This is an optimization exercise on Yosys and OpenROAD, whose aim is small area, not a production implementation.
At most, simulation tests tie the RTL to the original design; equivalence was not proved.
The series may have gaps, and a smaller design here may also do less where the tests do not look.
The RTL of runs 2 to 4, 6 to 8, 11 and 12 was laid out without a check of its function.

==> flow/design.v <==
`timescale 1ns / 1ps
module PUF_FSM #(parameter CW = 12) (input clock, 
					input reset,
					input puf_out,
					input [CW-1:0] clockcounter_out,
					input [11:0] mux1_out,
					input [11:0] mux2_out,
					input start,
					input puf_request,
					output reg done,
					output [11:0] oc,
					output [255:0] crp,
					output [3:0] sel1,
					output [3:0] sel2,
					output reg [3:0] rng1,
					output reg [3:0] rng2);
	wire [11:0] muxin1, muxin2, mathstuff, CRP_count,CRP_index,onescount;
	reg clearmux2, clearmux1;
	reg clearcrpcountmux,clearindexmux,clearonescount,onescountenable;
	reg enablemux1,enablemux2;
	reg [3:0] rng1t,rng2t;
	reg setrngvals;
	reg [1:0] currentState;
	reg [1:0] nextState;
	wire CRP_DONE;
	reg indexenable;
	reg [255:0] pufgoodtemp, pufgoodmask,crptemp,crpmask;
	reg resetcrp;
	assign CRP_DONE=(&clockcounter_out) ? 1:0;
	assign crp=crptemp; 
	reg sel2mux;
	always @(posedge clock, posedge reset) begin
		if (reset) begin
			currentState<=2'd0;
			rng1<=4'd0;
			rng2<=4'd1;
			pufgoodtemp<=256'd0;
		end
		else begin
			if (setrngvals) begin
				rng1<=rng1t;
				rng2<=rng2t;
			end
			pufgoodtemp<=pufgoodtemp|pufgoodmask;
			currentState<=nextState;
		end
	end
	always @(posedge clock) begin
		if (!reset) begin
			if (resetcrp) begin
				crptemp<=256'd0;
			end
			else begin
				crptemp<=crptemp|crpmask;
			end
		end
	end
	reg [11:0] min_diff;
	reg [11:0] diff_to_add;
	reg [11:0] currentdiff;
	reg [11:0] prev_diff;
	reg resetdiff;
	reg updatediff;
	reg updatemindiff;
	reg diffneg;
		assign oc= currentdiff;
	always @(posedge clock, posedge reset) begin
			if(reset) begin
				min_diff<=12'h000;
				currentdiff<=12'd0;
				prev_diff<=12'd0;
			end
			else begin
				if (resetdiff) begin
					currentdiff<=12'd0;
					prev_diff<=12'd0;
				end
				else if (updatediff) begin
					if(CRP_count!=0)
						currentdiff<=currentdiff+(diff_to_add-prev_diff);
					prev_diff<=diff_to_add;
				end
				if (updatemindiff) begin
					if (diffneg)
						min_diff<=~currentdiff;
					else
						min_diff<=currentdiff;
				end
			end
	end
	always @(currentState or start or CRP_DONE or mathstuff or puf_out or onescount or CRP_count or CRP_index or muxin1 or mux1_out or mux2_out or muxin2 or puf_request or pufgoodtemp or currentdiff or min_diff) begin
		clearcrpcountmux=1'b0;
		enablemux1=1'b0;
		done=1'b0;
		enablemux2=1'b0;
		indexenable=1'b0;
		clearonescount=1'b0;
		clearindexmux=1'b0;
		clearmux2=1'b0;
		clearmux1=1'b0;
		setrngvals=1'b0;
		rng1t=4'd0;
		rng2t=4'd0;
		sel2mux=1'b0;
		crpmask=256'd0;
		pufgoodmask=256'd0;
		resetcrp=1'b0;
		onescountenable=1'b0;
		updatediff=1'b0;
		resetdiff=1'b0;
		updatemindiff=1'b0;
		diffneg=1'b0;
		diff_to_add=12'd0;
		case(currentState)
			2'd0: begin
				nextState=2'd0;
				clearcrpcountmux=1'b1;
				clearindexmux=1'b1;
				clearmux1=1'b1;
				clearmux2=1'b1;
				resetdiff=1'b1;
				if(start) begin
					nextState=2'd1;
				end
			end
			2'd1: begin
				nextState=2'd1;
				if (CRP_DONE) begin
					if (CRP_count==12'd50 || (muxin1[3:0]==muxin2[3:0])) begin
						if (muxin2[3:0]==4'hf) begin
							enablemux1=1'b1;
							clearmux2=1'b1;
							if (muxin1[3:0]==4'hF)
								clearmux1=1'b1;
						end
						enablemux2=1'b1;
						clearcrpcountmux=1'b1;
						indexenable=1'b1;
						clearonescount=1'b1;
						resetdiff=1'b1;
						if ((onescount>12'd45 || onescount<12'd5) && muxin2[3:0]!=muxin1[3:0]) begin
							pufgoodmask[CRP_index] = 1'b1;
						end
						if (muxin1[3:0] != muxin2[3:0]) begin
							if ((mux1_out>mux2_out && mux1_out-mux2_out<=2) ||(mux2_out>mux1_out && mux2_out-mux1_out<=2))begin 
								if (currentdiff[11] && ~currentdiff>=min_diff) begin
									setrngvals=1'b1;
									rng2t=muxin1[3:0];
									rng1t=mathstuff[3:0];
									updatemindiff=1'b1;
									diffneg=1'b1;
								end
								else if (~currentdiff[11] && currentdiff>=min_diff) begin
									setrngvals=1'b1;
									rng2t=muxin1[3:0];
									rng1t=mathstuff[3:0];
									updatemindiff=1'b1;
								end
							end
						end
					end
					if (puf_out)
						onescountenable=1'b1;
					diff_to_add=mux1_out-mux2_out;
					updatediff=1'b1;
				end
				if (CRP_index>=12'd256) begin
					nextState=2'd2;
					clearindexmux=1'b0;
					clearmux1=1'b1;
					clearmux2=1'b1;
					clearonescount=1'b1;
					clearcrpcountmux=1'b1;
				end
			end
			2'd2: begin
				nextState=2'd2;
				done=1'b1;
				if (puf_request) begin
					clearcrpcountmux=1'b1;
					clearonescount=1'b1;
					clearindexmux=1'b1;
					clearmux2=1'b1;
					clearmux1=1'b1;
					nextState=2'd3;
					resetcrp=1'b1;
				end
			end
			2'd3: begin
				nextState=2'd3;
				sel2mux=1'b1;
				if (CRP_DONE) begin
					if (CRP_count==12'd5 || (muxin1[3:0]==muxin2[3:0])) begin
						if (muxin2[3:0]==4'hf) begin
							enablemux1=1'b1;
							clearmux2=1'b1;
							if (muxin1[3:0]==4'hF)
								clearmux1=1'b1;
						end
						enablemux2=1'b1;
						clearcrpcountmux=1'b1;
						indexenable=1'b1;
						clearonescount=1'b1;
						if (~pufgoodtemp[CRP_index]) begin
							crpmask[CRP_index]=1'b0;
						end
						else if (onescount>=12'd3) begin
							crpmask[CRP_index]=1'b1;
						end
						else begin
							crpmask[CRP_index]=1'b0;
						end
					end
					if (puf_out)
						onescountenable=1'b1;
				end
				if (CRP_index>=12'd256) begin
					nextState=2'd2;
					clearindexmux=1'b1;
					clearmux1=1'b1;
					clearmux2=1'b1;
					clearonescount=1'b1;
					clearcrpcountmux=1'b1;
				end
			end
		endcase
	end
	assign mathstuff = muxin2; 
	counter12 muxincoconut  (muxin1, enablemux1, clock, reset, clearmux1);
	counter12 mux2incoconut (muxin2, enablemux2, clock, reset, clearmux2);
	assign sel1=muxin1[3:0];
	assign sel2=(sel2mux) ? mathstuff[3:0]:muxin2;
	counter12 onecounter  	(onescount, CRP_DONE & puf_out, clock, reset, clearonescount);
	counter12 CRP_Counter  	(CRP_count, CRP_DONE, clock, reset, clearcrpcountmux);
	counter12 CRP_index_count (CRP_index, indexenable, clock, reset, clearindexmux);
endmodule
module mux16_1_12(
								 input [11:0] in1,                
                         input [11:0]in2,                
                         input [11:0]in3,                
                         input [11:0]in4,
								 input [11:0]in5,                
                         input [11:0]in6,                
                         input [11:0]in7,                
                         input [11:0]in8,
								 input [11:0]in9,                
                         input [11:0]in10,                
                         input [11:0]in11,                
                         input [11:0]in12,
								 input [11:0]in13,                
                         input [11:0]in14,                
                         input [11:0]in15,                
                         input [11:0]in16,								 
                         input [3:0] sel,               
                         output [11:0]outfinal);             
reg [11:0] out;
assign outfinal=out;
always @(sel or in1 or in2 or in3 or in4 or in5 or in6 or in7 or in8 or in9 or in10 or in11 or in12 or in13 or in14 or in15 or in16)
 case(sel) 
    4'b0000 : out = in1;
    4'b0001 : out = in2;
    4'b0010 : out = in3;
	 4'b0011 : out = in4;
    4'b0100 : out = in5;
    4'b0101 : out = in6;
    4'b0110 : out = in7;
	 4'b0111 : out = in8;	
    4'b1000 : out = in9;
    4'b1001 : out = in10;
    4'b1010 : out = in11;
	 4'b1011 : out = in12;
    4'b1100 : out = in13;
    4'b1101 : out = in14;
    4'b1110 : out = in15;
	 4'b1111 : out = in16;	 
 endcase 
endmodule  
module counter12 #(parameter W = 12) (
    output [W-1:0] count,
    input enable,
    input clk,
    input reset, input clear
);
reg [W-1:0] temp;
assign count=temp;
always @(posedge clk, posedge reset)
if (reset) begin
  temp <= {W{1'b0}} ;
end else if (clear) begin
	temp<={W{1'b0}};
end else if (enable) begin
  temp <= temp + 1;
end
endmodule
`timescale 1ns / 1ps
`default_nettype none
module ro_puf_ctrl #(parameter CW = 6) (
    input  wire         clock,
    input  wire         reset,
    input  wire         enable,
    input  wire         puf_request,
    input  wire [3:0]   select1,
    input  wire [3:0]   select2,
    input  wire [191:0] counter_outs,
    output wire         puf_out,
    output wire         done,
    output wire [255:0] crp,
    output wire [11:0]  oc,
    output wire [3:0]   sel1,
    output wire [3:0]   sel2,
    output wire [3:0]   rng1,
    output wire [3:0]   rng2,
    output wire         ro_enable,
    output wire         ro_reset,
    output wire         cnt_enable,
    output wire         cnt_reset
);
	 wire [11:0] mux1_out, mux2_out;
	 wire [CW-1:0] clockcounter_out;
	 wire [3:0] muxmux, muxmux2;
	 mux16_1_12 mux1 (counter_outs[11:0],counter_outs[23:12],counter_outs[35:24],counter_outs[47:36],counter_outs[59:48],counter_outs[71:60],counter_outs[83:72],counter_outs[95:84],counter_outs[107:96],counter_outs[119:108],counter_outs[131:120],counter_outs[143:132],counter_outs[155:144],counter_outs[167:156],counter_outs[179:168],counter_outs[191:180], muxmux, mux1_out);
	 mux16_1_12 mux2 (counter_outs[11:0],counter_outs[23:12],counter_outs[35:24],counter_outs[47:36],counter_outs[59:48],counter_outs[71:60],counter_outs[83:72],counter_outs[95:84],counter_outs[107:96],counter_outs[119:108],counter_outs[131:120],counter_outs[143:132],counter_outs[155:144],counter_outs[167:156],counter_outs[179:168],counter_outs[191:180], muxmux2, mux2_out);
	 assign muxmux  = (~done) ? sel1:select1;
	 assign muxmux2 = (~done) ? sel2:select2;
	 assign cnt_enable = clockcounter_out != {CW{1'b1}};
	 assign cnt_reset  = (clockcounter_out == 2 || reset) ? 1:0;
	 PUF_FSM #(.CW(CW)) fsm(clock, reset, puf_out, clockcounter_out, mux1_out, mux2_out, enable, puf_request, done, oc, crp, sel1, sel2, rng1, rng2);
	 assign ro_enable = (enable && clockcounter_out > 2) || done ? 1:0;
	 assign ro_reset  = (reset || ((clockcounter_out <= 2) && ~done)) ? 1:0;
	 counter12 #(.W(CW)) clock_counter (clockcounter_out, enable, clock, reset, 1'b0);
	 assign puf_out = (mux1_out > mux2_out) ? 1:0;
endmodule
`default_nettype wire
==> flow/run.sh <==
#!/bin/bash
# synth_recipe.tcl (not shown) runs the flow's synth.tcl, then flattens the netlist and writes it again
# the make line also repeats each setting of config.mk as NAME=value (left out here)
make -C /OpenROAD-flow-scripts/flow DESIGN_CONFIG=/design/flow/config.mk WORK_HOME=/design/flow/orfs CLKGATE_MAP_FILE= SYNTH_SCRIPT=/design/flow/synth_recipe.tcl finish
==> flow/config.mk <==
export PLATFORM = sky130hd
export DESIGN_NAME = ro_puf_ctrl
export DESIGN_NICKNAME = ro_puf_ctrl
export VERILOG_FILES = /design/flow/design.v
export SDC_FILE = /design/flow/constraint.sdc
export NUM_CORES = 4
export LEC_CHECK = 0
export CAP_MARGIN = 20
export CORE_MARGIN = 2
export CORE_UTILIZATION = 40
export SLEW_MARGIN = 20
==> flow/constraint.sdc <==
create_clock -name core_clock -period 12.0 [get_ports {clock}]
set_input_delay 2.4000 -clock core_clock [delete_from_list [all_inputs] [get_ports {clock}]]
set_output_delay 2.4000 -clock core_clock [all_outputs]
set_load 0.01 [all_outputs]
run_1/final_clocks.png
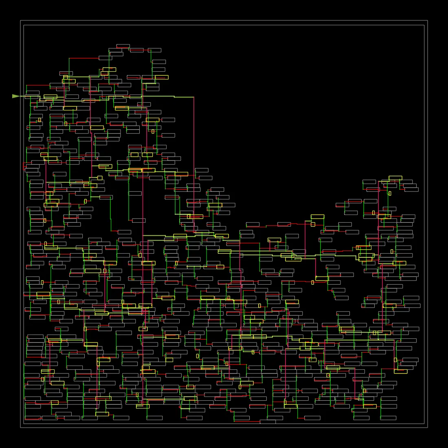
num sequential: 608
clkbuf count: 97

run_1/gate_families.png
Scale: 2 px per um.
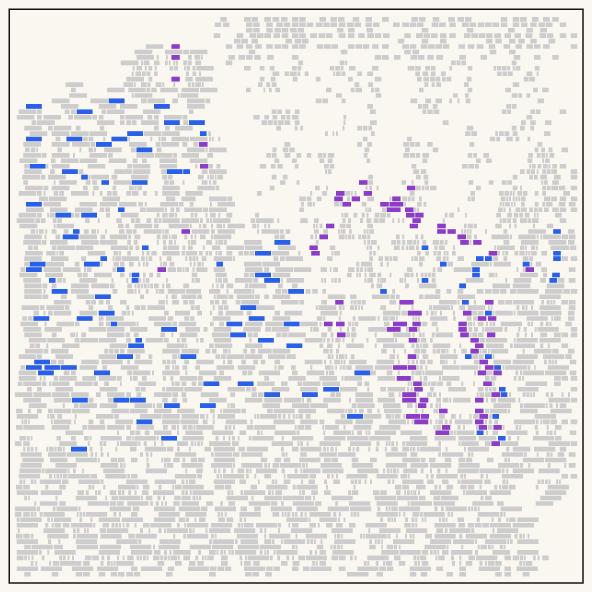
colour	family	cells	most used
blue	multiplexers	105	mux4_2
purple	adder and majority cells	86	ha_1

==> flow_metrics.env, run 1 <==
export IMPL_yosysMostFrequentCell="nand2_1"
export IMPL_route_detailed_wl_per_inst_um=27.09
export IMPL_nets=3673
export IMPL_busiest_layer="met2"
export IMPL_hp_start="fsm.pufgoodtemp[120]"
export IMPL_status="finished clean"
export IMPL_met1_usage_pct=37.85
export IMPL_postCtsResizedCells=0
export IMPL_track_usage_pct=29.09
export IMPL_num_rows=103
export IMPL_met2_usage_pct=49.29
export IMPL_worst_path_buf_inv=2
export IMPL_arrival_ns=7.20
export IMPL_highest_layer="met4"
export IMPL_worstPathCellList="clkdlybuf4s50_1 -> nor4bb_1 -> a31oi_1 -> nor2_2 -> a22o_1 -> a221oi_1 -> and3_1 -> nand3_1 -> o21a_1 -> fa_1 -> a211oi_1 -> o21ai_0 -> a311oi_1 -> nor2_1 -> clkdlybuf4s50_1"
export IMPL_dieWidth_um=286.2
export IMPL_antenna_left=0
export IMPL_endpoint_kind="output port"
export IMPL_multi_input_area_um2=14060
export IMPL_synth_commonest_cells="nand2_1, dfrtp_1, edfxtp_1, o21ai_0, o21bai_1"
export IMPL_cp_max_fo=12
export IMPL_placed_cell_area_um2=37690
export IMPL_whs_ns=0.4489
export IMPL_final_area_um2=39890
export IMPL_grt_pass1_vias=27060
export IMPL_use_met3_pct=3.561
export IMPL_path_class="primary input to output port"
export IMPL_drive_gt1_share_pct=8.644
export IMPL_startpoint="select1[1]"
export IMPL_multi_input_area_share_pct=35.24
export IMPL_routed_wl_mm=121.6
export IMPL_synthFlopType="dfrtp_1"
run_1/density.png
Scale: 1 px per um. The die is cut into 29 by 29 equal tiles; dark blue is low, red is high, 0 to 100% covered.
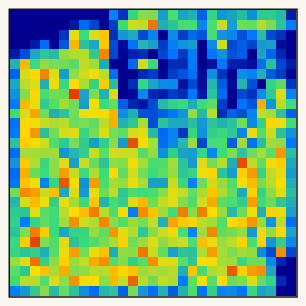
tiles over 75% full	11%
nearly empty tiles	6.5%
mean over tiles	47%
fullest tile	93%

run_1/cts_layout.png
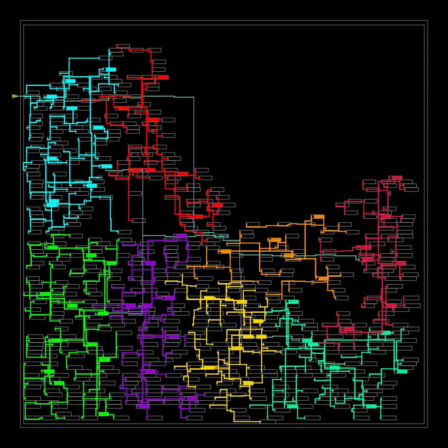

## Run 2: files that changed since run 1, shown whole
removed: flow/run.sh
==> flow/design.v <==
`timescale 1ns / 1ps
module PUF_FSM (
    input  wire         clock,
    input  wire         reset,
    input  wire         start,
    input  wire         puf_request,
    input  wire         wdone,       
    input  wire         puf_out,     
    input  wire [11:0]  dm1,         
    output wire         done,
    output wire [255:0] crp,
    output wire [11:0]  oc,
    output reg  [3:0]   sel1,
    output reg  [3:0]   sel2,
    output reg  [3:0]   rng1,
    output reg  [3:0]   rng2
);
    reg  [1:0] st;
    reg        idx8;
    wire s0 = (st == 2'd0);
    wire s1 = (st == 2'd1);
    wire s2 = (st == 2'd2);
    wire s3 = (st == 2'd3);
    wire run = st[0];
    assign done = s2;
    reg [5:0] cnt;      
    reg [5:0] ones;     
    reg [11:0] pd;      
    reg [11:0] d0;      
    reg [10:0] md;      
    wire eq = (sel1 == sel2);
    wire last = s1 ? (cnt[5] & cnt[4] & cnt[1]) : (cnt[2] & cnt[0]);
    wire pe = run & wdone & (last | eq);           
    always @(posedge clock, posedge reset) begin
        if (reset) begin
            st   <= 2'd0;
            idx8 <= 1'b0;
            sel1 <= 4'd0;
            sel2 <= 4'd0;
        end else begin
            case (st)
                2'd0: if (start) st <= 2'd1;
                2'd1: if (idx8) st <= 2'd2;
                2'd2: if (puf_request) st <= 2'd3;
                2'd3: if (idx8) st <= 2'd2;
            endcase
            if (s0 | idx8) begin
                idx8 <= 1'b0;
                sel1 <= 4'd0;
                sel2 <= 4'd0;
            end else if (pe) begin
                {idx8, sel1, sel2} <= {1'b0, sel1, sel2} + 9'd1;
            end
        end
    end
    always @(posedge clock) begin
        if (!run | pe) begin
            cnt  <= 6'd0;
            ones <= 6'd0;
        end else if (wdone) begin
            cnt  <= cnt + 6'd1;
            ones <= ones + {5'd0, puf_out};
        end
    end
    wire [11:0] cd = pd - d0;
    assign oc = s0 ? 12'd0 : cd;
    always @(posedge clock) begin
        if (s0 | (s1 & pe)) begin
            pd <= 12'd0;
            d0 <= 12'd0;
        end else if (s1 & wdone) begin
            pd <= dm1;
            if (cnt == 6'd0)
                d0 <= dm1;
        end
    end
    wire close = (dm1[11:1] == 11'd0) | ((&dm1[11:2]) & (dm1[1] ^ dm1[0]));
    wire [10:0] cabs = cd[10:0] ^ {11{cd[11]}};
    wire setrng = s1 & pe & ~eq & close & (cabs >= md);
    always @(posedge clock) begin
        if (s0)
            md <= 11'd0;
        else if (setrng)
            md <= cabs;
    end
    always @(posedge clock, posedge reset) begin
        if (reset) begin
            rng1 <= 4'd0;
            rng2 <= 4'd1;
        end else if (setrng) begin
            rng1 <= sel2;
            rng2 <= sel1;
        end
    end
    wire good = (ones > 6'd45) | (ones < 6'd5);
    wire resp = (ones >= 6'd3);
    wire [15:0] row, col;
    genvar i, j;
    generate
        for (i = 0; i < 16; i = i + 1) begin : g_dec
            assign row[i] = (sel1 == i);
            assign col[i] = (sel2 == i);
        end
    endgenerate
    wire wg = s1 & pe & good;
    wire wr = s3 & pe & resp;
    wire clrcrp = s2 & puf_request;
    wire [255:0] pg, cr;
    generate
        for (i = 0; i < 16; i = i + 1) begin : g_row
            for (j = 0; j < 16; j = j + 1) begin : g_col
                if (i == j) begin : g_diag
                    assign pg[16*i+j] = 1'b0;
                    assign cr[16*i+j] = 1'b0;
                end else begin : g_bit
                    reg g, c;
                    always @(posedge clock) begin
                        if (s0)
                            g <= 1'b0;
                        else if (wg & row[i] & col[j])
                            g <= 1'b1;
                    end
                    always @(posedge clock) begin
                        if (clrcrp)
                            c <= 1'b0;
                        else if (wr & row[i] & col[j] & g)
                            c <= 1'b1;
                    end
                    assign pg[16*i+j] = g;
                    assign cr[16*i+j] = c;
                end
            end
        end
    endgenerate
    assign crp = cr;
endmodule
`timescale 1ns / 1ps
`default_nettype none
module ro_puf_ctrl (
    input  wire         clock,
    input  wire         reset,
    input  wire         enable,
    input  wire         puf_request,
    input  wire [3:0]   select1,
    input  wire [3:0]   select2,
    input  wire [191:0] counter_outs,
    output wire         puf_out,
    output wire         done,
    output wire [255:0] crp,
    output wire [11:0]  oc,
    output wire [3:0]   sel1,
    output wire [3:0]   sel2,
    output wire [3:0]   rng1,
    output wire [3:0]   rng2,
    output wire         ro_enable,
    output wire         ro_reset,
    output wire         cnt_enable,
    output wire         cnt_reset
);
    reg [5:0] cc;
    always @(posedge clock, posedge reset)
        if (reset) cc <= 6'd0;
        else if (enable) cc <= cc + 6'd1;
    wire wdone = &cc;
    wire [3:0] s1 = sel1 | (select1 & {4{done}});
    wire [3:0] s2 = sel2 | (select2 & {4{done}});
    reg [11:0] a, b;
    integer k;
    always @(*) begin
        a = 12'd0;
        b = 12'd0;
        for (k = 0; k < 16; k = k + 1) begin
            a = a | (counter_outs[12*k +: 12] & {12{s1 == k}});
            b = b | (counter_outs[12*k +: 12] & {12{s2 == k}});
        end
    end
    wire [12:0] sum = {1'b0, a} + {1'b0, ~b};    
    assign puf_out = sum[12];
    PUF_FSM fsm (
        .clock(clock), .reset(reset), .start(enable), .puf_request(puf_request),
        .wdone(wdone), .puf_out(puf_out), .dm1(sum[11:0]),
        .done(done), .crp(crp), .oc(oc), .sel1(sel1), .sel2(sel2),
        .rng1(rng1), .rng2(rng2));
    assign cnt_enable = ~wdone;
    assign cnt_reset  = (cc == 6'd2) | reset;
    assign ro_enable  = (enable & (cc > 6'd2)) | done;
    assign ro_reset   = reset | ((cc <= 6'd2) & ~done);
endmodule
`default_nettype wire
==> flow/flow/run.sh <==
#!/bin/bash
# Standard layout, with the port buffers made of buf_1 cells.
set -o pipefail
export BUFFER_PORTS_ARGS="-buffer_cell sky130_fd_sc_hd__buf_1"
bash standard.sh > standard.log 2>&1
==> flow/standard.sh <==
#!/bin/bash
# synth_recipe.tcl (not shown) runs the flow's synth.tcl, then flattens the netlist and writes it again
# the make line also repeats each setting of config.mk as NAME=value (left out here)
make -C /OpenROAD-flow-scripts/flow DESIGN_CONFIG=/design/flow/config.mk WORK_HOME=/design/flow/orfs CLKGATE_MAP_FILE= SYNTH_SCRIPT=/design/flow/synth_recipe.tcl "${@:-finish}"
run_2/cts_layout.png
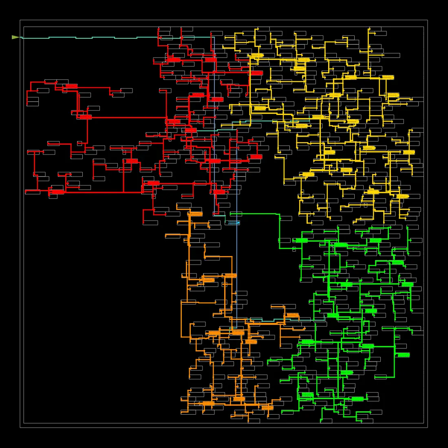
H-tree depth: 2
Num CTS Buffers: 58
root buffer cell: clkbuf_16
num sequential: 552
CTS sink cnt: 552

==> run 2 against run 1 <==
Synthesized area is 23% lower. Sequential share of layout area about the same. Cell count down 15%. Die area shrank 23%. Count of clock-buffer cells in the layout decreased by 12. Synthesized cell count is 4.1% lower.
==> flow_metrics.env, run 2 <==
export IMPL_status="finished clean"
export IMPL_yosysMostFrequentCell="nor2_1"
export IMPL_required_ns=9.60
export IMPL_busiest_layer="met2"
export IMPL_antenna_left=0
export IMPL_num_rows=90
export IMPL_synthMuxAreaShare_pct=0.8972
export IMPL_routed_wl_mm=90.56
export IMPL_whs_ns=0.4610
export IMPL_use_met3_pct=4.653
export IMPL_postCtsResizedCells=0
export IMPL_ctsHoldBuffers=0
export IMPL_met2_usage_pct=45.49
export IMPL_endpoint_kind="output port"
export IMPL_worstPathCellList="buf_1 -> o21ai_0 -> nand3_1 -> nor2_1 -> buf_4 -> a22o_1 -> a221oi_1 -> nand3_1 -> nor2_1 -> ha_1 -> inv_1 -> fa_1 -> nor2b_4 -> o2111a_1 -> o31ai_2 -> o21bai_1 -> a21o_1 -> buf_1"
export IMPL_worst_path_buf_inv=4
export IMPL_highest_layer="met5"
export IMPL_clock_fmax_ghz=0.1247
export IMPL_multi_input_area_share_pct=39.06
export IMPL_grt_pass1_vias=21000
export IMPL_startpoint="select2[0]"
export IMPL_drtIter0Drc=1963
export IMPL_hp_start="fsm.g_row[10].g_col[4].g_bit.c"
export IMPL_synth_commonest_cells="nor2_1, dfxtp_1, a21oi_1, buf_4, a31oi_1"
export IMPL_track_usage_pct=27.37
export IMPL_dieWidth_um=251.7
export IMPL_drive_gt1_share_pct=6.935
export IMPL_met1_usage_pct=34.55
export IMPL_route_detailed_wl_per_inst_um=23.77
export IMPL_clkbuf_count=85
export IMPL_placed_cell_area_um2=25040
export IMPL_synthFlopType="dfxtp_1"
export IMPL_nets=3235
export IMPL_multi_input_area_um2=10550
export IMPL_path_class="primary input to output port"
run_2/metal_stack.png
Scale: 3 px per um. Only two layers are drawn.
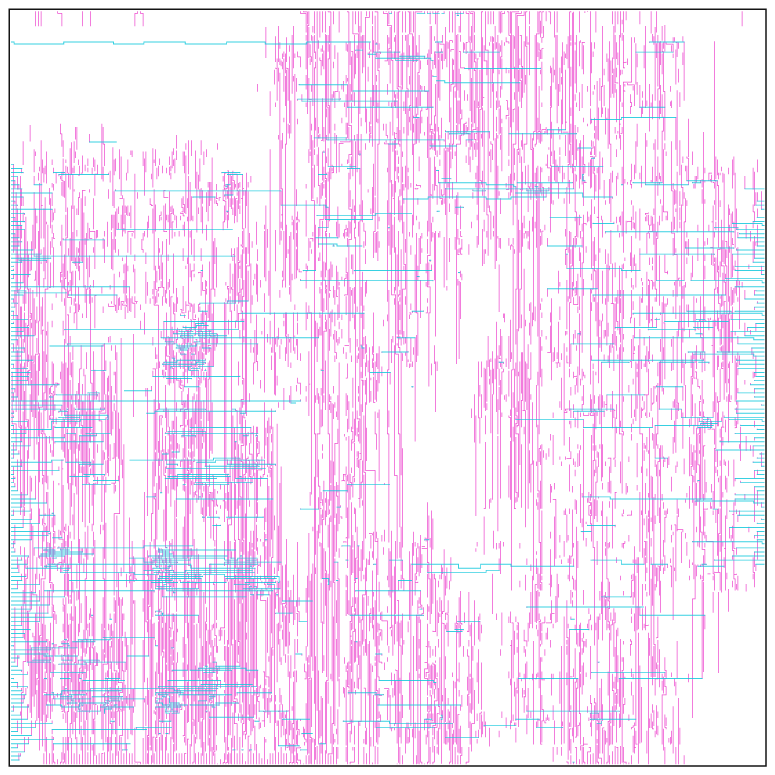
colour	layer	wire length
magenta	met2	42.3 mm
cyan	met3	6600 um

run_2/density.png
Scale: 1.5 px per um. The die is cut into 25 by 25 equal tiles; dark blue is low, red is high, 0 to 100% covered.
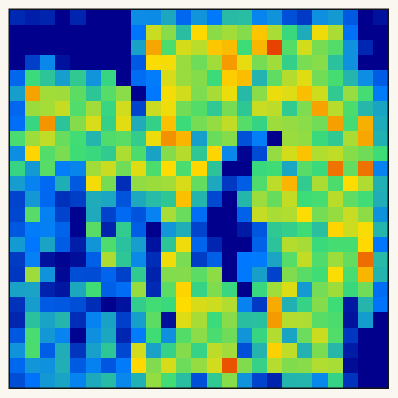

==> run 3: changes to the inputs <==
==> flow/flow/run.sh (replaced) <==
#!/bin/bash
# Standard layout (standard.sh), with two changes:
#  - port buffers are buf_1 cells;
#  - the clock tree uses small clock buffers and no dummy loads.
set -o pipefail
export BUFFER_PORTS_ARGS="-buffer_cell sky130_fd_sc_hd__buf_1"
export CTS_ARGS="-sink_clustering_enable -repair_clock_nets -dont_use_dummy_load -buf_list sky130_fd_sc_hd__clkbuf_4 -sink_clustering_size 8 -sink_clustering_max_diameter 30"
bash standard.sh > standard.log 2>&1
--- a/flow/config.mk
+++ b/flow/config.mk
@@ -7,5 +7,5 @@
 export LEC_CHECK = 0
 export CAP_MARGIN = 20
 export CORE_MARGIN = 2
-export CORE_UTILIZATION = 40
+export CORE_UTILIZATION = 60
 export SLEW_MARGIN = 20
run_3/density.png
Scale: 2 px per um. The die is cut into 21 by 21 equal tiles; dark blue is low, red is high, 0 to 100% covered.
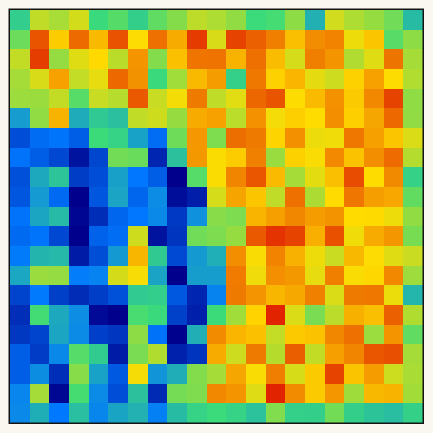
nearly empty tiles	1.8%
tiles over 75% full	34%
mean over tiles	58%

==> run 3 against run 2 <==
Flip-flop and latch count unchanged. Setup slack got worse by 0.49 ns. Critical path type unchanged. Synthesized cell count stayed put. Still clean. Core utilization grew 18 points.
==> flow_metrics.env, run 3 <==
export IMPL_worst_path_buf_inv=3
export IMPL_num_rows=74
export IMPL_drtIter0Drc=2483
export IMPL_grt_pass1_vias=21930
export IMPL_whs_ns=0.4412
export IMPL_design_seq_count=552
export IMPL_track_usage_pct=39.85
export IMPL_worstPathCellList="buf_1 -> a21o_1 -> nand2b_1 -> nor2_1 -> a22o_1 -> a221oi_1 -> nand4_1 -> ha_1 -> inv_1 -> fa_1 -> nor2b_4 -> o2111a_1 -> o31ai_2 -> o21bai_1 -> a21o_1 -> buf_1"
export IMPL_synth_adder_area_share_pct=2.406
export IMPL_cts_root_buf="clkbuf_4"
export IMPL_synthFlopType="dfxtp_1"
export IMPL_h_tree_depth=3
export IMPL_required_ns=9.60
export IMPL_path_class="primary input to output port"
export IMPL_synth_commonest_cells="nor2_1, dfxtp_1, a21oi_1, buf_4, a31oi_1"
export IMPL_clkbuf_count=95
export IMPL_final_area_um2=25400
export IMPL_placed_cell_area_um2=24660
export IMPL_endpoint_kind="output port"
export IMPL_routed_wl_mm=87.64
export IMPL_ctsHoldBuffers=0
export IMPL_nets=3261
export IMPL_arrival_ns=6.11
export IMPL_met2_usage_pct=65.29
export IMPL_clock_fmax_ghz=0.1175
export IMPL_hp_start="fsm.g_row[3].g_col[9].g_bit.g"
export IMPL_dieWidth_um=206.3
export IMPL_synthMuxAreaShare_pct=0.8972
export IMPL_status="finished clean"
export IMPL_cts_buffers=95
export IMPL_drive_gt1_share_pct=6.879
export IMPL_route_detailed_wl_per_inst_um=24.72
export IMPL_postCtsResizedCells=0
export IMPL_cts_sinks=552
export IMPL_antenna_left=0
export IMPL_multi_input_area_um2=10540
export IMPL_cp_max_fo=12
run_3/clock_map.png
Scale: 2 px per um.
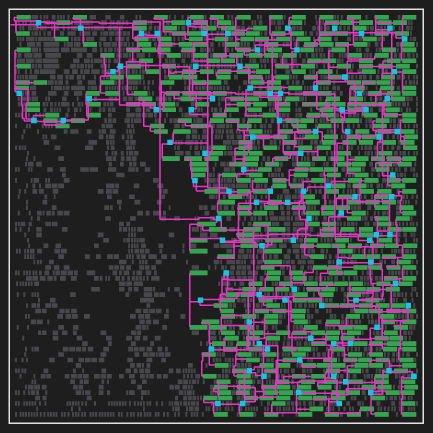
[green] flip-flops | count: 552
[cyan] cells driving clock nets | count: 95
[magenta] clock wires | length: 5950 um
routed clock nets	96

run_3/cts_layout.png
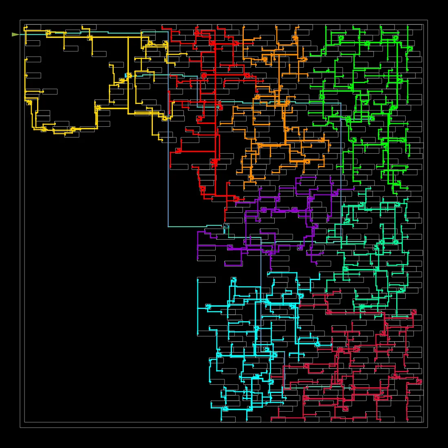

==> run 4: changes to the inputs <==
==> flow/flow/run.sh (replaced) <==
#!/bin/bash
# Standard layout (standard.sh), with two changes:
#  - port buffers are buf_1 cells;
#  - the clock tree uses small clock buffers and no dummy loads.
set -o pipefail
export BUFFER_PORTS_ARGS="-buffer_cell sky130_fd_sc_hd__buf_1"
export CTS_ARGS="-sink_clustering_enable -repair_clock_nets -dont_use_dummy_load -buf_list sky130_fd_sc_hd__clkbuf_8 -sink_clustering_size 14 -sink_clustering_max_diameter 40"
bash standard.sh > standard.log 2>&1
run_4/cts_layout.png
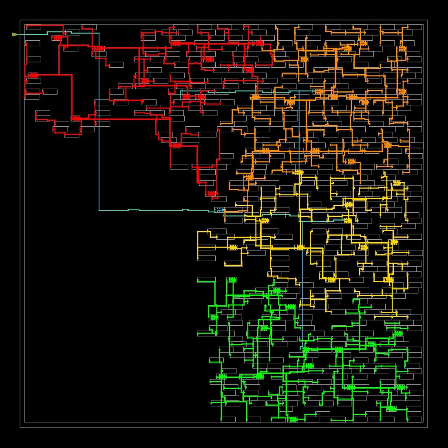
root buffer cell: clkbuf_8
Num CTS Buffers: 57

run_4/final_clocks.png
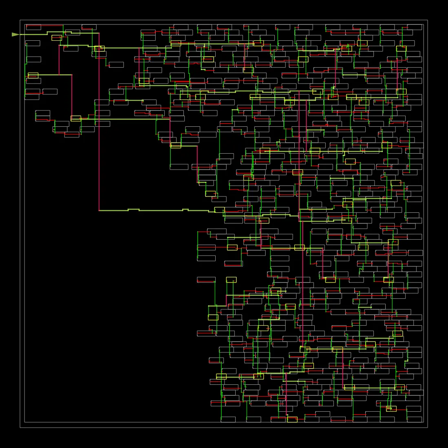
worst skew pair latency: 0.67 ns
final setup skew: 0.07600 ns

==> run 4 against run 3 <==
Clock skew decreased by 0.049 ns. Largest cell class unchanged. Cell count decreased by 1.2%. Flip-flop and latch count unchanged. Setup slack improved by 0.015 ns. Wire length increased by 0.65%. Critical path depth unchanged. First-iteration DRC count increased by 11%. Hold slack improved by 0.025 ns. Design area increased by 0.29%.
==> flow_metrics.env, run 4 <==
export IMPL_multi_input_area_share_pct=41.45
export IMPL_drive_gt1_share_pct=5.690
export IMPL_h_tree_depth=2
export IMPL_track_usage_pct=39.66
export IMPL_postCtsResizedCells=0
export IMPL_met1_usage_pct=47.65
export IMPL_required_ns=9.60
export IMPL_use_met3_pct=9.429
export IMPL_worst_path_buf_inv=3
export IMPL_clock_fmax_ghz=0.1177
export IMPL_num_rows=74
export IMPL_busiest_layer="met2"
export IMPL_multi_input_area_um2=10560
export IMPL_path_class="primary input to output port"
export IMPL_cp_max_fo=12
export IMPL_startpoint="select1[3]"
export IMPL_worstPathCellList="buf_1 -> a21o_1 -> nand2b_1 -> nor2_1 -> a22o_1 -> a221oi_1 -> nand4_1 -> ha_1 -> inv_1 -> fa_1 -> nor2b_4 -> o2111a_1 -> o31ai_2 -> o21bai_1 -> a21o_1 -> buf_1"
export IMPL_synth_adder_area_share_pct=2.406
export IMPL_final_area_um2=25470
export IMPL_ctsHoldBuffers=0
export IMPL_yosysMostFrequentCell="nor2_1"
export IMPL_dieWidth_um=206.3
export IMPL_synthFlopType="dfxtp_1"
export IMPL_synth_commonest_cells="nor2_1, dfxtp_1, a21oi_1, buf_4, a31oi_1"
export IMPL_antenna_left=0
export IMPL_drtIter0Drc=2744
export IMPL_cts_sinks=552
export IMPL_clkbuf_count=57
export IMPL_status="finished clean"
export IMPL_highest_layer="met4"
export IMPL_whs_ns=0.4658
export IMPL_endpoint_kind="output port"
export IMPL_arrival_ns=6.10
run_4/metal_stack.png
Scale: 3 px per um. Only two layers are drawn.
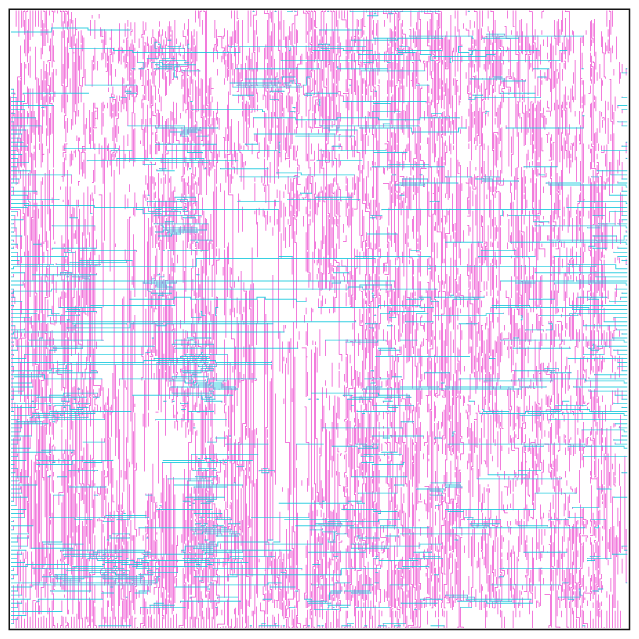

==> run 5: changes to the inputs <==
--- a/flow/design.v
+++ b/flow/design.v
@@ -63,9 +63,12 @@
         end
     end
     wire [11:0] cd = pd - d0;
-    assign oc = s0 ? 12'd0 : cd;
-    always @(posedge clock) begin
-        if (s0 | (s1 & pe)) begin
+    assign oc = cd;
+    always @(posedge clock, posedge reset) begin
+        if (reset) begin
+            pd <= 12'd0;
+            d0 <= 12'd0;
+        end else if (s0 | (s1 & pe)) begin
             pd <= 12'd0;
             d0 <= 12'd0;
         end else if (s1 & wdone) begin
@@ -74,7 +77,7 @@
                 d0 <= dm1;
         end
     end
-    wire close = (dm1[11:1] == 11'd0) | ((&dm1[11:2]) & (dm1[1] ^ dm1[0]));
+    wire close = puf_out ? (dm1[11:1] == 11'd0) : ((&dm1[11:2]) & (dm1[1] ^ dm1[0]));
     wire [10:0] cabs = cd[10:0] ^ {11{cd[11]}};
     wire setrng = s1 & pe & ~eq & close & (cabs >= md);
     always @(posedge clock) begin
@@ -175,7 +178,7 @@
         end
     end
     wire [12:0] sum = {1'b0, a} + {1'b0, ~b};    
-    assign puf_out = sum[12];
+    assign puf_out = a > b;
     PUF_FSM fsm (
         .clock(clock), .reset(reset), .start(enable), .puf_request(puf_request),
         .wdone(wdone), .puf_out(puf_out), .dm1(sum[11:0]),
==> flow/flow/run.sh (replaced) <==
#!/bin/bash
# Standard layout (standard.sh), with two changes:
#  - port buffers are buf_1 cells;
#  - the clock tree uses small clock buffers and no dummy loads.
set -o pipefail
export BUFFER_PORTS_ARGS="-buffer_cell sky130_fd_sc_hd__buf_1"
export CTS_ARGS="-sink_clustering_enable -repair_clock_nets -dont_use_dummy_load -buf_list sky130_fd_sc_hd__clkbuf_4 -sink_clustering_size 8 -sink_clustering_max_diameter 30"
bash standard.sh > standard.log 2>&1
run_5/metal_stack.png
Scale: 3 px per um. Only two layers are drawn.
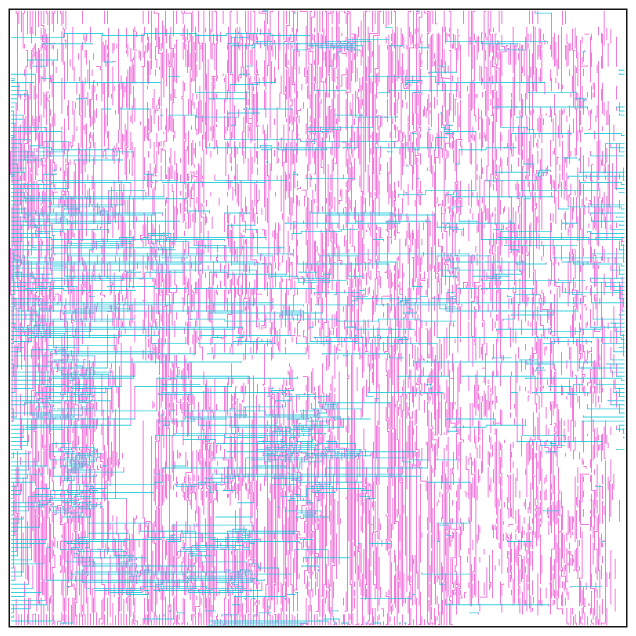
colour	layer	wire length
cyan	met3	10000 um
magenta	met2	38.1 mm

run_5/clock_map.png
Scale: 2 px per um.
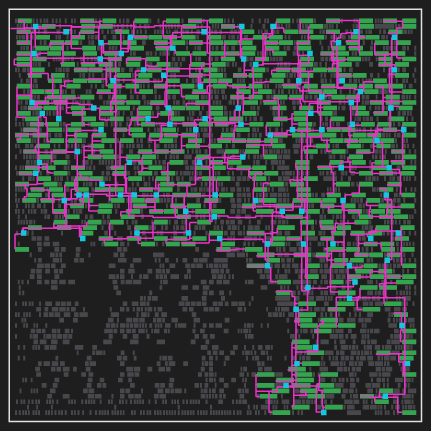
[magenta] clock wires | length: 5970 um
[cyan] cells driving clock nets | count: 94
[green] flip-flops | count: 552
routed clock nets	95

==> run 5 against run 4 <==
Still clean on timing, DRC and antenna. Hold slack worse by 0.0060 ns. Non-clock buffer count down 11. Flip-flop and latch count unchanged. Synthesized cell count down 0.67%. Count of clock-buffer cells in the layout up 37. Via count down 1.4%. Highest routed layer unchanged.
==> flow_metrics.env, run 5 <==
export IMPL_status="finished clean"
export IMPL_multi_input_area_um2=10250
export IMPL_highest_layer="met4"
export IMPL_startpoint="select2[3]"
export IMPL_hp_start="fsm.idx8"
export IMPL_multi_input_area_share_pct=40.69
export IMPL_route_detailed_wl_per_inst_um=24.38
export IMPL_whs_ns=0.4598
export IMPL_placed_cell_area_um2=24390
export IMPL_design_seq_count=552
export IMPL_antenna_left=0
export IMPL_met1_usage_pct=49.04
export IMPL_drtIter0Drc=3105
export IMPL_routed_wl_mm=85.69
export IMPL_synth_commonest_cells="nor2_1, dfxtp_1, buf_4, a21oi_1, a31oi_1"
export IMPL_synth_top_cell_by_area="dfxtp_1"
export IMPL_clkbuf_count=94
export IMPL_clock_skew_final_ns=0.07918
export IMPL_grt_max_degree=241
export IMPL_synthMuxAreaShare_pct=0.8228
export IMPL_yosysMostFrequentCell="nor2_1"
export IMPL_nets=3235
export IMPL_drive_gt1_share_pct=7.042
export IMPL_grt_pass1_vias=21360
export IMPL_track_usage_pct=39.39
export IMPL_synth_adder_area_share_pct=2.479
export IMPL_cts_buffers=94
export IMPL_use_met3_pct=11.51
export IMPL_arrival_ns=5.94
export IMPL_worst_path_buf_inv=2
export IMPL_path_class="primary input to output port"
export IMPL_h_tree_depth=3
export IMPL_cts_root_buf="clkbuf_4"
export IMPL_postCtsResizedCells=0
export IMPL_insertion_delay_ns=0.80
export IMPL_endpoint_kind="output port"
export IMPL_met2_usage_pct=61.34
export IMPL_final_area_um2=25180
export IMPL_cp_max_fo=12
export IMPL_cts_sinks=552
export IMPL_num_rows=73
export IMPL_dieWidth_um=205.4
export IMPL_required_ns=9.60
run_5/density.png
Scale: 2 px per um. The die is cut into 21 by 21 equal tiles; dark blue is low, red is high, 0 to 100% covered.
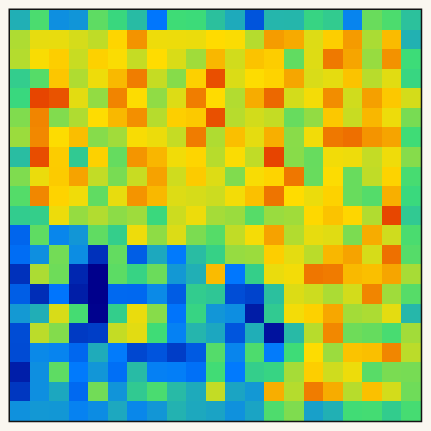

==> run 6: changes to the inputs <==
--- a/flow/design.v
+++ b/flow/design.v
@@ -7,6 +7,8 @@
     input  wire         wdone,       
     input  wire         puf_out,     
     input  wire [11:0]  dm1,         
+    input  wire [15:0]  row,         
+    input  wire [15:0]  col,         
     output wire         done,
     output wire [255:0] crp,
     output wire [11:0]  oc,
@@ -34,7 +36,6 @@
     always @(posedge clock, posedge reset) begin
         if (reset) begin
             st   <= 2'd0;
-            idx8 <= 1'b0;
             sel1 <= 4'd0;
             sel2 <= 4'd0;
         end else begin
@@ -45,14 +46,15 @@
                 2'd3: if (idx8) st <= 2'd2;
             endcase
             if (s0 | idx8) begin
-                idx8 <= 1'b0;
                 sel1 <= 4'd0;
                 sel2 <= 4'd0;
             end else if (pe) begin
-                {idx8, sel1, sel2} <= {1'b0, sel1, sel2} + 9'd1;
+                {sel1, sel2} <= {sel1, sel2} + 8'd1;
             end
         end
     end
+    always @(posedge clock)
+        idx8 <= ~s0 & ~idx8 & pe & (&{sel1, sel2});
     always @(posedge clock) begin
         if (!run | pe) begin
             cnt  <= 6'd0;
@@ -97,14 +99,7 @@
     end
     wire good = (ones > 6'd45) | (ones < 6'd5);
     wire resp = (ones >= 6'd3);
-    wire [15:0] row, col;
     genvar i, j;
-    generate
-        for (i = 0; i < 16; i = i + 1) begin : g_dec
-            assign row[i] = (sel1 == i);
-            assign col[i] = (sel2 == i);
-        end
-    endgenerate
     wire wg = s1 & pe & good;
     wire wr = s3 & pe & resp;
     wire clrcrp = s2 & puf_request;
@@ -167,21 +162,29 @@
     wire wdone = &cc;
     wire [3:0] s1 = sel1 | (select1 & {4{done}});
     wire [3:0] s2 = sel2 | (select2 & {4{done}});
+    wire [15:0] h1, h2;
+    genvar i;
+    generate
+        for (i = 0; i < 16; i = i + 1) begin : g_dec
+            assign h1[i] = (s1 == i);
+            assign h2[i] = (s2 == i);
+        end
+    endgenerate
     reg [11:0] a, b;
     integer k;
     always @(*) begin
         a = 12'd0;
         b = 12'd0;
         for (k = 0; k < 16; k = k + 1) begin
-            a = a | (counter_outs[12*k +: 12] & {12{s1 == k}});
-            b = b | (counter_outs[12*k +: 12] & {12{s2 == k}});
+            a = a | (counter_outs[12*k +: 12] & {12{h1[k]}});
+            b = b | (counter_outs[12*k +: 12] & {12{h2[k]}});
         end
     end
     wire [12:0] sum = {1'b0, a} + {1'b0, ~b};    
     assign puf_out = a > b;
     PUF_FSM fsm (
         .clock(clock), .reset(reset), .start(enable), .puf_request(puf_request),
-        .wdone(wdone), .puf_out(puf_out), .dm1(sum[11:0]),
+        .wdone(wdone), .puf_out(puf_out), .dm1(sum[11:0]), .row(h1), .col(h2),
         .done(done), .crp(crp), .oc(oc), .sel1(sel1), .sel2(sel2),
         .rng1(rng1), .rng2(rng2));
     assign cnt_enable = ~wdone;
==> flow/flow/run.sh (replaced) <==
#!/bin/bash
# Standard layout (standard.sh), with two changes:
#  - port buffers are buf_1 cells;
#  - the clock tree uses small clock buffers and no dummy loads.
set -o pipefail
export BUFFER_PORTS_ARGS="-buffer_cell sky130_fd_sc_hd__buf_1"
export CTS_ARGS="-sink_clustering_enable -repair_clock_nets -dont_use_dummy_load -buf_list sky130_fd_sc_hd__clkbuf_4 -sink_clustering_size 9 -sink_clustering_max_diameter 60"
bash standard.sh > standard.log 2>&1
run_6/density.png
Scale: 2 px per um. The die is cut into 20 by 20 equal tiles; dark blue is low, red is high, 0 to 100% covered.
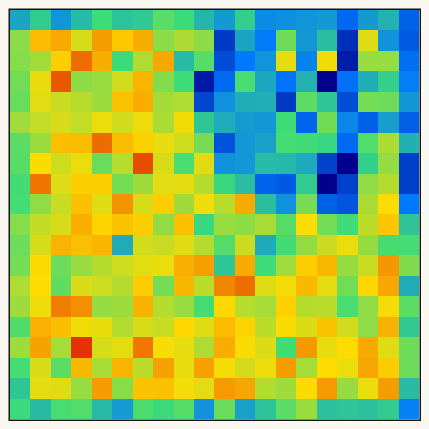
nearly empty tiles	0.70%
mean over tiles	58%
emptiest ninth of the die	north-east
tiles over 75% full	20%

run_6/cts_layout.png
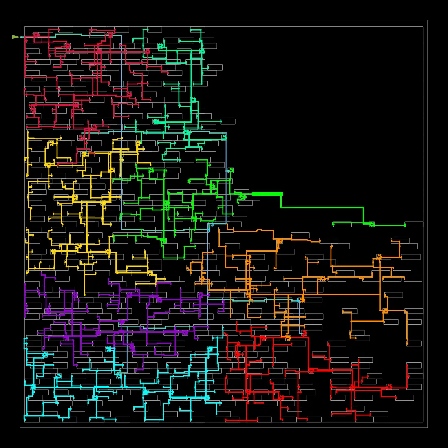
Num CTS Buffers: 73
H-tree depth: 3
root buffer cell: clkbuf_4

==> run 6 against run 5 <==
Flip-flop and latch count did not move. Global-route usage fell by 0.18 points. Cell count fell by 0.20%. Design area fell by 0.31%. Count of clock-buffer cells in the layout fell by 21. Setup slack got worse by 0.84 ns. Largest cell class unchanged. Synthesized cell count barely moved.
==> flow_metrics.env, run 6 <==
export IMPL_use_met3_pct=12.03
export IMPL_whs_ns=0.4560
export IMPL_setup_tns_ns=0
export IMPL_multi_input_area_um2=10250
export IMPL_status="finished clean"
export IMPL_final_area_um2=25100
export IMPL_clock_skew_final_ns=0.08413
export IMPL_ctsHoldBuffers=0
export IMPL_synth_adder_area_share_pct=2.340
export IMPL_critPathMaxStageDelay_ns=0.63
export IMPL_clkbuf_count=73
export IMPL_busiest_layer="met2"
export IMPL_arrival_ns=6.78
export IMPL_place_ws_ns=2.997
export IMPL_drtIter0Drc=2604
export IMPL_synthMuxAreaShare_pct=0.9577
export IMPL_insertion_delay_ns=0.78
export IMPL_cts_sinks=552
export IMPL_highest_layer="met5"
export IMPL_endpoint_kind="output port"
export IMPL_routed_wl_mm=85.23
export IMPL_met2_usage_pct=60.88
export IMPL_startpoint="select2[3]"
export IMPL_design_seq_count=552
export IMPL_yosys_area_share_simple_pct=14.69
export IMPL_postCtsResizedCells=0
export IMPL_hp_start="fsm.g_row[3].g_col[8].g_bit.g"
export IMPL_worst_path_buf_inv=4
export IMPL_placed_cell_area_um2=24480
export IMPL_track_usage_pct=39.21
export IMPL_met1_usage_pct=49.48
export IMPL_cp_max_fo=22
export IMPL_yosysMostFrequentCell="nor2_1"
export IMPL_route_detailed_wl_per_inst_um=24.29
export IMPL_path_class="primary input to output port"
export IMPL_num_rows=73
export IMPL_synth_commonest_cells="nor2_1, dfxtp_1, a21oi_1, buf_4, a31oi_1"
export IMPL_multi_input_area_share_pct=40.82
export IMPL_grt_max_degree=102
run_6/metal_stack.png
Scale: 3 px per um. Only two layers are drawn.
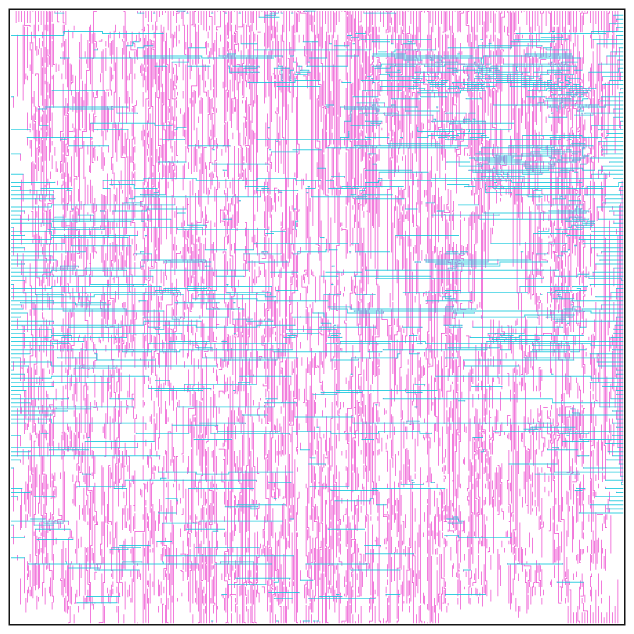

==> run 7: changes to the inputs <==
--- a/flow/flow/run.sh
+++ b/flow/flow/run.sh
@@ -1,5 +1,5 @@
 #!/bin/bash
-# Standard layout (standard.sh), with two changes:
+# Standard layout (standard.sh), with these changes:
 #  - port buffers are buf_1 cells;
 #  - the clock tree uses small clock buffers and no dummy loads.
 set -o pipefail
--- a/flow/config.mk
+++ b/flow/config.mk
@@ -7,5 +7,5 @@
 export LEC_CHECK = 0
 export CAP_MARGIN = 20
 export CORE_MARGIN = 2
-export CORE_UTILIZATION = 60
+export CORE_UTILIZATION = 72
 export SLEW_MARGIN = 20
run_7/metal_stack.png
Scale: 4 px per um. Only two layers are drawn.
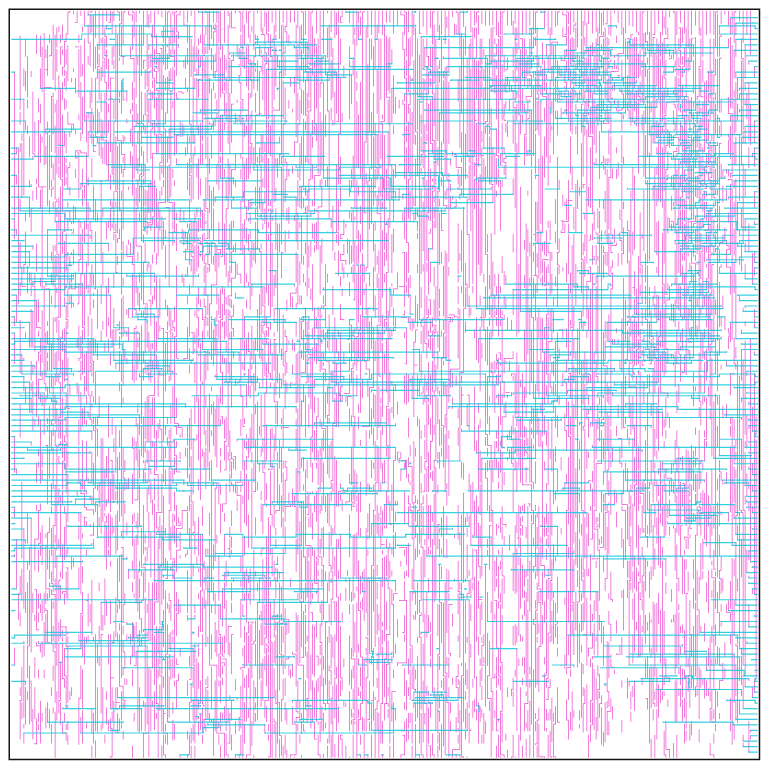
colour	layer	wire length
magenta	met2	35.7 mm
cyan	met3	10500 um

==> run 7 against run 6 <==
Synthesized area stayed put. Maximum frequency rose by 2.4%. Critical path depth down 1. Still clean on timing, DRC and antenna. Wire length shrank 5.2%.
==> flow_metrics.env, run 7 <==
export IMPL_synth_adder_area_share_pct=2.340
export IMPL_num_rows=67
export IMPL_busiest_layer="met2"
export IMPL_yosys_area_share_simple_pct=14.69
export IMPL_multi_input_area_share_pct=40.89
export IMPL_worstPathCellList="buf_1 -> a21oi_1 -> or2_2 -> nor2_1 -> buf_4 -> a22o_1 -> a221oi_1 -> nand4_1 -> ha_1 -> a21oi_1 -> o21ai_1 -> a22o_1 -> o41ai_1 -> inv_1 -> buf_1"
export IMPL_clock_skew_final_ns=0.08207
export IMPL_hp_start="fsm.g_row[9].g_col[3].g_bit.g"
export IMPL_insertion_delay_ns=0.73
export IMPL_arrival_ns=6.57
export IMPL_synthMuxAreaShare_pct=0.9577
export IMPL_yosysMostFrequentCell="nor2_1"
export IMPL_critPathMaxStageDelay_ns=0.83
export IMPL_routed_wl_mm=80.81
export IMPL_synth_top_cell_by_area="dfxtp_1"
export IMPL_clock_fmax_ghz=0.1115
export IMPL_track_usage_pct=44.12
export IMPL_status="finished clean"
export IMPL_startpoint="select1[0]"
export IMPL_drive_gt1_share_pct=5.710
export IMPL_worst_path_buf_inv=4
export IMPL_antenna_left=0
export IMPL_grt_pass1_vias=21350
export IMPL_ctsHoldBuffers=0
export IMPL_route_detailed_wl_per_inst_um=23.52
export IMPL_postCtsResizedCells=0
export IMPL_clkbuf_count=72
export IMPL_setup_tns_ns=0
export IMPL_cts_sinks=552
export IMPL_cts_root_buf="clkbuf_4"
run_7/gate_families.png
Scale: 3 px per um.
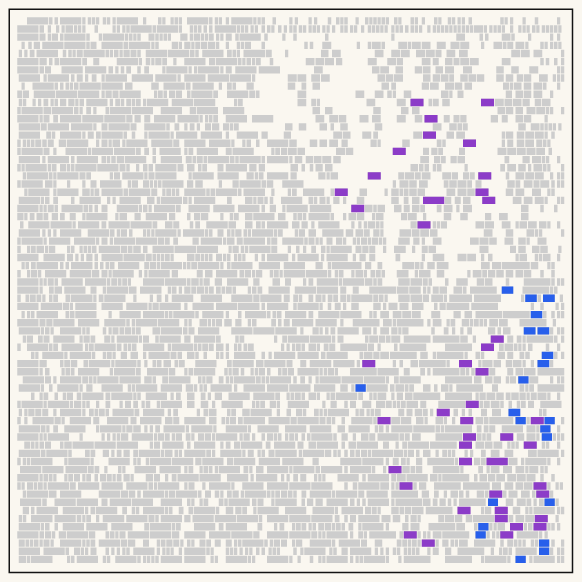
colour	family	cells	most used
purple	adder and majority cells	44	ha_1
blue	multiplexers	22	mux2i_1

run_7/final_clocks.png
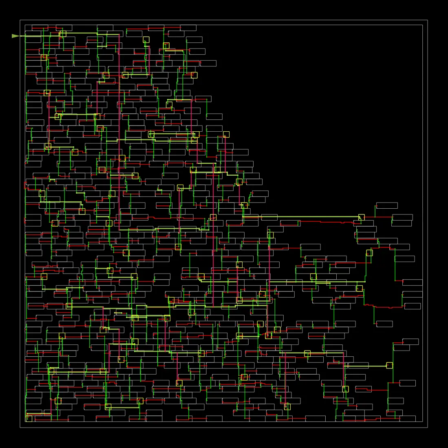

==> run 8: changes to the inputs <==
--- a/flow/design.v
+++ b/flow/design.v
@@ -65,12 +65,9 @@
         end
     end
     wire [11:0] cd = pd - d0;
-    assign oc = cd;
-    always @(posedge clock, posedge reset) begin
-        if (reset) begin
-            pd <= 12'd0;
-            d0 <= 12'd0;
-        end else if (s0 | (s1 & pe)) begin
+    assign oc = s0 ? 12'd0 : cd;
+    always @(posedge clock) begin
+        if (s0 | (s1 & pe)) begin
             pd <= 12'd0;
             d0 <= 12'd0;
         end else if (s1 & wdone) begin
--- a/flow/config.mk
+++ b/flow/config.mk
@@ -7,5 +7,5 @@
 export LEC_CHECK = 0
 export CAP_MARGIN = 20
 export CORE_MARGIN = 2
-export CORE_UTILIZATION = 72
+export CORE_UTILIZATION = 60
 export SLEW_MARGIN = 20
run_8/final_clocks.png
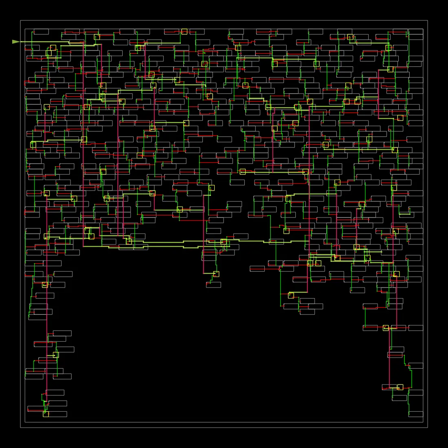
worst skew pair latency: 0.78 ns
final setup skew: 0.08013 ns

==> run 8 against run 7 <==
Hold slack gained 0.0050 ns. Clock skew shrank 0.0019 ns. Register-to-register slack gained 0.05 ns. Count of clock-buffer cells in the layout is the same. Cell count grew 2.5%. Critical endpoint unchanged.
==> flow_metrics.env, run 8 <==
export IMPL_status="finished clean"
export IMPL_postCtsResizedCells=0
export IMPL_cp_max_fo=25
export IMPL_design_seq_count=552
export IMPL_synth_adder_area_share_pct=2.319
export IMPL_ctsHoldBuffers=0
export IMPL_worstPathCellList="buf_1 -> a21o_1 -> nand2b_1 -> nor2_4 -> buf_4 -> a222oi_1 -> nand3_1 -> nor2_1 -> ha_1 -> nand4_1 -> or4_1 -> o221ai_1 -> inv_2 -> buf_1"
export IMPL_cts_sinks=552
export IMPL_use_met3_pct=11.02
export IMPL_final_area_um2=25270
export IMPL_grt_max_degree=220
export IMPL_whs_ns=0.4641
export IMPL_num_rows=73
export IMPL_met2_usage_pct=61.22
export IMPL_hp_start="fsm.md[1]"
export IMPL_required_ns=9.60
export IMPL_synth_top_cell_by_area="dfxtp_1"
export IMPL_multi_input_area_share_pct=41.78
export IMPL_place_ws_ns=3.197
export IMPL_synthMuxAreaShare_pct=1.483
export IMPL_drive_gt1_share_pct=6.377
export IMPL_endpoint_kind="output port"
export IMPL_antenna_left=0
export IMPL_worst_path_buf_inv=4
export IMPL_dieWidth_um=205.6
export IMPL_nets=3245
run_8/density.png
Scale: 2 px per um. The die is cut into 21 by 21 equal tiles; dark blue is low, red is high, 0 to 100% covered.
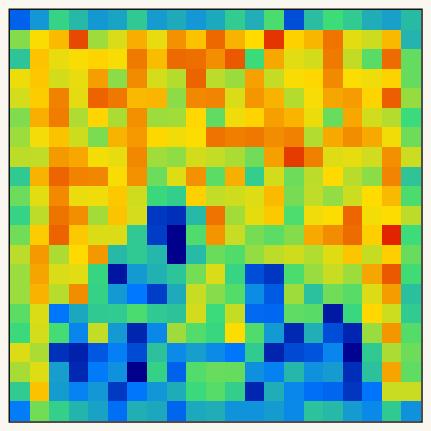
nearly empty tiles	0.90%
tiles over 75% full	27%
mean over tiles	58%
fullest tile	96%

run_8/metal_stack.png
Scale: 3 px per um. Only two layers are drawn.
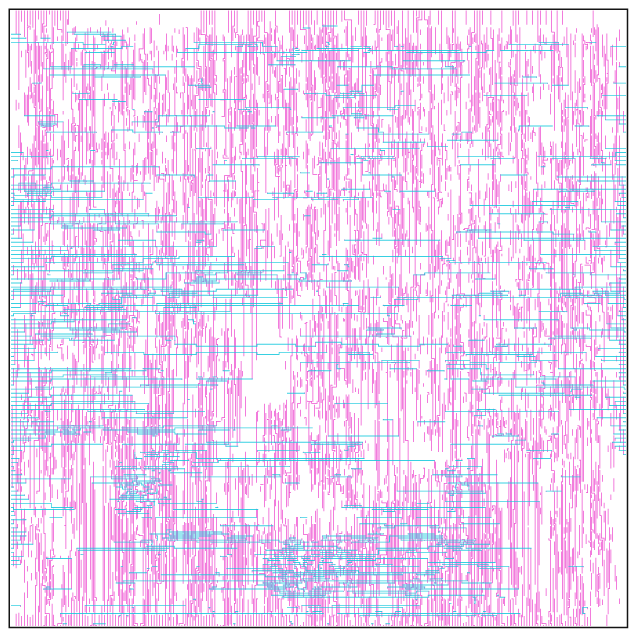

==> run 9: changes to the inputs <==
--- a/flow/design.v
+++ b/flow/design.v
@@ -65,9 +65,12 @@
         end
     end
     wire [11:0] cd = pd - d0;
-    assign oc = s0 ? 12'd0 : cd;
-    always @(posedge clock) begin
-        if (s0 | (s1 & pe)) begin
+    assign oc = cd;
+    always @(posedge clock, posedge reset) begin
+        if (reset) begin
+            pd <= 12'd0;
+            d0 <= 12'd0;
+        end else if (s0 | (s1 & pe)) begin
             pd <= 12'd0;
             d0 <= 12'd0;
         end else if (s1 & wdone) begin
@@ -178,7 +181,7 @@
         end
     end
     wire [12:0] sum = {1'b0, a} + {1'b0, ~b};    
-    assign puf_out = a > b;
+    assign puf_out = sum[12];
     PUF_FSM fsm (
         .clock(clock), .reset(reset), .start(enable), .puf_request(puf_request),
         .wdone(wdone), .puf_out(puf_out), .dm1(sum[11:0]), .row(h1), .col(h2),
run_9/metal_stack.png
Scale: 3 px per um. Only two layers are drawn.
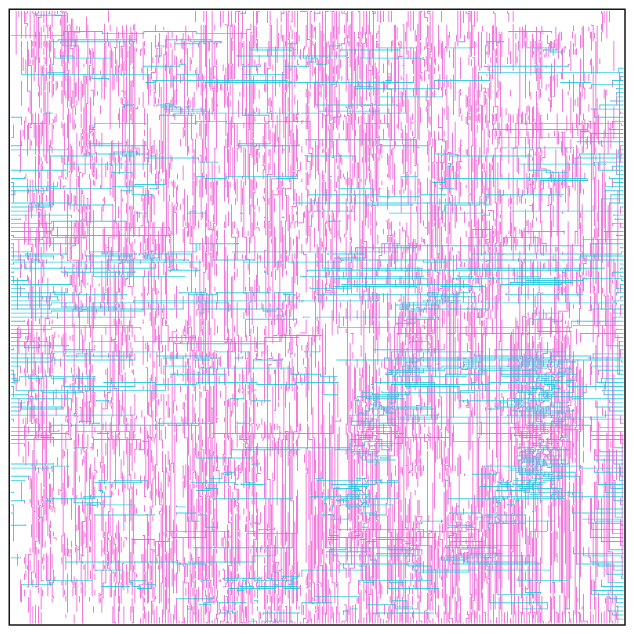
colour	layer	wire length
cyan	met3	10100 um
magenta	met2	38.6 mm

run_9/cts_layout.png
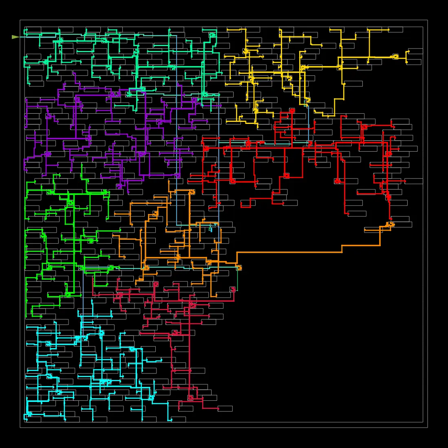

==> run 9 against run 8 <==
Core utilization shrank 0.63 points. Still clean on timing, DRC and antenna. Largest cell class unchanged. Sequential share of layout area increased by 1.1 points. Global-route usage is 0.27 points higher. Flip-flop and latch count unchanged. Via count is 1.6% lower. Critical endpoint unchanged. First-iteration DRC count is 1.2% lower. Critical path depth rose by 4.
==> flow_metrics.env, run 9 <==
export IMPL_clkbuf_count=73
export IMPL_track_usage_pct=40.02
export IMPL_postCtsResizedCells=0
export IMPL_synth_area_top_cells="dfxtp_1, nor2_1, buf_4"
export IMPL_synth_top_cell_by_area="dfxtp_1"
export IMPL_placed_cell_area_um2=24330
export IMPL_yosysMostFrequentCell="nor2_1"
export IMPL_synth_commonest_cells="nor2_1, dfxtp_1, buf_4, a21oi_1, a31oi_1"
export IMPL_clock_skew_final_ns=0.08782
export IMPL_synthMuxAreaShare_pct=0.9989
export IMPL_h_tree_depth=3
export IMPL_busiest_layer="met2"
export IMPL_final_area_um2=24900
export IMPL_met2_usage_pct=62.39
export IMPL_route_detailed_wl_per_inst_um=25.13
export IMPL_drtIter0Drc=2833
export IMPL_worstPathCellList="buf_1 -> a21o_1 -> nand2b_1 -> nor2_4 -> buf_4 -> a22oi_1 -> nand4_1 -> nor2_1 -> ha_1 -> fa_1 -> a21o_1 -> a221oi_4 -> o21ai_0 -> a21oi_1 -> o21bai_1 -> nand2_1 -> nand2_1 -> buf_1"
export IMPL_nets=3171
export IMPL_startpoint_type="primary input"
export IMPL_fin_crit_ns=8.964
export IMPL_synthFlopType="dfxtp_1"
export IMPL_cts_sinks=552
export IMPL_startpoint="select2[2]"
export IMPL_antenna_left=0
export IMPL_synth_warnings=2
export IMPL_synth_adder_area_share_pct=2.288
export IMPL_routed_wl_mm=86.72
export IMPL_arrival_ns=6.56
export IMPL_met1_usage_pct=50.79
export IMPL_use_met3_pct=11.82
export IMPL_worst_path_buf_inv=3
export IMPL_path_class="primary input to output port"
export IMPL_design_seq_count=552
export IMPL_endpoint_kind="output port"
export IMPL_insertion_delay_ns=0.78
export IMPL_cts_root_buf="clkbuf_4"
export IMPL_yosys_area_share_simple_pct=14.81
export IMPL_clock_fmax_ghz=0.1116
export IMPL_cp_max_fo=26
export IMPL_place_ws_ns=3.179
export IMPL_cts_buffers=73
export IMPL_highest_layer="met5"
export IMPL_largestClassByArea="sequential cells"
export IMPL_dieWidth_um=204.7
export IMPL_drive_gt1_share_pct=6.194
export IMPL_grt_max_degree=241
export IMPL_whs_ns=0.4392
export IMPL_hp_start="fsm.g_row[3].g_col[6].g_bit.g"
export IMPL_multi_input_area_um2=10170
export IMPL_num_rows=73
export IMPL_ctsHoldBuffers=0
export IMPL_required_ns=9.60
export IMPL_status="finished clean"
export IMPL_critPathMaxStageDelay_ns=0.58
run_9/final_clocks.png
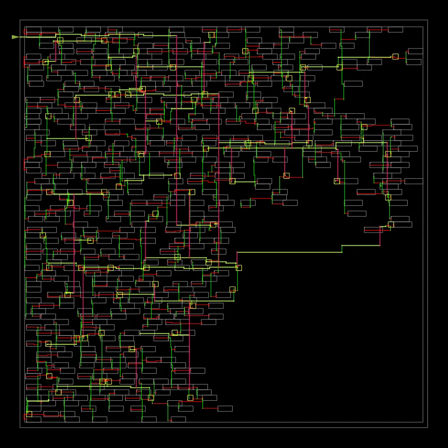

==> run 10: changes to the inputs <==
--- a/flow/config.mk
+++ b/flow/config.mk
@@ -5,7 +5,7 @@
 export SDC_FILE = /design/flow/constraint.sdc
 export NUM_CORES = 4
 export LEC_CHECK = 0
-export CAP_MARGIN = 20
+export CAP_MARGIN = 10
 export CORE_MARGIN = 2
 export CORE_UTILIZATION = 60
-export SLEW_MARGIN = 20
+export SLEW_MARGIN = 10
run_10/final_clocks.png
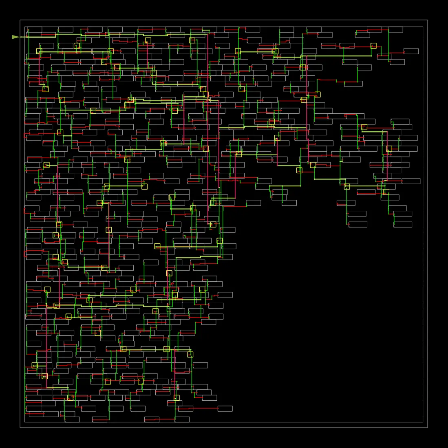
Num CTS Buffers: 71
final setup skew: 0.07905 ns
clkbuf count: 71

run_10/metal_stack.png
Scale: 3 px per um. Only two layers are drawn.
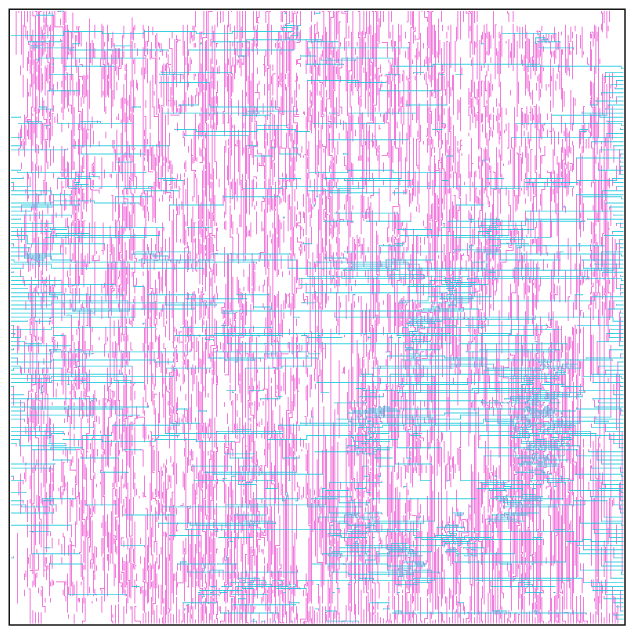
colour	layer	wire length
cyan	met3	10700 um
magenta	met2	38.8 mm

==> run 10 against run 9 <==
Die area is the same. Design area is essentially flat. Highest routed layer is now met4. Synthesized area is the same. Critical endpoint unchanged. Maximum frequency shrank 0.76%.
==> flow_metrics.env, run 10 <==
export IMPL_status="finished clean"
export IMPL_final_area_um2=24890
export IMPL_path_class="primary input to output port"
export IMPL_synth_adder_area_share_pct=2.288
export IMPL_ctsHoldBuffers=0
export IMPL_antenna_left=0
export IMPL_grt_pass1_vias=20860
export IMPL_num_rows=73
export IMPL_met1_usage_pct=51.00
export IMPL_synth_area_top_cells="dfxtp_1, nor2_1, buf_4"
export IMPL_hp_start="fsm.md[8]"
export IMPL_busiest_layer="met2"
export IMPL_highest_layer="met4"
export IMPL_met2_usage_pct=62.16
export IMPL_postCtsResizedCells=0
export IMPL_route_detailed_wl_per_inst_um=25.19
export IMPL_place_ws_ns=3.165
export IMPL_cp_max_fo=26
export IMPL_synth_top_cell_by_area="dfxtp_1"
export IMPL_synth_warnings=2
export IMPL_multi_input_area_share_pct=40.81
export IMPL_worst_path_buf_inv=3
export IMPL_use_met3_pct=12.19
export IMPL_cts_root_buf="clkbuf_4"
run_10/cts_layout.png
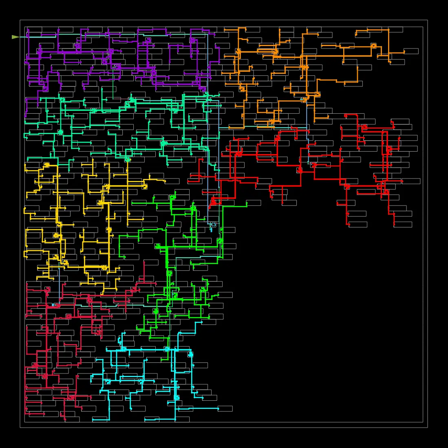

==> run 11: changes to the inputs <==
--- a/flow/design.v
+++ b/flow/design.v
@@ -181,7 +181,7 @@
         end
     end
     wire [12:0] sum = {1'b0, a} + {1'b0, ~b};    
-    assign puf_out = sum[12];
+    assign puf_out = a > b;
     PUF_FSM fsm (
         .clock(clock), .reset(reset), .start(enable), .puf_request(puf_request),
         .wdone(wdone), .puf_out(puf_out), .dm1(sum[11:0]), .row(h1), .col(h2),
==> flow/flow/run.sh (replaced) <==
#!/bin/bash
# Standard layout (standard.sh), with these changes:
#  - port buffers are buf_1 cells;
#  - the clock tree uses small clock buffers and no dummy loads;
#  - after global routing, gates off the critical paths are downsized.
set -o pipefail
export BUFFER_PORTS_ARGS="-buffer_cell sky130_fd_sc_hd__buf_1"
export CTS_ARGS="-sink_clustering_enable -repair_clock_nets -dont_use_dummy_load -buf_list sky130_fd_sc_hd__clkbuf_4 -sink_clustering_size 9 -sink_clustering_max_diameter 60"
export RECOVER_POWER=100
bash standard.sh > standard.log 2>&1
--- a/flow/config.mk
+++ b/flow/config.mk
@@ -5,7 +5,7 @@
 export SDC_FILE = /design/flow/constraint.sdc
 export NUM_CORES = 4
 export LEC_CHECK = 0
-export CAP_MARGIN = 10
+export CAP_MARGIN = 20
 export CORE_MARGIN = 2
 export CORE_UTILIZATION = 60
-export SLEW_MARGIN = 10
+export SLEW_MARGIN = 20
run_11/cts_layout.png
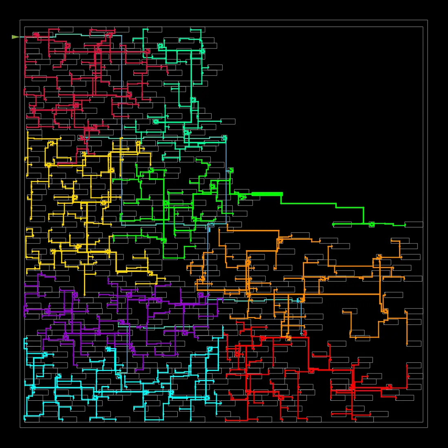
Num CTS Buffers: 73

run_11/metal_stack.png
Scale: 3 px per um. Only two layers are drawn.
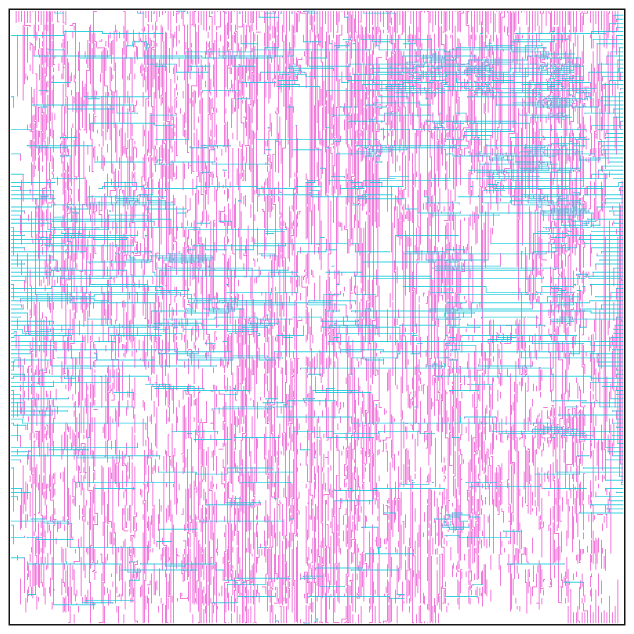
colour	layer	wire length
magenta	met2	38.4 mm
cyan	met3	9930 um

==> run 11 against run 10 <==
Now fails the layout checks on max-capacitance violations, max-slew violations. First-iteration DRC count shrank 12%. Wire length shrank 2.0%. Register-to-register slack worse by 3.3 ns. Count of clock-buffer cells in the layout rose by 2. Critical endpoint unchanged. Largest cell class unchanged.
==> flow_metrics.env, run 11 <==
export IMPL_drive_gt1_share_pct=5.101
export IMPL_violations="max-capacitance violations, max-slew violations"
export IMPL_busiest_layer="met2"
export IMPL_endpoint_kind="output port"
export IMPL_maxCapViolations=6
export IMPL_startpoint_type="primary input"
export IMPL_dieWidth_um=204.7
export IMPL_synth_warnings=2
export IMPL_grt_max_degree=102
export IMPL_clock_fmax_ghz=0.09788
export IMPL_worst_path_buf_inv=4
export IMPL_num_rows=73
export IMPL_synth_adder_area_share_pct=2.340
export IMPL_met1_usage_pct=49.48
export IMPL_clkbuf_count=73
export IMPL_synth_commonest_cells="nor2_1, dfxtp_1, a21oi_1, buf_4, a31oi_1"
export IMPL_multi_input_area_um2=10180
export IMPL_place_ws_ns=2.997
export IMPL_synthFlopType="dfxtp_1"
export IMPL_yosysMostFrequentCell="nor2_1"
export IMPL_ctsHoldBuffers=0
export IMPL_status="failed layout checks"
export IMPL_synth_area_top_cells="dfxtp_1, nor2_1, buf_4"
export IMPL_hp_start="fsm.g_row[3].g_col[8].g_bit.g"
export IMPL_cp_max_fo=22
export IMPL_placed_cell_area_um2=24480
export IMPL_routed_wl_mm=85.19
export IMPL_grt_pass1_vias=21270
export IMPL_antenna_left=0
export IMPL_route_detailed_wl_per_inst_um=24.28
export IMPL_design_seq_count=552
export IMPL_highest_layer="met5"
export IMPL_required_ns=9.60
export IMPL_whs_ns=0.4580
export IMPL_cts_sinks=552
export IMPL_fin_crit_ns=10.22
export IMPL_slew_violations=326
export IMPL_nets=3230
export IMPL_startpoint="select2[3]"
export IMPL_worstPathCellList="buf_1 -> a21o_1 -> nand2b_1 -> nor2_1 -> buf_4 -> a22o_1 -> a221oi_1 -> nand3_1 -> nor2_1 -> ha_1 -> a21oi_1 -> o21ai_0 -> a22o_1 -> o41ai_1 -> inv_1 -> buf_1"
export IMPL_use_met3_pct=12.03
export IMPL_synth_top_cell_by_area="dfxtp_1"
export IMPL_synthMuxAreaShare_pct=0.9577
export IMPL_path_class="primary input to output port"
export IMPL_track_usage_pct=39.21
export IMPL_met2_usage_pct=60.88
run_11/clock_map.png
Scale: 2 px per um.
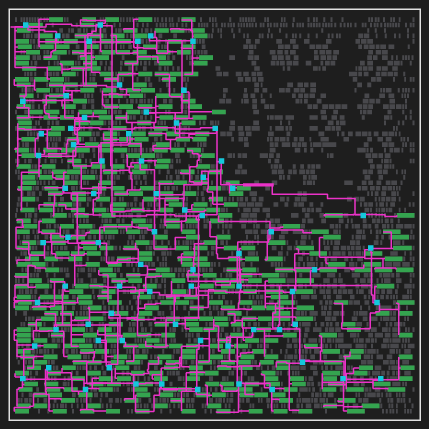

==> run 12: changes to the inputs <==
--- a/flow/design.v
+++ b/flow/design.v
@@ -65,17 +65,12 @@
         end
     end
     wire [11:0] cd = pd - d0;
-    assign oc = cd;
-    always @(posedge clock, posedge reset) begin
-        if (reset) begin
-            pd <= 12'd0;
-            d0 <= 12'd0;
-        end else if (s0 | (s1 & pe)) begin
-            pd <= 12'd0;
-            d0 <= 12'd0;
-        end else if (s1 & wdone) begin
+    wire cnt0 = (cnt == 6'd0);
+    assign oc = (s1 & ~cnt0) ? cd : 12'd0;
+    always @(posedge clock) begin
+        if (s1 & wdone) begin
             pd <= dm1;
-            if (cnt == 6'd0)
+            if (cnt0)
                 d0 <= dm1;
         end
     end
@@ -181,7 +176,7 @@
         end
     end
     wire [12:0] sum = {1'b0, a} + {1'b0, ~b};    
-    assign puf_out = a > b;
+    assign puf_out = sum[12];
     PUF_FSM fsm (
         .clock(clock), .reset(reset), .start(enable), .puf_request(puf_request),
         .wdone(wdone), .puf_out(puf_out), .dm1(sum[11:0]), .row(h1), .col(h2),
==> flow/flow/run.sh (replaced) <==
#!/bin/bash
# Standard layout (standard.sh), with these changes:
#  - port buffers are buf_1 cells;
#  - the clock tree uses small clock buffers and no dummy loads.
set -o pipefail
export BUFFER_PORTS_ARGS="-buffer_cell sky130_fd_sc_hd__buf_1"
export CTS_ARGS="-sink_clustering_enable -repair_clock_nets -dont_use_dummy_load -buf_list sky130_fd_sc_hd__clkbuf_4 -sink_clustering_size 9 -sink_clustering_max_diameter 60"
bash standard.sh > standard.log 2>&1
run_12/clock_map.png
Scale: 2 px per um.
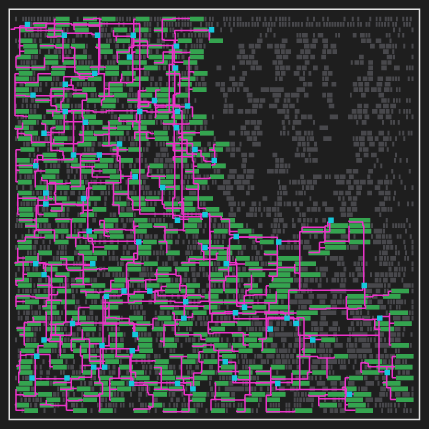
[cyan] cells driving clock nets | count: 73
[green] flip-flops | count: 552
[magenta] clock wires | length: 5850 um
flops lie	widely spread
routed clock nets	74

run_12/density.png
Scale: 2 px per um. The die is cut into 20 by 20 equal tiles; dark blue is low, red is high, 0 to 100% covered.
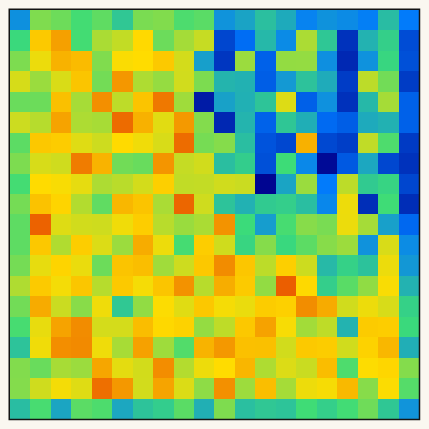
emptiest ninth of the die	north-east
fullest tile	89%
tiles over 75% full	23%

==> run 12 against run 11 <==
The run now finishes clean. Synthesized cell count decreased by 2.7%. Flip-flop and latch count unchanged. Design area about the same. Maximum frequency increased by 11%. Clock skew increased by 0.056 ns. Wire length increased by 0.40%. Core utilization increased by 0.14 points. Critical endpoint unchanged.
==> flow_metrics.env, run 12 <==
export IMPL_synthFlopType="dfxtp_1"
export IMPL_drive_gt1_share_pct=6.256
export IMPL_met2_usage_pct=61.76
export IMPL_route_detailed_wl_per_inst_um=24.86
export IMPL_num_rows=73
export IMPL_cts_root_buf="clkbuf_4"
export IMPL_dieWidth_um=204.4
export IMPL_synth_adder_area_share_pct=2.295
export IMPL_path_class="primary input to output port"
export IMPL_arrival_ns=6.79
export IMPL_nets=3158
export IMPL_met1_usage_pct=50.36
export IMPL_cts_sinks=552
export IMPL_synth_commonest_cells="nor2_1, dfxtp_1, buf_4, a21oi_1, a31oi_1"
export IMPL_status="finished clean"
export IMPL_endpoint_kind="output port"
export IMPL_grt_max_degree=96
export IMPL_placed_cell_area_um2=24370
export IMPL_startpoint_type="primary input"
export IMPL_synth_warnings=2
export IMPL_clock_fmax_ghz=0.1089
export IMPL_antenna_left=0
export IMPL_use_met3_pct=11.38

==> layout pictures side by side <==
Selected gate families.
image #1
Scale: 3 px per um.
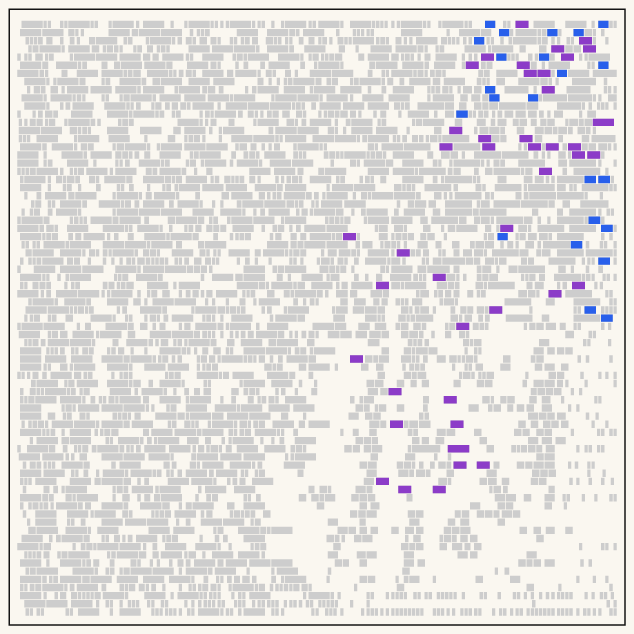
image #2
Scale: 3 px per um.
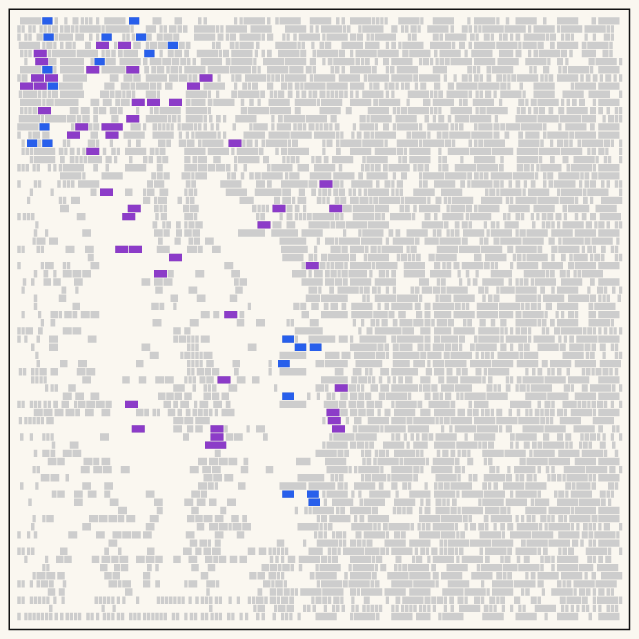
image #3
Scale: 3 px per um.
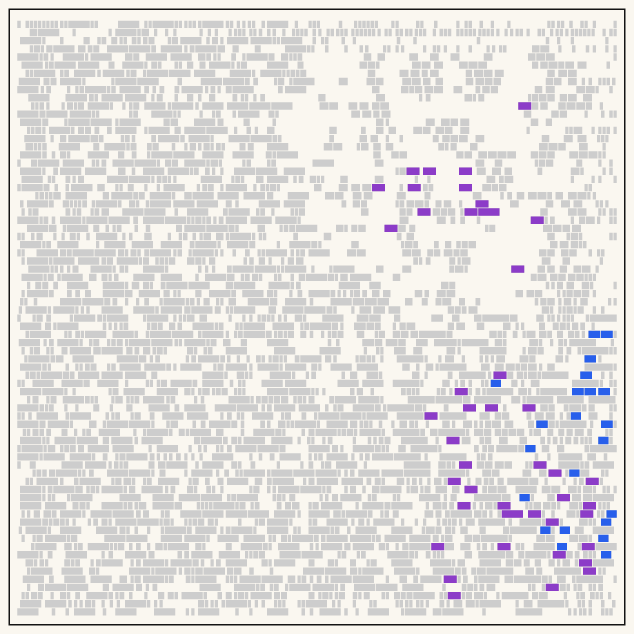
image #4
Scale: 2 px per um.
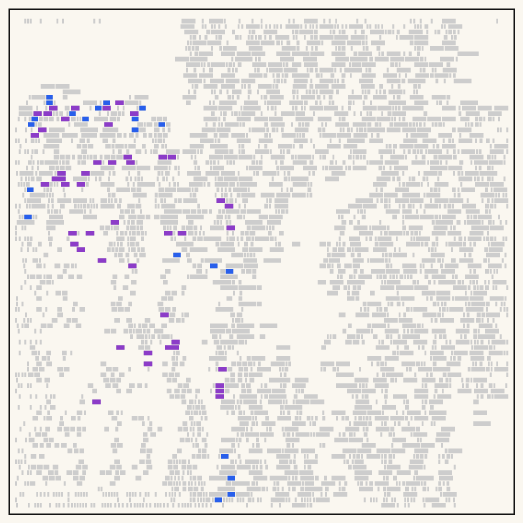
image #5
Scale: 3 px per um.
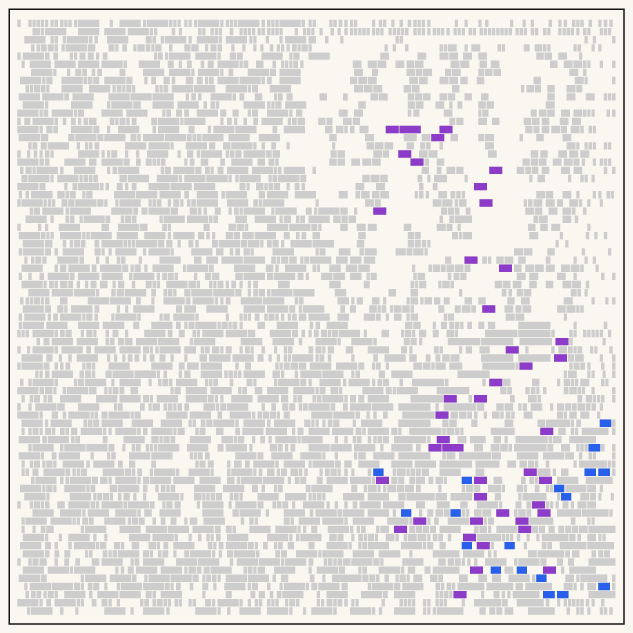
image #6
Scale: 3 px per um.
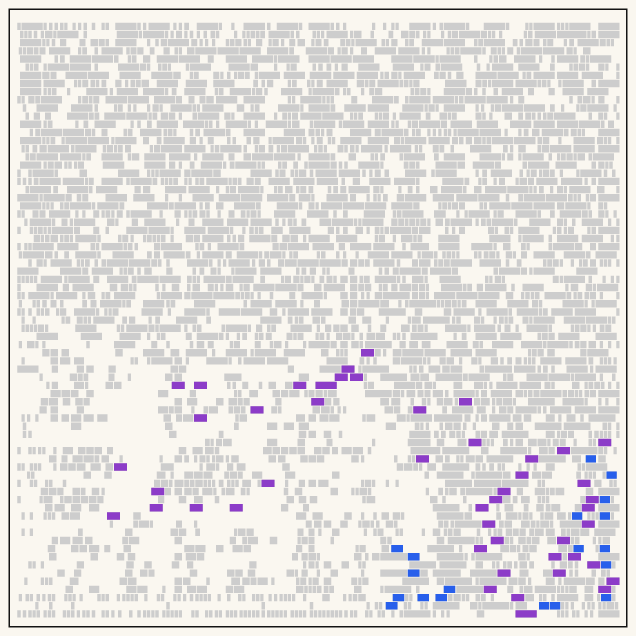
- largest die: image #4
- image #3 = run 11
- image #6 = run 5
- image #1 = run 10
- image #4 = run 2
- image #2 = run 4
- image #5 = run 12

Key to image #3:
colour	family	cells	most used
blue	multiplexers	22	mux2i_1
purple	adder and majority cells	44	ha_1


==> layout pictures side by side <==
Metal layers overlaid.
(a)
Scale: 2 px per um. Only two layers are drawn.
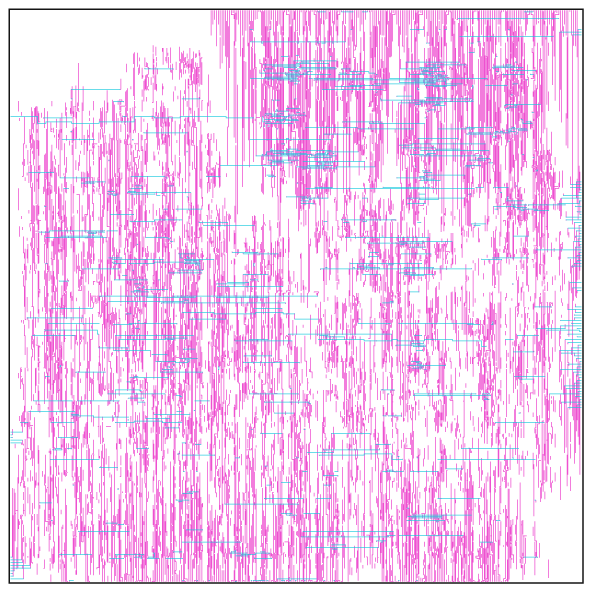
(b)
Scale: 3 px per um. Only two layers are drawn.
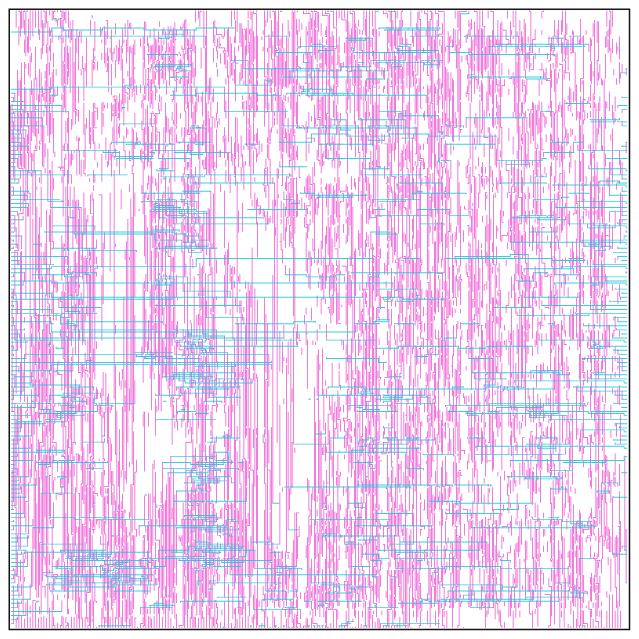
(c)
Scale: 3 px per um. Only two layers are drawn.
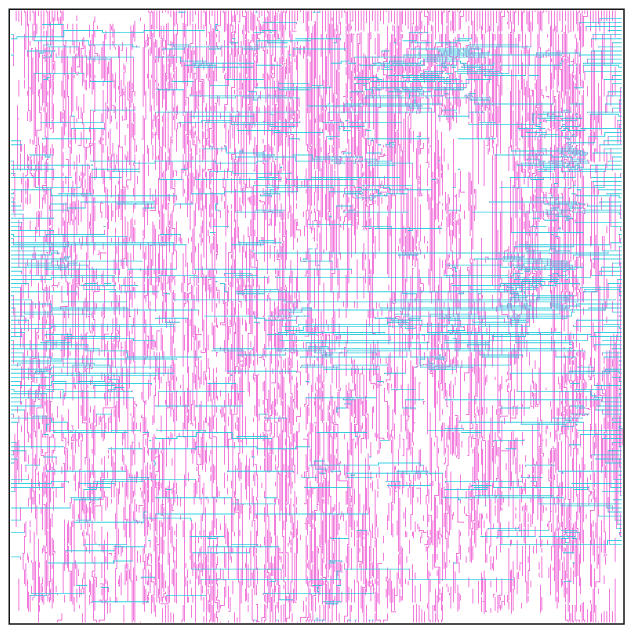
run 12 -> (c)
run 1 -> (a)
run 3 -> (b)
Of these, largest die: (a)
Of these, most wire: (a)

Key to (b):
colour	layer	wire length
cyan	met3	8490 um
magenta	met2	41.0 mm

==> re-timing with driven ports <==
The results above use ideal ports. As a check the final layouts listed here were re-extracted and re-timed, cells and wires unchanged. Step 1 assumes that a clkbuf_16 drives the clock port and a buf_2 every other input. Step 2 also shifts input and output timing later by t, the mid clock arrival at the registers, as if the neighbouring blocks saw the same clock. Three values: no drivers, after step 1, after step 2; two values: the first two.
run	t, ns	setup WS [ns]	clock arrival spread, ns	slew at the worst register clock pin (ns)
run 1	0.668	2.395 / 2.365 / 2.365	0.047 / 0.047	0.07 / 0.07
run 2	0.657	3.979 / 3.955 / 3.955	0.060 / 0.061	0.06 / 0.06
run 3	0.857	3.488 / 3.464 / 3.464	0.126 / 0.125	0.09 / 0.09
run 4	0.685	3.502 / 3.476 / 3.476	0.076 / 0.076	0.09 / 0.09
run 5	0.820	3.657 / 3.637 / 3.637	0.079 / 0.080	0.09 / 0.09
run 6	0.795	2.816 / 2.783 / 2.783	0.093 / 0.093	0.11 / 0.11
run 7	0.746	3.028 / 2.975 / 2.975	0.096 / 0.096	0.11 / 0.11
run 8	0.801	3.096 / 3.061 / 3.061	0.087 / 0.087	0.11 / 0.11
run 9	0.794	3.036 / 3.004 / 3.004	0.100 / 0.100	0.10 / 0.10
run 10	0.795	2.968 / 2.931 / 2.931	0.079 / 0.079	0.11 / 0.11
run 11	0.795	1.783 / 1.750 / 1.529	0.093 / 0.093	0.11 / 0.11
run 12	0.795	2.814 / 2.785 / 2.785	0.141 / 0.142	0.11 / 0.11
For run 11, which loses most, drivers alone change the setup slack by -0.033 ns; drivers and shift together by -0.254 ns.
